This design comes from an exercise in tuning for small area, a short achievable clock period and few clock cycles per item on the open sky130 flow, not from production work. In this exercise RTL edits were held to simulation tests only and were not proved equivalent to the original. Power and IR drop assume default switching activity.

===== flow/run.sh =====
#!/bin/bash
# synth_recipe.tcl (not shown) runs the flow's synth.tcl, then flattens the netlist and writes it again
# the make line also repeats each setting of config.mk as NAME=value (left out here)
make -C /OpenROAD-flow-scripts/flow DESIGN_CONFIG=/design/flow/config.mk WORK_HOME=/design/flow/orfs CLKGATE_MAP_FILE= SYNTH_SCRIPT=/design/flow/synth_recipe.tcl finish

===== flow/config.mk =====
export PLATFORM = sky130hd
export DESIGN_NAME = KyberHPM1PE_top
export DESIGN_NICKNAME = KyberHPM1PE_top
export VERILOG_FILES = /design/flow/design.v
export SDC_FILE = /design/flow/constraint.sdc
export NUM_CORES = 8
export LEC_CHECK = 0
export CAP_MARGIN = 20
export CORE_MARGIN = 2
export CORE_UTILIZATION = 40
export SLEW_MARGIN = 20
export SYNTH_MEMORY_MAX_BITS = 16384

===== flow/constraint.sdc =====
create_clock -name core_clock -period 12.0 [get_ports {clk}]
set_input_delay 2.4000 -clock core_clock [delete_from_list [all_inputs] [get_ports {clk}]]
set_output_delay 2.4000 -clock core_clock [all_outputs]
set_load 0.01 [all_outputs]

===== flow/design.v =====
module shiftreg #(parameter SHIFT = 1, DATA=32)
   (input         clk,reset,
    input  [DATA-1:0] data_in,
    output [DATA-1:0] data_out);
reg [DATA-1:0] shift_array [SHIFT-1:0];
always @(posedge clk or posedge reset) begin
    if(reset)
        shift_array[0] <= 0;
    else
        shift_array[0] <= data_in;
end
genvar shft;
generate
    for(shft=0; shft < SHIFT-1; shft=shft+1) begin: DELAY_BLOCK
        always @(posedge clk or posedge reset) begin
            if(reset)
                shift_array[shft+1] <= 0;
            else
                shift_array[shft+1] <= shift_array[shft];
        end
    end
endgenerate
assign data_out = shift_array[SHIFT-1];
endmodule
module FA(input a,b,cin,
          output c,s);
    assign {c,s} = a+b+cin;
endmodule
module HA(input a,b,
          output c,s);
    assign {c,s} = a+b;
endmodule
module dt0(
    input [7-1:0] t0_0,
    input [8-1:0] t0_1,
    input [8-1:0] t0_2,
    input [7-1:0] t0_3,
    input [7-1:0] t0_4,
    input [5-1:0] t0_5,
    input [6-1:0] t0_6,
    input [4-1:0] t0_7,
    input [9-1:0] t0_8,
    input [6-1:0] t0_9,
    input [8-1:0] t0_10,
    input [2-1:0] t0_11,
    input [1-1:0] t0_13,
    input [1-1:0] t0_14,
    output [15-1:0] s,
    output [15-1:0] c);
    wire [6-1:0] t1_0;
    wire [6-1:0] t1_1;
    wire [6-1:0] t1_2;
    wire [6-1:0] t1_3;
    wire [6-1:0] t1_4;
    wire [6-1:0] t1_5;
    wire [6-1:0] t1_6;
    wire [5-1:0] t1_7;
    wire [6-1:0] t1_8;
    wire [6-1:0] t1_9;
    wire [6-1:0] t1_10;
    wire [4-1:0] t1_11;
    wire [1-1:0] t1_13;
    wire [1-1:0] t1_14;
    wire [4-1:0] t2_0;
    wire [4-1:0] t2_1;
    wire [4-1:0] t2_2;
    wire [4-1:0] t2_3;
    wire [4-1:0] t2_4;
    wire [4-1:0] t2_5;
    wire [4-1:0] t2_6;
    wire [4-1:0] t2_7;
    wire [4-1:0] t2_8;
    wire [4-1:0] t2_9;
    wire [4-1:0] t2_10;
    wire [4-1:0] t2_11;
    wire [1-1:0] t2_12;
    wire [1-1:0] t2_13;
    wire [1-1:0] t2_14;
    wire [3-1:0] t3_0;
    wire [3-1:0] t3_1;
    wire [3-1:0] t3_2;
    wire [3-1:0] t3_3;
    wire [3-1:0] t3_4;
    wire [3-1:0] t3_5;
    wire [3-1:0] t3_6;
    wire [3-1:0] t3_7;
    wire [3-1:0] t3_8;
    wire [3-1:0] t3_9;
    wire [3-1:0] t3_10;
    wire [3-1:0] t3_11;
    wire [2-1:0] t3_12;
    wire [1-1:0] t3_13;
    wire [1-1:0] t3_14;
    wire [2-1:0] t4_0;
    wire [2-1:0] t4_1;
    wire [2-1:0] t4_2;
    wire [2-1:0] t4_3;
    wire [2-1:0] t4_4;
    wire [2-1:0] t4_5;
    wire [2-1:0] t4_6;
    wire [2-1:0] t4_7;
    wire [2-1:0] t4_8;
    wire [2-1:0] t4_9;
    wire [2-1:0] t4_10;
    wire [2-1:0] t4_11;
    wire [2-1:0] t4_12;
    wire [2-1:0] t4_13;
    wire [1-1:0] t4_14;
    HA u000(t0_0[0],t0_0[1],t1_1[0],t1_0[0]);
    assign t1_0[1] = t0_0[2];
    assign t1_0[2] = t0_0[3];
    assign t1_0[3] = t0_0[4];
    assign t1_0[4] = t0_0[5];
    assign t1_0[5] = t0_0[6];
    FA u010(t0_1[0],t0_1[1],t0_1[2],t1_2[0],t1_1[1]);
    HA u011(t0_1[3],t0_1[4],t1_2[1],t1_1[2]);
    assign t1_1[3] = t0_1[5];
    assign t1_1[4] = t0_1[6];
    assign t1_1[5] = t0_1[7];
    FA u020(t0_2[0],t0_2[1],t0_2[2],t1_3[0],t1_2[2]);
    FA u021(t0_2[3],t0_2[4],t0_2[5],t1_3[1],t1_2[3]);
    assign t1_2[4] = t0_2[6];
    assign t1_2[5] = t0_2[7];
    FA u030(t0_3[0],t0_3[1],t0_3[2],t1_4[0],t1_3[2]);
    HA u031(t0_3[3],t0_3[4],t1_4[1],t1_3[3]);
    assign t1_3[4] = t0_3[5];
    assign t1_3[5] = t0_3[6];
    FA u040(t0_4[0],t0_4[1],t0_4[2],t1_5[0],t1_4[2]);
    HA u041(t0_4[3],t0_4[4],t1_5[1],t1_4[3]);
    assign t1_4[4] = t0_4[5];
    assign t1_4[5] = t0_4[6];
    HA u050(t0_5[0],t0_5[1],t1_6[0],t1_5[2]);
    assign t1_5[3] = t0_5[2];
    assign t1_5[4] = t0_5[3];
    assign t1_5[5] = t0_5[4];
    HA u060(t0_6[0],t0_6[1],t1_7[0],t1_6[1]);
    assign t1_6[2] = t0_6[2];
    assign t1_6[3] = t0_6[3];
    assign t1_6[4] = t0_6[4];
    assign t1_6[5] = t0_6[5];
    assign t1_7[1] = t0_7[0];
    assign t1_7[2] = t0_7[1];
    assign t1_7[3] = t0_7[2];
    assign t1_7[4] = t0_7[3];
    FA u080(t0_8[0],t0_8[1],t0_8[2],t1_9[0],t1_8[0]);
    HA u081(t0_8[3],t0_8[4],t1_9[1],t1_8[1]);
    assign t1_8[2] = t0_8[5];
    assign t1_8[3] = t0_8[6];
    assign t1_8[4] = t0_8[7];
    assign t1_8[5] = t0_8[8];
    FA u090(t0_9[0],t0_9[1],t0_9[2],t1_10[0],t1_9[2]);
    assign t1_9[3] = t0_9[3];
    assign t1_9[4] = t0_9[4];
    assign t1_9[5] = t0_9[5];
    FA u0100(t0_10[0],t0_10[1],t0_10[2],t1_11[0],t1_10[1]);
    HA u0101(t0_10[3],t0_10[4],t1_11[1],t1_10[2]);
    assign t1_10[3] = t0_10[5];
    assign t1_10[4] = t0_10[6];
    assign t1_10[5] = t0_10[7];
    assign t1_11[2] = t0_11[0];
    assign t1_11[3] = t0_11[1];
    assign t1_13[0] = t0_13[0];
    assign t1_14[0] = t0_14[0];
    FA u100(t1_0[0],t1_0[1],t1_0[2],t2_1[0],t2_0[0]);
    assign t2_0[1] = t1_0[3];
    assign t2_0[2] = t1_0[4];
    assign t2_0[3] = t1_0[5];
    FA u110(t1_1[0],t1_1[1],t1_1[2],t2_2[0],t2_1[1]);
    HA u111(t1_1[3],t1_1[4],t2_2[1],t2_1[2]);
    assign t2_1[3] = t1_1[5];
    FA u120(t1_2[0],t1_2[1],t1_2[2],t2_3[0],t2_2[2]);
    FA u121(t1_2[3],t1_2[4],t1_2[5],t2_3[1],t2_2[3]);
    FA u130(t1_3[0],t1_3[1],t1_3[2],t2_4[0],t2_3[2]);
    FA u131(t1_3[3],t1_3[4],t1_3[5],t2_4[1],t2_3[3]);
    FA u140(t1_4[0],t1_4[1],t1_4[2],t2_5[0],t2_4[2]);
    FA u141(t1_4[3],t1_4[4],t1_4[5],t2_5[1],t2_4[3]);
    FA u150(t1_5[0],t1_5[1],t1_5[2],t2_6[0],t2_5[2]);
    FA u151(t1_5[3],t1_5[4],t1_5[5],t2_6[1],t2_5[3]);
    FA u160(t1_6[0],t1_6[1],t1_6[2],t2_7[0],t2_6[2]);
    FA u161(t1_6[3],t1_6[4],t1_6[5],t2_7[1],t2_6[3]);
    FA u170(t1_7[0],t1_7[1],t1_7[2],t2_8[0],t2_7[2]);
    HA u171(t1_7[3],t1_7[4],t2_8[1],t2_7[3]);
    FA u180(t1_8[0],t1_8[1],t1_8[2],t2_9[0],t2_8[2]);
    FA u181(t1_8[3],t1_8[4],t1_8[5],t2_9[1],t2_8[3]);
    FA u190(t1_9[0],t1_9[1],t1_9[2],t2_10[0],t2_9[2]);
    FA u191(t1_9[3],t1_9[4],t1_9[5],t2_10[1],t2_9[3]);
    FA u1100(t1_10[0],t1_10[1],t1_10[2],t2_11[0],t2_10[2]);
    FA u1101(t1_10[3],t1_10[4],t1_10[5],t2_11[1],t2_10[3]);
    FA u1110(t1_11[0],t1_11[1],t1_11[2],t2_12[0],t2_11[2]);
    assign t2_11[3] = t1_11[3];
    assign t2_13[0] = t1_13[0];
    assign t2_14[0] = t1_14[0];
    HA u200(t2_0[0],t2_0[1],t3_1[0],t3_0[0]);
    assign t3_0[1] = t2_0[2];
    assign t3_0[2] = t2_0[3];
    FA u210(t2_1[0],t2_1[1],t2_1[2],t3_2[0],t3_1[1]);
    assign t3_1[2] = t2_1[3];
    FA u220(t2_2[0],t2_2[1],t2_2[2],t3_3[0],t3_2[1]);
    assign t3_2[2] = t2_2[3];
    FA u230(t2_3[0],t2_3[1],t2_3[2],t3_4[0],t3_3[1]);
    assign t3_3[2] = t2_3[3];
    FA u240(t2_4[0],t2_4[1],t2_4[2],t3_5[0],t3_4[1]);
    assign t3_4[2] = t2_4[3];
    FA u250(t2_5[0],t2_5[1],t2_5[2],t3_6[0],t3_5[1]);
    assign t3_5[2] = t2_5[3];
    FA u260(t2_6[0],t2_6[1],t2_6[2],t3_7[0],t3_6[1]);
    assign t3_6[2] = t2_6[3];
    FA u270(t2_7[0],t2_7[1],t2_7[2],t3_8[0],t3_7[1]);
    assign t3_7[2] = t2_7[3];
    FA u280(t2_8[0],t2_8[1],t2_8[2],t3_9[0],t3_8[1]);
    assign t3_8[2] = t2_8[3];
    FA u290(t2_9[0],t2_9[1],t2_9[2],t3_10[0],t3_9[1]);
    assign t3_9[2] = t2_9[3];
    FA u2100(t2_10[0],t2_10[1],t2_10[2],t3_11[0],t3_10[1]);
    assign t3_10[2] = t2_10[3];
    FA u2110(t2_11[0],t2_11[1],t2_11[2],t3_12[0],t3_11[1]);
    assign t3_11[2] = t2_11[3];
    assign t3_12[1] = t2_12[0];
    assign t3_13[0] = t2_13[0];
    assign t3_14[0] = t2_14[0];
    HA u300(t3_0[0],t3_0[1],t4_1[0],t4_0[0]);
    assign t4_0[1] = t3_0[2];
    FA u310(t3_1[0],t3_1[1],t3_1[2],t4_2[0],t4_1[1]);
    FA u320(t3_2[0],t3_2[1],t3_2[2],t4_3[0],t4_2[1]);
    FA u330(t3_3[0],t3_3[1],t3_3[2],t4_4[0],t4_3[1]);
    FA u340(t3_4[0],t3_4[1],t3_4[2],t4_5[0],t4_4[1]);
    FA u350(t3_5[0],t3_5[1],t3_5[2],t4_6[0],t4_5[1]);
    FA u360(t3_6[0],t3_6[1],t3_6[2],t4_7[0],t4_6[1]);
    FA u370(t3_7[0],t3_7[1],t3_7[2],t4_8[0],t4_7[1]);
    FA u380(t3_8[0],t3_8[1],t3_8[2],t4_9[0],t4_8[1]);
    FA u390(t3_9[0],t3_9[1],t3_9[2],t4_10[0],t4_9[1]);
    FA u3100(t3_10[0],t3_10[1],t3_10[2],t4_11[0],t4_10[1]);
    FA u3110(t3_11[0],t3_11[1],t3_11[2],t4_12[0],t4_11[1]);
    HA u3120(t3_12[0],t3_12[1],t4_13[0],t4_12[1]);
    assign t4_13[1] = t3_13[0];
    assign t4_14[0] = t3_14[0];
    assign c[0] = t4_0[0];
    assign c[1] = t4_1[0];
    assign c[2] = t4_2[0];
    assign c[3] = t4_3[0];
    assign c[4] = t4_4[0];
    assign c[5] = t4_5[0];
    assign c[6] = t4_6[0];
    assign c[7] = t4_7[0];
    assign c[8] = t4_8[0];
    assign c[9] = t4_9[0];
    assign c[10] = t4_10[0];
    assign c[11] = t4_11[0];
    assign c[12] = t4_12[0];
    assign c[13] = t4_13[0];
    assign c[14] = t4_14[0];
    assign s[0] = t4_0[1];
    assign s[1] = t4_1[1];
    assign s[2] = t4_2[1];
    assign s[3] = t4_3[1];
    assign s[4] = t4_4[1];
    assign s[5] = t4_5[1];
    assign s[6] = t4_6[1];
    assign s[7] = t4_7[1];
    assign s[8] = t4_8[1];
    assign s[9] = t4_9[1];
    assign s[10] = t4_10[1];
    assign s[11] = t4_11[1];
    assign s[12] = t4_12[1];
    assign s[13] = t4_13[1];
    assign s[14] = 1'b0;
endmodule
module dt1(
    input [3-1:0] t0_0,
    input [3-1:0] t0_1,
    input [3-1:0] t0_2,
    input [3-1:0] t0_3,
    input [3-1:0] t0_4,
    input [3-1:0] t0_5,
    input [3-1:0] t0_6,
    input [3-1:0] t0_7,
    input [2-1:0] t0_8,
    input [3-1:0] t0_9,
    input [2-1:0] t0_10,
    input [2-1:0] t0_11,
    input [3-1:0] t0_12,
    input [3-1:0] t0_13,
    input [3-1:0] t0_14,
    output [15-1:0] s,
    output [15-1:0] c);
    wire [2-1:0] t1_0;
    wire [2-1:0] t1_1;
    wire [2-1:0] t1_2;
    wire [2-1:0] t1_3;
    wire [2-1:0] t1_4;
    wire [2-1:0] t1_5;
    wire [2-1:0] t1_6;
    wire [2-1:0] t1_7;
    wire [2-1:0] t1_8;
    wire [2-1:0] t1_9;
    wire [2-1:0] t1_10;
    wire [2-1:0] t1_11;
    wire [2-1:0] t1_12;
    wire [2-1:0] t1_13;
    wire [2-1:0] t1_14;
    HA u000(t0_0[0],t0_0[1],t1_1[0],t1_0[0]);
    assign t1_0[1] = t0_0[2];
    FA u010(t0_1[0],t0_1[1],t0_1[2],t1_2[0],t1_1[1]);
    FA u020(t0_2[0],t0_2[1],t0_2[2],t1_3[0],t1_2[1]);
    FA u030(t0_3[0],t0_3[1],t0_3[2],t1_4[0],t1_3[1]);
    FA u040(t0_4[0],t0_4[1],t0_4[2],t1_5[0],t1_4[1]);
    FA u050(t0_5[0],t0_5[1],t0_5[2],t1_6[0],t1_5[1]);
    FA u060(t0_6[0],t0_6[1],t0_6[2],t1_7[0],t1_6[1]);
    FA u070(t0_7[0],t0_7[1],t0_7[2],t1_8[0],t1_7[1]);
    HA u080(t0_8[0],t0_8[1],t1_9[0],t1_8[1]);
    FA u090(t0_9[0],t0_9[1],t0_9[2],t1_10[0],t1_9[1]);
    HA u0100(t0_10[0],t0_10[1],t1_11[0],t1_10[1]);
    HA u0110(t0_11[0],t0_11[1],t1_12[0],t1_11[1]);
    FA u0120(t0_12[0],t0_12[1],t0_12[2],t1_13[0],t1_12[1]);
    FA u0130(t0_13[0],t0_13[1],t0_13[2],t1_14[0],t1_13[1]);
    FA u0140(t0_14[0],t0_14[1],t0_14[2],dummy_var_0,t1_14[1]);
    assign c[0] = t1_0[0];
    assign c[1] = t1_1[0];
    assign c[2] = t1_2[0];
    assign c[3] = t1_3[0];
    assign c[4] = t1_4[0];
    assign c[5] = t1_5[0];
    assign c[6] = t1_6[0];
    assign c[7] = t1_7[0];
    assign c[8] = t1_8[0];
    assign c[9] = t1_9[0];
    assign c[10] = t1_10[0];
    assign c[11] = t1_11[0];
    assign c[12] = t1_12[0];
    assign c[13] = t1_13[0];
    assign c[14] = t1_14[0];
    assign s[0] = t1_0[1];
    assign s[1] = t1_1[1];
    assign s[2] = t1_2[1];
    assign s[3] = t1_3[1];
    assign s[4] = t1_4[1];
    assign s[5] = t1_5[1];
    assign s[6] = t1_6[1];
    assign s[7] = t1_7[1];
    assign s[8] = t1_8[1];
    assign s[9] = t1_9[1];
    assign s[10] = t1_10[1];
    assign s[11] = t1_11[1];
    assign s[12] = t1_12[1];
    assign s[13] = t1_13[1];
    assign s[14] = t1_14[1];
endmodule
module dt2(
    input [2-1:0] t0_0,
    input [3-1:0] t0_1,
    input [3-1:0] t0_2,
    input [3-1:0] t0_3,
    input [3-1:0] t0_4,
    input [3-1:0] t0_5,
    input [3-1:0] t0_6,
    input [3-1:0] t0_7,
    input [3-1:0] t0_8,
    input [2-1:0] t0_9,
    input [3-1:0] t0_10,
    input [2-1:0] t0_11,
    input [2-1:0] t0_12,
    input [3-1:0] t0_13,
    input [3-1:0] t0_14,
    output [15-1:0] s,
    output [15-1:0] c);
    wire [2-1:0] t1_0;
    wire [2-1:0] t1_1;
    wire [2-1:0] t1_2;
    wire [2-1:0] t1_3;
    wire [2-1:0] t1_4;
    wire [2-1:0] t1_5;
    wire [2-1:0] t1_6;
    wire [2-1:0] t1_7;
    wire [2-1:0] t1_8;
    wire [2-1:0] t1_9;
    wire [2-1:0] t1_10;
    wire [2-1:0] t1_11;
    wire [2-1:0] t1_12;
    wire [2-1:0] t1_13;
    wire [2-1:0] t1_14;
    assign t1_0[0] = t0_0[0];
    assign t1_0[1] = t0_0[1];
    HA u010(t0_1[0],t0_1[1],t1_2[0],t1_1[0]);
    assign t1_1[1] = t0_1[2];
    FA u020(t0_2[0],t0_2[1],t0_2[2],t1_3[0],t1_2[1]);
    FA u030(t0_3[0],t0_3[1],t0_3[2],t1_4[0],t1_3[1]);
    FA u040(t0_4[0],t0_4[1],t0_4[2],t1_5[0],t1_4[1]);
    FA u050(t0_5[0],t0_5[1],t0_5[2],t1_6[0],t1_5[1]);
    FA u060(t0_6[0],t0_6[1],t0_6[2],t1_7[0],t1_6[1]);
    FA u070(t0_7[0],t0_7[1],t0_7[2],t1_8[0],t1_7[1]);
    FA u080(t0_8[0],t0_8[1],t0_8[2],t1_9[0],t1_8[1]);
    HA u090(t0_9[0],t0_9[1],t1_10[0],t1_9[1]);
    FA u0100(t0_10[0],t0_10[1],t0_10[2],t1_11[0],t1_10[1]);
    HA u0110(t0_11[0],t0_11[1],t1_12[0],t1_11[1]);
    HA u0120(t0_12[0],t0_12[1],t1_13[0],t1_12[1]);
    FA u0130(t0_13[0],t0_13[1],t0_13[2],t1_14[0],t1_13[1]);
    FA u0140(t0_14[0],t0_14[1],t0_14[2],dummy_var_0,t1_14[1]);
    assign c[0] = t1_0[0];
    assign c[1] = t1_1[0];
    assign c[2] = t1_2[0];
    assign c[3] = t1_3[0];
    assign c[4] = t1_4[0];
    assign c[5] = t1_5[0];
    assign c[6] = t1_6[0];
    assign c[7] = t1_7[0];
    assign c[8] = t1_8[0];
    assign c[9] = t1_9[0];
    assign c[10] = t1_10[0];
    assign c[11] = t1_11[0];
    assign c[12] = t1_12[0];
    assign c[13] = t1_13[0];
    assign c[14] = t1_14[0];
    assign s[0] = t1_0[1];
    assign s[1] = t1_1[1];
    assign s[2] = t1_2[1];
    assign s[3] = t1_3[1];
    assign s[4] = t1_4[1];
    assign s[5] = t1_5[1];
    assign s[6] = t1_6[1];
    assign s[7] = t1_7[1];
    assign s[8] = t1_8[1];
    assign s[9] = t1_9[1];
    assign s[10] = t1_10[1];
    assign s[11] = t1_11[1];
    assign s[12] = t1_12[1];
    assign s[13] = t1_13[1];
    assign s[14] = t1_14[1];
endmodule
module dt3(
    input [3-1:0] t0_0,
    input [2-1:0] t0_1,
    input [2-1:0] t0_2,
    input [2-1:0] t0_3,
    input [2-1:0] t0_4,
    input [2-1:0] t0_5,
    input [2-1:0] t0_6,
    input [2-1:0] t0_7,
    input [3-1:0] t0_8,
    input [2-1:0] t0_9,
    input [3-1:0] t0_10,
    input [3-1:0] t0_11,
    input [2-1:0] t0_12,
    input [2-1:0] t0_13,
    input [2-1:0] t0_14,
    output [15-1:0] s,
    output [15-1:0] c);
    wire [2-1:0] t1_0;
    wire [2-1:0] t1_1;
    wire [2-1:0] t1_2;
    wire [2-1:0] t1_3;
    wire [2-1:0] t1_4;
    wire [2-1:0] t1_5;
    wire [2-1:0] t1_6;
    wire [2-1:0] t1_7;
    wire [2-1:0] t1_8;
    wire [2-1:0] t1_9;
    wire [2-1:0] t1_10;
    wire [2-1:0] t1_11;
    wire [2-1:0] t1_12;
    wire [2-1:0] t1_13;
    wire [2-1:0] t1_14;
    HA u000(t0_0[0],t0_0[1],t1_1[0],t1_0[0]);
    assign t1_0[1] = t0_0[2];
    HA u010(t0_1[0],t0_1[1],t1_2[0],t1_1[1]);
    HA u020(t0_2[0],t0_2[1],t1_3[0],t1_2[1]);
    HA u030(t0_3[0],t0_3[1],t1_4[0],t1_3[1]);
    HA u040(t0_4[0],t0_4[1],t1_5[0],t1_4[1]);
    HA u050(t0_5[0],t0_5[1],t1_6[0],t1_5[1]);
    HA u060(t0_6[0],t0_6[1],t1_7[0],t1_6[1]);
    HA u070(t0_7[0],t0_7[1],t1_8[0],t1_7[1]);
    FA u080(t0_8[0],t0_8[1],t0_8[2],t1_9[0],t1_8[1]);
    HA u090(t0_9[0],t0_9[1],t1_10[0],t1_9[1]);
    FA u0100(t0_10[0],t0_10[1],t0_10[2],t1_11[0],t1_10[1]);
    FA u0110(t0_11[0],t0_11[1],t0_11[2],t1_12[0],t1_11[1]);
    HA u0120(t0_12[0],t0_12[1],t1_13[0],t1_12[1]);
    HA u0130(t0_13[0],t0_13[1],t1_14[0],t1_13[1]);
    HA u0140(t0_14[0],t0_14[1],dummy_var_0,t1_14[1]);
    assign c[0] = t1_0[0];
    assign c[1] = t1_1[0];
    assign c[2] = t1_2[0];
    assign c[3] = t1_3[0];
    assign c[4] = t1_4[0];
    assign c[5] = t1_5[0];
    assign c[6] = t1_6[0];
    assign c[7] = t1_7[0];
    assign c[8] = t1_8[0];
    assign c[9] = t1_9[0];
    assign c[10] = t1_10[0];
    assign c[11] = t1_11[0];
    assign c[12] = t1_12[0];
    assign c[13] = t1_13[0];
    assign c[14] = t1_14[0];
    assign s[0] = t1_0[1];
    assign s[1] = t1_1[1];
    assign s[2] = t1_2[1];
    assign s[3] = t1_3[1];
    assign s[4] = t1_4[1];
    assign s[5] = t1_5[1];
    assign s[6] = t1_6[1];
    assign s[7] = t1_7[1];
    assign s[8] = t1_8[1];
    assign s[9] = t1_9[1];
    assign s[10] = t1_10[1];
    assign s[11] = t1_11[1];
    assign s[12] = t1_12[1];
    assign s[13] = t1_13[1];
    assign s[14] = t1_14[1];
endmodule
module modred(input      [23:0] C,
              output reg [11:0] R);
wire [14:0] C0;
wire [14:0] S0;
dt0 level4_00 (
{C[0],!C[12],!C[14],!C[17],!C[18],!C[19],!C[20]},
{C[1],!C[13],!C[15],!C[17],!C[18],!C[20],!C[21],1'b1},
{C[2],!C[14],!C[16],!C[17],!C[18],!C[19],!C[21],!C[22]},
{C[3],!C[15],!C[18],!C[19],!C[20],!C[22],!C[23]},
{C[4],!C[16],!C[19],!C[20],!C[21],!C[23],1'b1},
{C[5],!C[17],!C[20],!C[21],!C[22]},
{C[6],!C[18],!C[21],!C[22],!C[23],1'b1},
{C[7],!C[19],!C[22],!C[23]},
{C[8], C[12],C[17],C[19],C[21],!C[14],!C[18],!C[21],!C[23]},
{C[9], C[12],C[13],C[15],C[19],C[18]},
{C[10],C[13],C[17],C[19],!C[18],!C[16],!C[15],1'b1},
{C[11],1'b1},
1'b1,
1'b1,
C0,S0
);
wire [14:0] R0,R1,R2,R3,R4,R5;
dt1 level5_00(
{C0[0] ,S0[0] ,1'b1},
{C0[1] ,S0[1] ,1'b1},
{C0[2] ,S0[2] ,1'b1},
{C0[3] ,S0[3] ,1'b1},
{C0[4] ,S0[4] ,1'b1},
{C0[5] ,S0[5] ,1'b1},
{C0[6] ,S0[6] ,1'b1},
{C0[7] ,S0[7] ,1'b1},
{C0[8] ,S0[8] },
{C0[9] ,S0[9] ,1'b1},
{C0[10],S0[10]},
{C0[11],S0[11]},
{C0[12],S0[12],1'b1},
{C0[13],S0[13],1'b1},
{C0[14],S0[14],1'b1},
R0,R1);
dt2 level5_01(
{C0[0] ,S0[0] },
{C0[1] ,S0[1] ,1'b1},
{C0[2] ,S0[2] ,1'b1},
{C0[3] ,S0[3] ,1'b1},
{C0[4] ,S0[4] ,1'b1},
{C0[5] ,S0[5] ,1'b1},
{C0[6] ,S0[6] ,1'b1},
{C0[7] ,S0[7] ,1'b1},
{C0[8] ,S0[8] ,1'b1},
{C0[9] ,S0[9] },
{C0[10],S0[10],1'b1},
{C0[11],S0[11]},
{C0[12],S0[12]},
{C0[13],S0[13],1'b1},
{C0[14],S0[14],1'b1},
R2,R3);
dt3 level5_02(
{C0[0] ,S0[0] ,1'b1},
{C0[1] ,S0[1] },
{C0[2] ,S0[2] },
{C0[3] ,S0[3] },
{C0[4] ,S0[4] },
{C0[5] ,S0[5] },
{C0[6] ,S0[6] },
{C0[7] ,S0[7] },
{C0[8] ,S0[8] ,1'b1},
{C0[9] ,S0[9] },
{C0[10],S0[10],1'b1},
{C0[11],S0[11],1'b1},
{C0[12],S0[12]},
{C0[13],S0[13]},
{C0[14],S0[14]},
R4,R5);
wire [14:0] Rmp0;
wire [14:0] Rm1q,Rm2q,Rp1q;
assign Rmp0 = C0+S0;
assign Rm1q = R0+R1;
assign Rm2q = R2+R3;
assign Rp1q = R4+R5;
always @(*) begin
    if(Rm2q[14] == 0)
        R = Rm2q[11:0];
    else if(Rm1q[14] == 0)
        R = Rm1q[11:0];
    else if(Rmp0[14] == 0)
        R = Rmp0[11:0];
    else
        R = Rp1q[11:0];
end
endmodule
module intmul(input [11:0] A,B,
              output[23:0] P);
(* use_dsp = "yes" *) reg [23:0] P_DSP;
always @* P_DSP = A*B;
assign P = P_DSP;
endmodule
module modmul(input         clk,rst,
              input  [11:0] A,B,
              output [11:0] R);
wire [23:0] P;
reg  [23:0] P_R;
intmul im0(A,B,P);
always @(posedge clk or posedge rst) begin
    if(rst) begin
        P_R <= 0;
    end
    else begin
        P_R <= P;
    end
end
modred mr0(P_R,R);
endmodule
module modadd(input [11:0] A,B,
              output[11:0] C);
wire        [12:0] R;
wire signed [13:0] Rq;
assign R = A + B;
assign Rq= R - 13'd3329;
assign C = (Rq[13] == 0) ? Rq[11:0] : R[11:0];
endmodule
module modsub(input [11:0] A,B,
              output[11:0] C);
wire signed [12:0] R;
wire signed [12:0] Rq;
assign R = A - B;
assign Rq= R + 13'd3329;
assign C = (R[12] == 0) ? R[11:0] : Rq[11:0];
endmodule
module div2(input [11:0] x,
            output[11:0] y);
wire [10:0] x0and;
assign x0and = {11{x[0]}} & 11'd1665;
assign y     = x[11:1] + x0and;
endmodule
module butterfly(input clk,rst,
                 input CT,
                 input PWM,
                 input [11:0] A,B,W,
                 output[11:0] E,O,        
                 output[11:0] MUL,        
                 output[11:0] ADD,SUB);   
reg  [11:0] Ar0,Ar1;
wire [11:0] w0,w1;
wire [11:0] w2,w3;
reg  [11:0] w2r0,w3r0;
reg  [11:0] w2r1,w2r2;
wire [11:0] w2r1d2;
wire [11:0] w4;
reg  [11:0] Wr0;
wire [11:0] Ww;
wire [11:0] w5;
reg  [11:0] w5r0;
wire [11:0] w5r0d2;
wire [11:0] w6;
reg  [11:0] w6r0;
wire [11:0] w7;
always @(posedge clk or posedge rst) begin
    if(rst)
        {Ar0,Ar1} <= 24'd0;
    else
        {Ar0,Ar1} <= (PWM) ? {w5r0,Ar0} : {A,Ar0};
end
assign w0 = (CT) ? w5r0 : B;
assign w1 = (CT) ? Ar1  : A;
modadd ma0(w1,w0,w2);
modsub ms0(w1,w0,w3);
always @(posedge clk or posedge rst) begin
    if(rst)
        {w2r0,w3r0} <= 0;
    else
        {w2r0,w3r0} <= {w2,w3};
end
always @(posedge clk or posedge rst) begin
    if(rst)
        {w2r1,w2r2} <= 24'd0;
    else
        {w2r1,w2r2} <= {w2r0,w2r1d2};
end
div2 d0(w2r1,w2r1d2);
assign w7 = (CT) ? w2r0 : w2r2;
assign w4 = (CT) ? B : w3r0;
always @(posedge clk or posedge rst) begin
    if(rst)
        Wr0 <= 0;
    else
        Wr0 <= W;
end
assign Ww = (CT) ? W : Wr0;
modmul mm0(clk,rst,Ww,w4,w5);
always @(posedge clk or posedge rst) begin
    if(rst)
        w5r0 <= 0;
    else
        w5r0 <= w5;
end
div2 d1(w5r0,w5r0d2);
assign w6 = (CT) ? w3r0 : w5r0d2;
always @(posedge clk or posedge rst) begin
    if(rst)
        w6r0 <= 0;
    else
        w6r0 <= w6;
end
assign E = w7;
assign O = w6r0;
assign MUL = w5r0;
assign ADD = w2r0;
assign SUB = w3r0;
endmodule
module BRAM(input             clk,
            input             wen,
            input      [7:0]  waddr,
            input      [11:0] din,
            input      [7:0]  raddr,
            output reg [11:0] dout);
(* ram_style="block" *) reg [11:0] blockram [255:0];
always @(posedge clk) begin
    if(wen)
        blockram[waddr] <= din;
end
always @(posedge clk) begin
    dout <= blockram[raddr];
end
endmodule
module BROM (input             clk,
             input      [8:0]  raddr,
             output reg [11:0] dout);
(* rom_style="block" *) reg [11:0] blockrom [511:0]; 
always @(posedge clk) begin
    case(raddr)
    9'd0  : dout <= 12'h6c1;
    9'd1  : dout <= 12'ha14;
    9'd2  : dout <= 12'hcd9;
    9'd3  : dout <= 12'ha52;
    9'd4  : dout <= 12'h276;
    9'd5  : dout <= 12'h769;
    9'd6  : dout <= 12'h350;
    9'd7  : dout <= 12'h426;
    9'd8  : dout <= 12'h77f;
    9'd9  : dout <= 12'hc1 ;
    9'd10 : dout <= 12'h31d;
    9'd11 : dout <= 12'hae2;
    9'd12 : dout <= 12'hcbc;
    9'd13 : dout <= 12'h239;
    9'd14 : dout <= 12'h6d2;
    9'd15 : dout <= 12'h128;
    9'd16 : dout <= 12'h98f;
    9'd17 : dout <= 12'h53b;
    9'd18 : dout <= 12'h5c4;
    9'd19 : dout <= 12'hbe6;
    9'd20 : dout <= 12'h38 ;
    9'd21 : dout <= 12'h8c0;
    9'd22 : dout <= 12'h535;
    9'd23 : dout <= 12'h592;
    9'd24 : dout <= 12'h82e;
    9'd25 : dout <= 12'h217;
    9'd26 : dout <= 12'hb42;
    9'd27 : dout <= 12'h959;
    9'd28 : dout <= 12'hb3f;
    9'd29 : dout <= 12'h7b6;
    9'd30 : dout <= 12'h335;
    9'd31 : dout <= 12'h121;
    9'd32 : dout <= 12'h14b;
    9'd33 : dout <= 12'hcb5;
    9'd34 : dout <= 12'h6dc;
    9'd35 : dout <= 12'h4ad;
    9'd36 : dout <= 12'h900;
    9'd37 : dout <= 12'h8e5;
    9'd38 : dout <= 12'h807;
    9'd39 : dout <= 12'h28a;
    9'd40 : dout <= 12'h7b9;
    9'd41 : dout <= 12'h9d1;
    9'd42 : dout <= 12'h278;
    9'd43 : dout <= 12'hb31;
    9'd44 : dout <= 12'h21 ;
    9'd45 : dout <= 12'h528;
    9'd46 : dout <= 12'h77b;
    9'd47 : dout <= 12'h90f;
    9'd48 : dout <= 12'h59b;
    9'd49 : dout <= 12'h327;
    9'd50 : dout <= 12'h1c4;
    9'd51 : dout <= 12'h59e;
    9'd52 : dout <= 12'hb34;
    9'd53 : dout <= 12'h5fe;
    9'd54 : dout <= 12'h962;
    9'd55 : dout <= 12'ha57;
    9'd56 : dout <= 12'ha39;
    9'd57 : dout <= 12'h5c9;
    9'd58 : dout <= 12'h288;
    9'd59 : dout <= 12'h9aa;
    9'd60 : dout <= 12'hc26;
    9'd61 : dout <= 12'h4cb;
    9'd62 : dout <= 12'h38e;
    9'd63 : dout <= 12'h11 ;
    9'd64 : dout <= 12'hac9;
    9'd65 : dout <= 12'h247;
    9'd66 : dout <= 12'ha59;
    9'd67 : dout <= 12'h665;
    9'd68 : dout <= 12'h2d3;
    9'd69 : dout <= 12'h8f0;
    9'd70 : dout <= 12'h44c;
    9'd71 : dout <= 12'h581;
    9'd72 : dout <= 12'ha66;
    9'd73 : dout <= 12'hcd1;
    9'd74 : dout <= 12'he9 ;
    9'd75 : dout <= 12'h2f4;
    9'd76 : dout <= 12'h86c;
    9'd77 : dout <= 12'hbc7;
    9'd78 : dout <= 12'hbea;
    9'd79 : dout <= 12'h6a7;
    9'd80 : dout <= 12'h673;
    9'd81 : dout <= 12'hae5;
    9'd82 : dout <= 12'h6fd;
    9'd83 : dout <= 12'h737;
    9'd84 : dout <= 12'h3b8;
    9'd85 : dout <= 12'h5b5;
    9'd86 : dout <= 12'ha7f;
    9'd87 : dout <= 12'h3ab;
    9'd88 : dout <= 12'h904;
    9'd89 : dout <= 12'h985;
    9'd90 : dout <= 12'h954;
    9'd91 : dout <= 12'h2dd;
    9'd92 : dout <= 12'h921;
    9'd93 : dout <= 12'h10c;
    9'd94 : dout <= 12'h281;
    9'd95 : dout <= 12'h630;
    9'd96 : dout <= 12'h8fa;
    9'd97 : dout <= 12'h7f5;
    9'd98 : dout <= 12'hc94;
    9'd99 : dout <= 12'h177;
    9'd100: dout <= 12'h9f5;
    9'd101: dout <= 12'h82a;
    9'd102: dout <= 12'h66d;
    9'd103: dout <= 12'h427;
    9'd104: dout <= 12'h13f;
    9'd105: dout <= 12'had5;
    9'd106: dout <= 12'h2f5;
    9'd107: dout <= 12'h833;
    9'd108: dout <= 12'h231;
    9'd109: dout <= 12'h9a2;
    9'd110: dout <= 12'ha22;
    9'd111: dout <= 12'haf4;
    9'd112: dout <= 12'h444;
    9'd113: dout <= 12'h193;
    9'd114: dout <= 12'h402;
    9'd115: dout <= 12'h477;
    9'd116: dout <= 12'h866;
    9'd117: dout <= 12'had7;
    9'd118: dout <= 12'h376;
    9'd119: dout <= 12'h6ba;
    9'd120: dout <= 12'h4bc;
    9'd121: dout <= 12'h752;
    9'd122: dout <= 12'h405;
    9'd123: dout <= 12'h83e;
    9'd124: dout <= 12'hb77;
    9'd125: dout <= 12'h375;
    9'd126: dout <= 12'h86a;
    9'd127: dout <= 12'h497;
    9'd128: dout <= 12'h98c;
    9'd129: dout <= 12'h18a;
    9'd130: dout <= 12'h4c3;
    9'd131: dout <= 12'h8fc;
    9'd132: dout <= 12'h5af;
    9'd133: dout <= 12'h845;
    9'd134: dout <= 12'h647;
    9'd135: dout <= 12'h98b;
    9'd136: dout <= 12'h22a;
    9'd137: dout <= 12'h49b;
    9'd138: dout <= 12'h88a;
    9'd139: dout <= 12'h8ff;
    9'd140: dout <= 12'hb6e;
    9'd141: dout <= 12'h8bd;
    9'd142: dout <= 12'h20d;
    9'd143: dout <= 12'h2df;
    9'd144: dout <= 12'h35f;
    9'd145: dout <= 12'had0;
    9'd146: dout <= 12'h4ce;
    9'd147: dout <= 12'ha0c;
    9'd148: dout <= 12'h22c;
    9'd149: dout <= 12'hbc2;
    9'd150: dout <= 12'h8da;
    9'd151: dout <= 12'h694;
    9'd152: dout <= 12'h4d7;
    9'd153: dout <= 12'h30c;
    9'd154: dout <= 12'hb8a;
    9'd155: dout <= 12'h6d ;
    9'd156: dout <= 12'h50c;
    9'd157: dout <= 12'h407;
    9'd158: dout <= 12'h6d1;
    9'd159: dout <= 12'ha80;
    9'd160: dout <= 12'hbf5;
    9'd161: dout <= 12'h3e0;
    9'd162: dout <= 12'ha24;
    9'd163: dout <= 12'h3ad;
    9'd164: dout <= 12'h37c;
    9'd165: dout <= 12'h3fd;
    9'd166: dout <= 12'h956;
    9'd167: dout <= 12'h282;
    9'd168: dout <= 12'h74c;
    9'd169: dout <= 12'h949;
    9'd170: dout <= 12'h5ca;
    9'd171: dout <= 12'h604;
    9'd172: dout <= 12'h21c;
    9'd173: dout <= 12'h68e;
    9'd174: dout <= 12'h65a;
    9'd175: dout <= 12'h117;
    9'd176: dout <= 12'h13a;
    9'd177: dout <= 12'h495;
    9'd178: dout <= 12'ha0d;
    9'd179: dout <= 12'hc18;
    9'd180: dout <= 12'h30 ;
    9'd181: dout <= 12'h29b;
    9'd182: dout <= 12'h780;
    9'd183: dout <= 12'h8b5;
    9'd184: dout <= 12'h411;
    9'd185: dout <= 12'ha2e;
    9'd186: dout <= 12'h69c;
    9'd187: dout <= 12'h2a8;
    9'd188: dout <= 12'haba;
    9'd189: dout <= 12'h238;
    9'd190: dout <= 12'hcf0;
    9'd191: dout <= 12'h973;
    9'd192: dout <= 12'h836;
    9'd193: dout <= 12'hdb ;
    9'd194: dout <= 12'h357;
    9'd195: dout <= 12'ha79;
    9'd196: dout <= 12'h738;
    9'd197: dout <= 12'h2c8;
    9'd198: dout <= 12'h2aa;
    9'd199: dout <= 12'h39f;
    9'd200: dout <= 12'h703;
    9'd201: dout <= 12'h1cd;
    9'd202: dout <= 12'h763;
    9'd203: dout <= 12'hb3d;
    9'd204: dout <= 12'h9da;
    9'd205: dout <= 12'h766;
    9'd206: dout <= 12'h3f2;
    9'd207: dout <= 12'h586;
    9'd208: dout <= 12'h7d9;
    9'd209: dout <= 12'hce0;
    9'd210: dout <= 12'h1d0;
    9'd211: dout <= 12'ha89;
    9'd212: dout <= 12'h330;
    9'd213: dout <= 12'h548;
    9'd214: dout <= 12'ha77;
    9'd215: dout <= 12'h4fa;
    9'd216: dout <= 12'h41c;
    9'd217: dout <= 12'h401;
    9'd218: dout <= 12'h854;
    9'd219: dout <= 12'h625;
    9'd220: dout <= 12'h4c ;
    9'd221: dout <= 12'hbb6;
    9'd222: dout <= 12'hbe0;
    9'd223: dout <= 12'h9cc;
    9'd224: dout <= 12'h54b;
    9'd225: dout <= 12'h1c2;
    9'd226: dout <= 12'h3a8;
    9'd227: dout <= 12'h1bf;
    9'd228: dout <= 12'haea;
    9'd229: dout <= 12'h4d3;
    9'd230: dout <= 12'h76f;
    9'd231: dout <= 12'h7cc;
    9'd232: dout <= 12'h441;
    9'd233: dout <= 12'hcc9;
    9'd234: dout <= 12'h11b;
    9'd235: dout <= 12'h73d;
    9'd236: dout <= 12'h7c6;
    9'd237: dout <= 12'h372;
    9'd238: dout <= 12'hbd9;
    9'd239: dout <= 12'h62f;
    9'd240: dout <= 12'hac8;
    9'd241: dout <= 12'h45 ;
    9'd242: dout <= 12'h21f;
    9'd243: dout <= 12'h9e4;
    9'd244: dout <= 12'hc40;
    9'd245: dout <= 12'h582;
    9'd246: dout <= 12'h8db;
    9'd247: dout <= 12'h9b1;
    9'd248: dout <= 12'h598;
    9'd249: dout <= 12'ha8b;
    9'd250: dout <= 12'h2af;
    9'd251: dout <= 12'h28 ;
    9'd252: dout <= 12'h2ed;
    9'd253: dout <= 12'h640;
    9'd254: dout <= 12'h11 ;
    9'd255: dout <= 12'hcf0;
    9'd256: dout <= 12'hac9;
    9'd257: dout <= 12'h238;
    9'd258: dout <= 12'h247;
    9'd259: dout <= 12'haba;
    9'd260: dout <= 12'ha59;
    9'd261: dout <= 12'h2a8;
    9'd262: dout <= 12'h665;
    9'd263: dout <= 12'h69c;
    9'd264: dout <= 12'h2d3;
    9'd265: dout <= 12'ha2e;
    9'd266: dout <= 12'h8f0;
    9'd267: dout <= 12'h411;
    9'd268: dout <= 12'h44c;
    9'd269: dout <= 12'h8b5;
    9'd270: dout <= 12'h581;
    9'd271: dout <= 12'h780;
    9'd272: dout <= 12'ha66;
    9'd273: dout <= 12'h29b;
    9'd274: dout <= 12'hcd1;
    9'd275: dout <= 12'h30 ;
    9'd276: dout <= 12'he9 ;
    9'd277: dout <= 12'hc18;
    9'd278: dout <= 12'h2f4;
    9'd279: dout <= 12'ha0d;
    9'd280: dout <= 12'h86c;
    9'd281: dout <= 12'h495;
    9'd282: dout <= 12'hbc7;
    9'd283: dout <= 12'h13a;
    9'd284: dout <= 12'hbea;
    9'd285: dout <= 12'h117;
    9'd286: dout <= 12'h6a7;
    9'd287: dout <= 12'h65a;
    9'd288: dout <= 12'h673;
    9'd289: dout <= 12'h68e;
    9'd290: dout <= 12'hae5;
    9'd291: dout <= 12'h21c;
    9'd292: dout <= 12'h6fd;
    9'd293: dout <= 12'h604;
    9'd294: dout <= 12'h737;
    9'd295: dout <= 12'h5ca;
    9'd296: dout <= 12'h3b8;
    9'd297: dout <= 12'h949;
    9'd298: dout <= 12'h5b5;
    9'd299: dout <= 12'h74c;
    9'd300: dout <= 12'ha7f;
    9'd301: dout <= 12'h282;
    9'd302: dout <= 12'h3ab;
    9'd303: dout <= 12'h956;
    9'd304: dout <= 12'h904;
    9'd305: dout <= 12'h3fd;
    9'd306: dout <= 12'h985;
    9'd307: dout <= 12'h37c;
    9'd308: dout <= 12'h954;
    9'd309: dout <= 12'h3ad;
    9'd310: dout <= 12'h2dd;
    9'd311: dout <= 12'ha24;
    9'd312: dout <= 12'h921;
    9'd313: dout <= 12'h3e0;
    9'd314: dout <= 12'h10c;
    9'd315: dout <= 12'hbf5;
    9'd316: dout <= 12'h281;
    9'd317: dout <= 12'ha80;
    9'd318: dout <= 12'h630;
    9'd319: dout <= 12'h6d1;
    9'd320: dout <= 12'h8fa;
    9'd321: dout <= 12'h407;
    9'd322: dout <= 12'h7f5;
    9'd323: dout <= 12'h50c;
    9'd324: dout <= 12'hc94;
    9'd325: dout <= 12'h6d ;
    9'd326: dout <= 12'h177;
    9'd327: dout <= 12'hb8a;
    9'd328: dout <= 12'h9f5;
    9'd329: dout <= 12'h30c;
    9'd330: dout <= 12'h82a;
    9'd331: dout <= 12'h4d7;
    9'd332: dout <= 12'h66d;
    9'd333: dout <= 12'h694;
    9'd334: dout <= 12'h427;
    9'd335: dout <= 12'h8da;
    9'd336: dout <= 12'h13f;
    9'd337: dout <= 12'hbc2;
    9'd338: dout <= 12'had5;
    9'd339: dout <= 12'h22c;
    9'd340: dout <= 12'h2f5;
    9'd341: dout <= 12'ha0c;
    9'd342: dout <= 12'h833;
    9'd343: dout <= 12'h4ce;
    9'd344: dout <= 12'h231;
    9'd345: dout <= 12'had0;
    9'd346: dout <= 12'h9a2;
    9'd347: dout <= 12'h35f;
    9'd348: dout <= 12'ha22;
    9'd349: dout <= 12'h2df;
    9'd350: dout <= 12'haf4;
    9'd351: dout <= 12'h20d;
    9'd352: dout <= 12'h444;
    9'd353: dout <= 12'h8bd;
    9'd354: dout <= 12'h193;
    9'd355: dout <= 12'hb6e;
    9'd356: dout <= 12'h402;
    9'd357: dout <= 12'h8ff;
    9'd358: dout <= 12'h477;
    9'd359: dout <= 12'h88a;
    9'd360: dout <= 12'h866;
    9'd361: dout <= 12'h49b;
    9'd362: dout <= 12'had7;
    9'd363: dout <= 12'h22a;
    9'd364: dout <= 12'h376;
    9'd365: dout <= 12'h98b;
    9'd366: dout <= 12'h6ba;
    9'd367: dout <= 12'h647;
    9'd368: dout <= 12'h4bc;
    9'd369: dout <= 12'h845;
    9'd370: dout <= 12'h752;
    9'd371: dout <= 12'h5af;
    9'd372: dout <= 12'h405;
    9'd373: dout <= 12'h8fc;
    9'd374: dout <= 12'h83e;
    9'd375: dout <= 12'h4c3;
    9'd376: dout <= 12'hb77;
    9'd377: dout <= 12'h18a;
    9'd378: dout <= 12'h375;
    9'd379: dout <= 12'h98c;
    9'd380: dout <= 12'h86a;
    9'd381: dout <= 12'h497;
    default: dout <= 12'h0;
    endcase
end
endmodule
module addressgenerator (input             clk,reset,
                         input             start_fntt,start_pwm2,start_intt,
                         output reg        ct,
                         output reg        pwm,
                         output reg [7:0]  raddr0,raddr1,
                         output reg [7:0]  waddr0,waddr1,
                         output reg        wen0  ,wen1  ,
                         output reg        brsel0,brsel1,
                         output reg        brselen0,brselen1,
                         output reg [2:0]  stage_count,
                         output reg [2:0]  stage_count_pwm,
                         output reg [6:0]  c_loop_pwm,
                         output reg [6:0]  raddr_b,
                         output reg [8:0]  raddr_tw);
reg [2:0] c_stage;
reg [6:0] c_loop;
reg [2:0] c_pwm;
reg [8:0] c_tw;
parameter IDLE = 2'b00;
parameter FNTT = 2'b01;
parameter PWM2 = 2'b10;
parameter INTT = 2'b11;
reg [1:0] curr_state,next_state;
always @(posedge clk or posedge reset) begin
    if(reset)
        curr_state <= 0;
    else
        curr_state <= next_state;
end
always @(*) begin
    case(curr_state)
	IDLE: begin
        if(start_fntt)
            next_state = FNTT;
        else if(start_pwm2)
            next_state = PWM2;
        else if(start_intt)
            next_state = INTT;
        else
            next_state = IDLE;
    end
    FNTT: begin
        if((c_stage == 3'd6) && (c_loop == 7'd127))
            next_state = IDLE;
        else
            next_state = FNTT;
    end
    PWM2: begin
        if((c_pwm == 3'd4) && (c_loop == 7'd127))
            next_state = IDLE;
        else
            next_state = PWM2;
    end
    INTT: begin
        if((c_stage == 3'd6) && (c_loop == 7'd127))
            next_state = IDLE;
        else
            next_state = INTT;
    end
    default: begin
        next_state = IDLE;
    end
    endcase
end
always @(posedge clk or posedge reset) begin
    if(reset) begin
        c_stage <= 0;
        c_loop  <= 0;
        c_pwm   <= 0;
        c_tw    <= 0;
    end
    else begin
        if(start_fntt || start_pwm2 || start_intt) begin
            c_stage <= 0;
            c_loop  <= 0;
            c_pwm   <= 0;
            c_tw    <= (start_intt) ? 9'd127 : ((start_pwm2) ? 9'd254 : 0);
        end
        else if(curr_state == FNTT) begin
            if(c_loop == 7'd127)
                c_stage <= (c_stage == 3'd6) ? 3'd6 : (c_stage + 3'd1);
            else
                c_stage <= c_stage;
            if(c_loop == 7'd127)
                c_loop <= 7'd0;
            else
                c_loop <= c_loop + 7'd1;
            if (c_loop == 7'd127) begin
                c_tw <= c_tw+9'd1;
            end
            else begin
                case(c_stage)
                3'd0: begin c_tw <= c_tw; end
                3'd1: begin c_tw <= (c_loop[5:0] == 6'd63) ? (c_tw+9'd1) : c_tw; end
                3'd2: begin c_tw <= (c_loop[4:0] == 5'd31) ? (c_tw+9'd1) : c_tw; end
                3'd3: begin c_tw <= (c_loop[3:0] == 4'd15) ? (c_tw+9'd1) : c_tw; end
                3'd4: begin c_tw <= (c_loop[2:0] == 3'd7)  ? (c_tw+9'd1) : c_tw; end
                3'd5: begin c_tw <= (c_loop[1:0] == 2'd3)  ? (c_tw+9'd1) : c_tw; end
                3'd6: begin c_tw <= (c_loop[0:0] == 1'd1)  ? (c_tw+9'd1) : c_tw; end
                endcase
            end
        end
        else if(curr_state == PWM2) begin
            c_stage <= 0;
            c_loop  <= (c_pwm == 3'd4) ? (c_loop+7'd1) : c_loop;
            c_pwm   <= (c_pwm == 3'd4) ? 3'd0 : (c_pwm+3'd1);
            c_tw    <= (c_pwm == 3'd4) ? (c_tw+9'd1) : c_tw;
        end
        else if(curr_state == INTT) begin
            if(c_loop == 7'd127)
                c_stage <= (c_stage == 3'd6) ? 3'd6 : (c_stage + 3'd1);
            else
                c_stage <= c_stage;
            if(c_loop == 7'd127)
                c_loop <= 7'd0;
            else
                c_loop <= c_loop + 7'd1;
            if (c_loop == 7'd127) begin
                c_tw <= c_tw+9'd1;
            end
            else begin
                case(c_stage)
                0: begin c_tw <= (c_loop[0] == 1'b0) ? (c_tw+9'd1) : (c_tw-9'd1 + ((c_loop[1:0]==2'd3)<<1)); end
                1: begin c_tw <= (c_loop[0] == 1'b0) ? (c_tw+9'd1) : (c_tw-9'd1 + ((c_loop[2:0]==3'd7)<<1)); end
                2: begin c_tw <= (c_loop[0] == 1'b0) ? (c_tw+9'd1) : (c_tw-9'd1 + ((c_loop[3:0]==4'd15)<<1)); end
                3: begin c_tw <= (c_loop[0] == 1'b0) ? (c_tw+9'd1) : (c_tw-9'd1 + ((c_loop[4:0]==5'd31)<<1)); end
                4: begin c_tw <= (c_loop[0] == 1'b0) ? (c_tw+9'd1) : (c_tw-9'd1 + ((c_loop[5:0]==6'd63)<<1)); end
                5: begin c_tw <= (c_loop[0] == 1'b0) ? (c_tw+9'd1) : (c_tw-9'd1 + ((c_loop[6:0]==7'd127)<<1)); end
                6: begin c_tw <= c_tw; end
                endcase
            end
        end
        else begin  
            c_stage <= 0;
            c_loop  <= 0;
            c_pwm   <= 0;
            c_tw    <= 0;
        end
    end
end
reg [7:0] raddr;
reg [7:0] waddre,waddro;
reg       wen;
reg       brsel;
reg       brselen;
always @(posedge clk or posedge reset) begin
    if(reset) begin
        raddr[7] <= 0;  
    end
    else begin
        if(start_fntt || start_pwm2 || start_intt) begin
            raddr[7] <= (start_fntt) ? 0 : 1;
        end
        else if((raddr[6:0] == 7'd127) && ((curr_state == FNTT) || (curr_state == INTT))) begin
            raddr[7] <= ~raddr[7];
        end
        else begin
            raddr[7] <= raddr[7];
        end
    end
end
always @(posedge clk or posedge reset) begin
    if(reset) begin
        raddr[6:0] <= 0;
    end
    else begin
        if(start_fntt || start_pwm2 || start_intt) begin
            raddr[6:0] <= 0;
        end
        else if(curr_state == FNTT) begin
            if(c_stage == 3'd6)
                raddr[6:0] <= c_loop;
            else begin
                raddr[6:0] <= ((c_loop>>1) & ((1<<(3'd6-c_stage))-1))
                            + (c_loop[0] << (3'd6-c_stage))
                            + ((c_loop>>(3'd7-c_stage)) << (3'd7-c_stage));
            end
        end
        else if(curr_state == PWM2) begin
            raddr[6:0] <= (c_pwm<2) + ((c_loop>>1)<<1);
        end
        else if(curr_state == INTT) begin
            if(c_stage == 3'd6)
                raddr[6:0] <= c_loop;
            else begin
                raddr[6:0] <= ((c_loop>>1) & ((1<<(c_stage+3'd1))-1))
                            + (c_loop[0] << (c_stage+3'd1))
                            + ((c_loop>>(c_stage+3'd2)) << (c_stage+3'd2));
            end
        end
        else begin
            raddr[6:0] <= 0;
        end
    end
end
reg [6:0] raddr_b_w;
always @(posedge clk or posedge reset) begin
    if(reset) begin
        raddr_b_w <= 0;
    end
    else begin
        if(curr_state == PWM2) begin
            raddr_b_w <= c_pwm[0] + ((c_loop>>1)<<1);
        end
        else begin
            raddr_b_w <= 0;
        end
    end
end
always @(posedge clk or posedge reset) begin
    if(reset) begin
        waddre[7] <= 0;
        waddro[7] <= 0;
    end
    else begin
        if(start_fntt || start_pwm2 || start_intt) begin
            waddre[7] <= (start_fntt || start_pwm2) ? 1 : 0;
            waddro[7] <= (start_fntt || start_pwm2) ? 1 : 0;
        end
        else if((waddro[6:0] == 7'd127) && (c_loop == 7'd0) && ((curr_state == FNTT) || (curr_state == INTT))) begin
            waddre[7] <= ~waddre[7];
            waddro[7] <= ~waddro[7];
        end
        else begin
            waddre[7] <= waddre[7];
            waddro[7] <= waddro[7];
        end
    end
end
always @(posedge clk or posedge reset) begin
    if(reset) begin
        waddre[6:0] <= 0;
        waddro[6:0] <= 0;
        wen         <= 0;
        brsel       <= 0;
        brselen     <= 0;
    end
    else begin
        if(start_fntt || start_pwm2 || start_intt) begin
            waddre[6:0] <= 0;
            waddro[6:0] <= 0;
            wen         <= 0;
            brsel       <= 0;
            brselen     <= 0;
        end
        else if (curr_state == FNTT)begin
            if(c_stage == 3'd6) begin
                waddre[6:0] <= c_loop;
                waddro[6:0] <= c_loop;
            end
            else begin
                waddre[6:0] <= (c_loop>>1) + ((c_loop>>(3'd7-c_stage)) << (3'd6-c_stage));
                waddro[6:0] <= (c_loop>>1) + ((c_loop>>(3'd7-c_stage)) << (3'd6-c_stage)) + (1 << (3'd6-c_stage));
            end
            wen         <= 1;
            brsel       <= c_loop[0];
            brselen     <= 1;
        end
        else if (curr_state == PWM2) begin
            waddre[6:0] <= ((0<c_pwm) && (c_pwm<3)) + ((c_loop>>1)<<1);
            waddro[6:0] <= ((0<c_pwm) && (c_pwm<3)) + ((c_loop>>1)<<1);
            wen         <= (c_pwm == 3'd3) ? 1 : 0; 
            brsel       <= 0;
            brselen     <= 0;
        end
        else if (curr_state == INTT) begin
            if(c_stage == 3'd6) begin
                waddre[6:0] <= c_loop;
                waddro[6:0] <= c_loop;
            end
            else begin
                waddre[6:0] <= (c_loop>>1) + ((c_loop>>(c_stage+3'd2)) << (c_stage+3'd1));
                waddro[6:0] <= (c_loop>>1) + ((c_loop>>(c_stage+3'd2)) << (c_stage+3'd1)) + (1 << (c_stage+3'd1));
            end
            wen         <= 1;
            brsel       <= c_loop[0];
            brselen     <= 1;
        end
        else begin
            waddre[6:0] <= 0;
            waddro[6:0] <= 0;
            wen         <= 0;
            brsel       <= 0;
            brselen     <= 0;
        end
    end
end
reg b_ct;
reg b_pwm;
always @(posedge clk or posedge reset) begin
    if(reset) begin
        b_ct  <= 0;
        b_pwm <= 0;
    end
    else begin
        if((curr_state == FNTT) || (curr_state == PWM2))
            b_ct <= 1;
        else if(curr_state == INTT)
            b_ct <= 0;
        else
            b_ct <= b_ct;
        if(curr_state == PWM2)
            b_pwm <= (c_pwm == 3'd4) ? 1 : 0;
        else
            b_pwm <= 0;
    end
end
wire       ctd0;
wire       pwmd0;
wire [7:0] waddrd0;
wire [7:0] waddrd1;
wire       wend0;
wire       wend1;
wire       brseld0;
wire       brseld1;
wire       brselend0;
wire       brselend1;
wire [2:0] stage_countd0;
wire [2:0] stage_count_pwmd0;
wire [6:0] c_loop_pwmd0;
wire [6:0] raddr_b_wd0;
wire [8:0] raddr_twd0;
shiftreg #(.SHIFT(1),.DATA(1)) sre00(clk,reset,b_ct   ,ctd0);
shiftreg #(.SHIFT(1),.DATA(1)) sre01(clk,reset,b_pwm  ,pwmd0);
shiftreg #(.SHIFT(5),.DATA(8)) sre02(clk,reset,waddre ,waddrd0);
shiftreg #(.SHIFT(6),.DATA(8)) sre03(clk,reset,waddro ,waddrd1);
shiftreg #(.SHIFT(5),.DATA(1)) sre04(clk,reset,wen    ,wend0);
shiftreg #(.SHIFT(6),.DATA(1)) sre05(clk,reset,wen    ,wend1);
shiftreg #(.SHIFT(5),.DATA(1)) sre06(clk,reset,brsel  ,brseld0);
shiftreg #(.SHIFT(6),.DATA(1)) sre07(clk,reset,brsel  ,brseld1);
shiftreg #(.SHIFT(5),.DATA(1)) sre08(clk,reset,brselen,brselend0);
shiftreg #(.SHIFT(6),.DATA(1)) sre09(clk,reset,brselen,brselend1);
shiftreg #(.SHIFT(6),.DATA(3)) sre10(clk,reset,c_stage,stage_countd0);
shiftreg #(.SHIFT(2),.DATA(3)) sre11(clk,reset,c_pwm,  stage_count_pwmd0);
shiftreg #(.SHIFT(2),.DATA(7)) sre12(clk,reset,c_loop ,c_loop_pwmd0);
shiftreg #(.SHIFT(1),.DATA(7)) sre13(clk,reset,raddr_b_w,raddr_b_wd0);
shiftreg #(.SHIFT(1),.DATA(9)) sre14(clk,reset,c_tw   ,raddr_twd0);
always @(posedge clk or posedge reset) begin
    if(reset) begin
        ct              <= 0;
        pwm             <= 0;
        raddr0          <= 0;
        raddr1          <= 0;
        waddr0          <= 0;
        waddr1          <= 0;
        wen0            <= 0;
        wen1            <= 0;
        brsel0          <= 0;
        brsel1          <= 0;
        brselen0        <= 0;
        brselen1        <= 0;
        stage_count     <= 0;
        stage_count_pwm <= 0;
        c_loop_pwm      <= 0;
    end
    else begin
        ct              <= ctd0;
        pwm             <= pwmd0;
        raddr0          <= raddr;
        raddr1          <= raddr;
        waddr0          <= waddrd0;
        waddr1          <= waddrd1;
        wen0            <= wend0;
        wen1            <= wend1;
        brsel0          <= brseld0;
        brsel1          <= brseld1;
        brselen0        <= brselend0;
        brselen1        <= brselend1;
        stage_count     <= stage_countd0;
        stage_count_pwm <= stage_count_pwmd0;
        c_loop_pwm      <= c_loop_pwmd0;
    end
end
always @(*) begin
    raddr_b  = raddr_b_wd0;
    raddr_tw = raddr_twd0;
end
endmodule
module KyberHPM1PE #(parameter PE_NUMBER=1,
                               FNTT_CC=10'd904,
                               PWM2_CC=10'd647,
                               INTT_CC=10'd904)
                  (input                         clk,reset,
                   input                         load_a_f,load_a_i,
                   input                         load_b_f,load_b_i,
                   input                         read_a,read_b,
                   input                         start_ab,
                   input                         start_fntt,start_pwm2,start_intt,
                   input      [12*PE_NUMBER-1:0] din,
                   output reg [12*PE_NUMBER-1:0] dout, 
                   output reg                    done
               );
parameter OP_IDLE        = 3'd0;
parameter OP_LOAD_DATA   = 3'd1;
parameter OP_FNTT        = 3'd2;
parameter OP_PWM2        = 3'd3;
parameter OP_INTT        = 3'd4;
parameter OP_NULL1       = 3'd5;  
parameter OP_NULL2       = 3'd6;  
parameter OP_READ_DATA   = 3'd7;
reg [2:0]  curr_state,next_state;
reg [7:0]  di_cntr;   
reg [8:0]  do_cntr;   
reg [9:0]  op_cntr;   
reg        op_out_a;  
reg        op_out_b;  
reg        load_type; 
reg        load_ab;   
reg        read_ab;   
reg        exec_ab;   
reg [11:0] di0 [2*PE_NUMBER-1:0];
wire[11:0] do0 [2*PE_NUMBER-1:0];
reg [7:0]  dw0 [2*PE_NUMBER-1:0];
reg [7:0]  dr0 [2*PE_NUMBER-1:0];
reg        de0 [2*PE_NUMBER-1:0];
reg [11:0] di1 [2*PE_NUMBER-1:0];
wire[11:0] do1 [2*PE_NUMBER-1:0];
reg [7:0]  dw1 [2*PE_NUMBER-1:0];
reg [7:0]  dr1 [2*PE_NUMBER-1:0];
reg        de1 [2*PE_NUMBER-1:0];
reg [11:0] di2 [2*PE_NUMBER-1:0];
reg [7:0]  dw2 [2*PE_NUMBER-1:0];
reg [7:0]  dr2 [2*PE_NUMBER-1:0];
reg        de2 [2*PE_NUMBER-1:0];
wire[12*PE_NUMBER-1:0] to;
reg [8:0]              tr;
wire       c_ct;
wire       c_pwm;
wire [7:0] raddr0,raddr1;
wire [7:0] waddr0,waddr1;
wire       wen0  ,wen1  ;
wire       brsel0,brsel1;
wire       brselen0,brselen1;
wire [2:0] stage_count;
wire [2:0] stage_count_pwm;
wire [6:0] c_loop_pwm;
wire [6:0] raddr_b;
wire [8:0] raddr_tw;
reg        CT;
reg        PWM;
reg [11:0] A;
reg [11:0] B;
reg [11:0] W;
wire[11:0] E;
wire[11:0] O;
wire[11:0] MUL;
wire[11:0] ADD;
wire[11:0] SUB;
always @(posedge clk or posedge reset) begin
    if(reset)
        load_type <= 0;
    else begin
        if(load_a_i || load_b_i)
            load_type <= 1;
        else if(curr_state == OP_LOAD_DATA)
            load_type <= load_type;
        else
            load_type <= 0;
    end
end
always @(posedge clk or posedge reset) begin
    if(reset)
        op_out_a <= 0;
    else begin
        if(start_fntt && ~start_ab)
            op_out_a <= 1;  
        else if(start_pwm2 && ~start_ab)
            op_out_a <= 1;  
        else if(start_intt && ~start_ab)
            op_out_a <= 0;  
        else
            op_out_a <= op_out_a;
    end
end
always @(posedge clk or posedge reset) begin
    if(reset)
        op_out_b <= 0;
    else begin
        if(start_fntt && start_ab)
            op_out_b <= 1;  
        else if(start_pwm2 && start_ab)
            op_out_b <= 1;  
        else if(start_intt && start_ab)
            op_out_b <= 0;  
        else
            op_out_b <= op_out_b;
    end
end
always @(posedge clk or posedge reset) begin
    if(reset) begin
        load_ab <= 0;
        read_ab <= 0;
        exec_ab <= 0;
    end
    else begin
        if(load_a_f || load_a_i)
            load_ab <= 0;
        else if(load_b_f || load_b_i)
            load_ab <= 1;
        else if(curr_state == OP_IDLE)
            load_ab <= 0;
        else
            load_ab <= load_ab;
        if(read_a)
            read_ab <= 0;
        else if(read_b)
            read_ab <= 1;
        else if(curr_state == OP_IDLE)
            read_ab <= 0;
        else
            read_ab <= read_ab;
        if(start_fntt || start_pwm2 || start_intt)
            exec_ab <= start_ab;
        else if(curr_state == OP_IDLE)
            exec_ab <= 0;
        else
            exec_ab <= exec_ab;
    end
end
always @(posedge clk or posedge reset) begin
    if(reset)
        curr_state <= 0;
    else
        curr_state <= next_state;
end
always @(*) begin
    case(curr_state)
    OP_IDLE: begin
        if(load_a_f || load_a_i || load_b_f || load_b_i)
            next_state = OP_LOAD_DATA;
        else if(start_fntt)
            next_state = OP_FNTT;
        else if(start_pwm2)
            next_state = OP_PWM2;
        else if(start_intt)
            next_state = OP_INTT;
        else if(read_a || read_b)
            next_state = OP_READ_DATA;
        else
            next_state = OP_IDLE;
    end
    OP_LOAD_DATA: begin
        next_state = (di_cntr == 8'd255) ? OP_IDLE : OP_LOAD_DATA;
    end
    OP_FNTT: begin
        next_state = (op_cntr == (FNTT_CC-10'd1)) ? OP_IDLE : OP_FNTT;
    end
    OP_PWM2: begin
        next_state = (op_cntr == (PWM2_CC-10'd1)) ? OP_IDLE : OP_PWM2;
    end
    OP_INTT: begin
        next_state = (op_cntr == (INTT_CC-10'd1)) ? OP_IDLE : OP_INTT;
    end
    OP_READ_DATA: begin
        next_state = (do_cntr == 9'd257) ? OP_IDLE : OP_READ_DATA;
    end
    default: next_state = OP_IDLE;
    endcase
end
always @(posedge clk or posedge reset) begin
    if(reset) begin
        di_cntr <= 0;
        do_cntr <= 0;
        op_cntr <= 0;
    end
    else begin
        if (curr_state == OP_LOAD_DATA)
            di_cntr <= (di_cntr == 8'd255) ? 0 : (di_cntr + 8'd1);
        if (curr_state == OP_READ_DATA)
            do_cntr <= (do_cntr == 9'd257) ? 0 : (do_cntr + 8'd1);
        case(curr_state)
        OP_FNTT: op_cntr <= (op_cntr == (FNTT_CC-10'd1)) ? 0 : (op_cntr+10'd1);
        OP_PWM2: op_cntr <= (op_cntr == (PWM2_CC-10'd1)) ? 0 : (op_cntr+10'd1);
        OP_INTT: op_cntr <= (op_cntr == (INTT_CC-10'd1)) ? 0 : (op_cntr+10'd1);
        default: op_cntr <= op_cntr;
        endcase
    end
end
always @(posedge clk or posedge reset) begin
    if(reset)
        tr <= 0;
    else
        tr <= raddr_tw;
end
always @(*) begin
    case(curr_state)
    OP_LOAD_DATA: begin
        {di2[0],di2[1]} = {din,din};
        {dw2[0],dw2[1]} = (load_type == 1'd0) ? {2{1'b0,di_cntr[6:0]}} : {2{1'b1,di_cntr[7:1]}};
        {dr2[0],dr2[1]} = 0;
        {de2[0],de2[1]} = (load_type == 1'd0) ? {~di_cntr[7],di_cntr[7]} : {~di_cntr[0],di_cntr[0]};
    end
    OP_FNTT: begin
        {dr2[0],dr2[1]} = {raddr0,raddr1};
        case(stage_count)
        3'd0,3'd1,3'd2,3'd3,3'd4,3'd5: begin
            if(brselen0) begin
                if(brsel0 == 1'd0) begin
                    di2[0] = E;
                    dw2[0] = waddr0;
                    de2[0] = wen0;
                end
                else begin  
                    di2[0] = O;
                    dw2[0] = waddr1;
                    de2[0] = wen1;
                end
            end
            else begin
                di2[0] = 0;
                dw2[0] = 0;
                de2[0] = 0;
            end
            if(brselen1) begin
                if(brsel1 == 1'd0) begin
                    di2[1] = E;
                    dw2[1] = waddr0;
                    de2[1] = wen0;
                end
                else begin  
                    di2[1] = O;
                    dw2[1] = waddr1;
                    de2[1] = wen1;
                end
            end
            else begin
                di2[1] = 0;
                dw2[1] = 0;
                de2[1] = 0;
            end
        end
        3'd6: begin
            {di2[0],di2[1]} = {E,O};
            {dw2[0],dw2[1]} = {waddr0,waddr1};
            {de2[0],de2[1]} = {wen0,wen1};
        end
        default: begin
            {di2[0],di2[1]} = 0;
            {dw2[0],dw2[1]} = 0;
            {de2[0],de2[1]} = 0;
        end
        endcase
    end
    OP_PWM2: begin
        if(c_loop_pwm[0] == 1'b1) begin
            {di2[0],di2[1]} = {E,E};
            {dw2[0],dw2[1]} = {waddr1,waddr1};
            {dr2[0],dr2[1]} = {raddr1,raddr0};
            {de2[0],de2[1]} = {wen1|wen0,1'b0};
        end
        else begin
            {di2[0],di2[1]} = {E,E};
            {dw2[0],dw2[1]} = {waddr1,waddr1};
            {dr2[0],dr2[1]} = {raddr1,raddr0};
            {de2[0],de2[1]} = {1'b0,wen1|wen0};
        end
    end
    OP_INTT: begin
        {dr2[0],dr2[1]} = {raddr0,raddr1};
        case(stage_count)
        3'd6: begin
            {di2[0],di2[1]} = {E,O};
            {dw2[0],dw2[1]} = {waddr0,waddr1};
            {de2[0],de2[1]} = {wen0,wen1};
        end
        default: begin
            if(brselen0) begin
                if(brsel0 == 1'd0) begin
                    di2[0] = E;
                    dw2[0] = waddr0;
                    de2[0] = wen0;
                end
                else begin  
                    di2[0] = O;
                    dw2[0] = waddr1;
                    de2[0] = wen1;
                end
            end
            else begin
                di2[0] = 0;
                dw2[0] = 0;
                de2[0] = 0;
            end
            if(brselen1) begin
                if(brsel1 == 1'd0) begin
                    di2[1] = E;
                    dw2[1] = waddr0;
                    de2[1] = wen0;
                end
                else begin  
                    di2[1] = O;
                    dw2[1] = waddr1;
                    de2[1] = wen1;
                end
            end
            else begin
                di2[1] = 0;
                dw2[1] = 0;
                de2[1] = 0;
            end
        end
        endcase
    end
    OP_READ_DATA: begin
        {di2[0],di2[1]} = 0;
        {dw2[0],dw2[1]} = 0;
        {dr2[0],dr2[1]} = (read_ab == 1'b0) ? {2{op_out_a,do_cntr[7:1]}} : {2{op_out_b,do_cntr[7:1]}};
        {de2[0],de2[1]} = 0;
    end
    default: begin
        {di2[0],di2[1]} = 0;
        {dw2[0],dw2[1]} = 0;
        {dr2[0],dr2[1]} = 0;
        {de2[0],de2[1]} = 0;
    end
    endcase
end
always @(*) begin
    {dr0[0],dr0[1]} = {dr2[0],dr2[1]};
    {dr1[0],dr1[1]} = (curr_state == OP_PWM2) ? {2{1'b1,raddr_b}} : {dr2[0],dr2[1]};
    {dw0[0],dw0[1]} = {dw2[0],dw2[1]};
    {dw1[0],dw1[1]} = {dw2[0],dw2[1]};
    {di0[0],di0[1]} = {di2[0],di2[1]};
    {di1[0],di1[1]} = {di2[0],di2[1]};
    {de0[0],de0[1]} = (load_ab || read_ab || exec_ab) ? 0 : {de2[0],de2[1]};
    {de1[0],de1[1]} = (load_ab || read_ab || exec_ab) ? {de2[0],de2[1]}: 0;
end
always @(posedge clk or posedge reset) begin
    if(reset) begin
        A   <= 0;
        B   <= 0;
        W   <= 0;
        CT  <= 0;
        PWM <= 0;
    end
    else begin
        case(curr_state)
        OP_FNTT,OP_INTT: begin
            A   <= (exec_ab == 1'b0) ? do0[0] : do1[0];
            B   <= (exec_ab == 1'b0) ? do0[1] : do1[1];
            W   <= to;
            CT  <= c_ct;
            PWM <= c_pwm;
        end
        OP_PWM2: begin
            case(stage_count_pwm)
            3'd0: begin
                A <= 0;
                B <= (c_loop_pwm[0]==1'b0) ? do0[0] : do0[1];
                W <= (c_loop_pwm[0]==1'b0) ? do1[0] : do1[1];
            end
            3'd1: begin
                A <= 0;
                B <= (c_loop_pwm[0]==1'b0) ? do0[0] : do0[1];
                W <= (c_loop_pwm[0]==1'b0) ? do1[0] : do1[1];
            end
            3'd2: begin
                A <= 0;
                B <= (c_loop_pwm[0]==1'b0) ? do0[0] : do0[1];
                W <= (c_loop_pwm[0]==1'b0) ? do1[0] : do1[1];
            end
            3'd3: begin
                A <= MUL;
                B <= (c_loop_pwm[0]==1'b0) ? do0[0] : do0[1];
                W <= (c_loop_pwm[0]==1'b0) ? do1[0] : do1[1];
            end
            3'd4: begin
                A <= 0;
                B <= MUL;
                W <= to;
            end
            default: begin
                A <= 0;
                B <= 0;
                W <= 0;
            end
            endcase
            CT  <= c_ct;
            PWM <= c_pwm;
        end
        default: begin
            A   <= A;
            B   <= B;
            W   <= W;
            CT  <= CT;
            PWM <= PWM;
        end
        endcase
    end
end
always @(posedge clk or posedge reset) begin
    if(reset)
        done <= 0;
    else begin
        case(curr_state)
        OP_FNTT: done <= (op_cntr == (FNTT_CC-10'd1)) ? 1'b1 : 1'b0;
        OP_INTT: done <= (op_cntr == (INTT_CC-10'd1)) ? 1'b1 : 1'b0;
        OP_PWM2: done <= (op_cntr == (PWM2_CC-10'd1)) ? 1'b1 : 1'b0;
        default: done <= 1'b0;
        endcase
    end
end
always @(posedge clk or posedge reset) begin
    if(reset) begin
        dout <= 0;
    end
    else begin
        if(curr_state == OP_READ_DATA) begin
            if(do_cntr > 9'd0)
                dout <= (do_cntr[0] == 1'd1) ? ((read_ab == 1'd0) ? do0[0] : do1[0]) : ((read_ab == 0) ? do0[1] : do1[1]);
        end
        else begin
            dout <= 0;
        end
    end
end
addressgenerator ag(clk,reset,
                    start_fntt,start_pwm2,start_intt,
                    c_ct,
                    c_pwm,
                    raddr0,raddr1,
                    waddr0,waddr1,
                    wen0  ,wen1  ,
                    brsel0,brsel1,
                    brselen0,brselen1,
                    stage_count,
                    stage_count_pwm,
                    c_loop_pwm,
                    raddr_b,
                    raddr_tw
                    );
BRAM bd00(clk,de0[0],dw0[0],di0[0],dr0[0],do0[0]);
BRAM bd01(clk,de0[1],dw0[1],di0[1],dr0[1],do0[1]);
BRAM bd10(clk,de1[0],dw1[0],di1[0],dr1[0],do1[0]);
BRAM bd11(clk,de1[1],dw1[1],di1[1],dr1[1],do1[1]);
BROM bt00(clk,tr,to);
butterfly btfu(clk,reset,
               CT,
               PWM,
	           A,B,W,
		       E,O,
		       MUL,
		       ADD,SUB);
endmodule
module KyberHPM1PE_top #(parameter PE_NUMBER=1)
                  (input                         clk,reset,
                   input                         load_a_f,load_a_i,
                   input                         load_b_f,load_b_i,
                   input                         read_a,read_b,
                   input                         start_ab,
                   input                         start_fntt,start_pwm2,start_intt,
                   input      [12*PE_NUMBER-1:0] din,   
                   output reg [12*PE_NUMBER-1:0] dout,  
                   output reg                    done
               );
reg                     load_a_f_R,load_a_i_R;
reg                     load_b_f_R,load_b_i_R;
reg                     read_a_R,read_b_R;
reg                     start_ab_R;
reg                     start_fntt_R,start_pwm2_R,start_intt_R;
reg  [12*PE_NUMBER-1:0] din_R;
wire [12*PE_NUMBER-1:0] dout_W;
wire                    done_W;
always @(posedge clk or posedge reset) begin
    if(reset) begin
        load_a_f_R   <= 0;
        load_a_i_R   <= 0;
        load_b_f_R   <= 0;
        load_b_i_R   <= 0;
        read_a_R     <= 0;
        read_b_R     <= 0;
        start_ab_R   <= 0;
        start_fntt_R <= 0;
        start_pwm2_R <= 0;
        start_intt_R <= 0;
        din_R        <= 0;
        dout         <= 0;
        done         <= 0;
    end
    else begin
        load_a_f_R   <= load_a_f  ;
        load_a_i_R   <= load_a_i  ;
        load_b_f_R   <= load_b_f  ;
        load_b_i_R   <= load_b_i  ;
        read_a_R     <= read_a    ;
        read_b_R     <= read_b    ;
        start_ab_R   <= start_ab  ;
        start_fntt_R <= start_fntt;
        start_pwm2_R <= start_pwm2;
        start_intt_R <= start_intt;
        din_R        <= din       ;
        dout         <= dout_W    ;
        done         <= done_W    ;
    end
end
KyberHPM1PE unit
(
clk,reset,
load_a_f_R,load_a_i_R,
load_b_f_R,load_b_i_R,
read_a_R,read_b_R,
start_ab_R,
start_fntt_R,start_pwm2_R,start_intt_R,
din_R,
dout_W,
done_W
);
endmodule

==> results_dict.tcl <==
set metrics [dict create \
    status "no timing/DRC/antenna violations" \
    crit_path_frequent_cell "fa_1" \
    synthTopCellsByArea "edfxtp_1 72%, mux4_2 10%, nand2_1 2.9%" \
    rows 416 \
    ff2ff_path_depth 21 \
    final_common_cell "edfxtp_1" \
    p_leak_nw 190 \
    synth_top_area_cell "edfxtp_1" \
    tightest_slew_ns 1.34 \
    crit_family "adder cells" \
    routed-wl-met2_um 701000 \
    synth_common_cells "12300 x edfxtp_1, 3944 x nand2_1, 2284 x mux4_2, 1677 x nor2_1, 1251 x nand3_1" \
    cts_hold_buf 0 \
    synth-main-ff-cell "edfxtp_1" \
    hpwl_um 937000 \
    synthMuxAreaShare_pct 11.2 \
    io-pin-count 37 \
    post-route-period-util_pct 65.3 \
    layout_common_cells "12300 x edfxtp_1, 3893 x nand2_1, 2284 x mux4_2, 1419 x clkbuf_16, 1226 x nand3_1" \
    critPathMaxFanout 62 \
    crit_path_start "unit.CT" \
    met1_usage_pct 31.9 \
    initial_core_util_pct 40.1 \
    cts_tree "done" \
    grtUsageMet3_pct 4.73 \
    highest_layer "met5" \
    via_per_inst 5.92 \
    num_vias 288000 \
    syn_area_um2 514000 \
    grt_pass1_vias 278000 \
    multiInputGateArea_um2 124000 \
    arrival_ns 9.00 \
]
Testbench counts, summed over its fixed seeds: cycles 66,336, items 16.
## metrics by stage
stage                     instance area (um2)  hold WS (ns)  worst slack (ns)
after floorplan                        514000         0.331             -5.01
after global placement                 538000         0.331              3.66
after detailed placement               539000         0.335              4.10
after CTS                              582000         0.343              4.09
after global routing                   583000         0.344              3.68
final                                  583000         0.335              4.16
## layout make-up
| type | count | share of cell area [%] |
|---|---|---|
| sequential | 12900 | 65.7 |
| clock buffer | 1747 | 6.37 |
| tap | 17100 | 3.68 |
| clock inverter | 662 | 0.974 |
| timing repair buffer | 1135 | 1.69 |
| antenna | 105 | 0.0451 |
| inverter | 402 | 0.260 |
| multi-input combinational | 14600 | 21.3 |
## registers in the layout (all words and copies together), names as in the netlist, 18 cells and up
signal                     cells
unit.ag.sre02.shift_array     40
unit.ag.sre03.shift_array     48
unit.ag.sre10.shift_array     18
unit.bd00.blockram          3072
unit.bd01.blockram          3072
unit.bd10.blockram          3072
unit.bd11.blockram          3072
unit.btfu.mm0.P_R             24
## power by group
part	leakage (nW)	switching [mW]	internal, mW
clock network	21.0	17.2	23.7
registers	119	0.984	56.4
logic	50.6	31.9	16.1
### Clock wires, drivers and flops

(0.5 px per um)
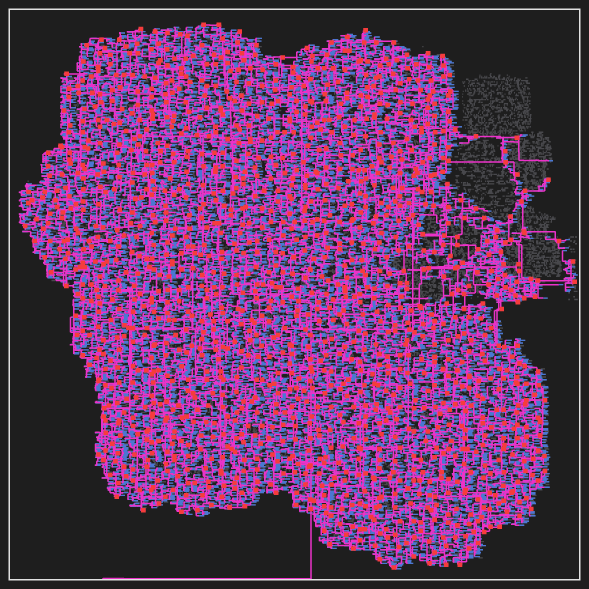
legend:
  red:
    item: clock drivers
    count: 1396
  magenta:
    item: clock wires
    length: 148 mm
  blue:
    item: flip-flops
    count: 12857
flops lie: widely spread

### Cell outlines without signal wires

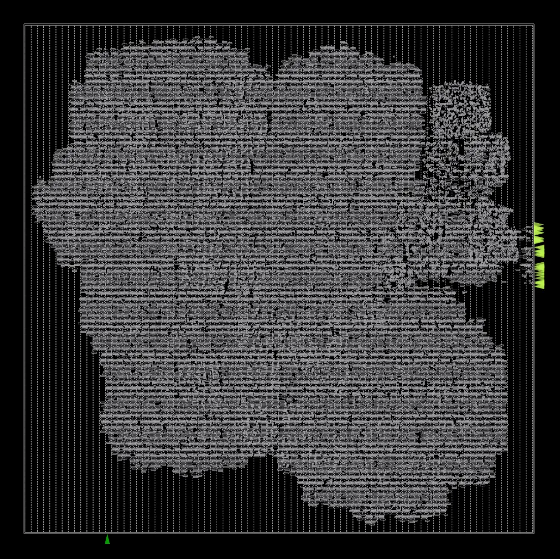
Fill cells: 109000
sequential cell count: 12900
Core ar.: 1280000 um2
fraction of area in registers: 65.7%

-- re-timing with driven ports --
In the flow no input, the clock included, has a driving cell. The finished layout below was timed again as built, in two steps.
Step 1 sets driving cells, clkbuf_16 on the clock port and buf_2 on the other inputs (assumed; they add their load-dependent delay and slew).
Step 2, shift: input delay + t, output delay - t, t = (earliest + latest rising clock arrival at the registers) / 2. This alone moves slack from input paths to output paths.
Three values: ideal ports, drivers, drivers and shift; two values: the first two.
t, ns: 1.402
setup WS [ns]: 4.159 / 4.159 / 4.159
slew at the worst register clock pin (ns): 0.07 / 0.07
After both steps setup and hold are still met in this run. For this run, drivers alone change the setup slack by 0.000 ns; drivers and shift together by 0.000 ns.
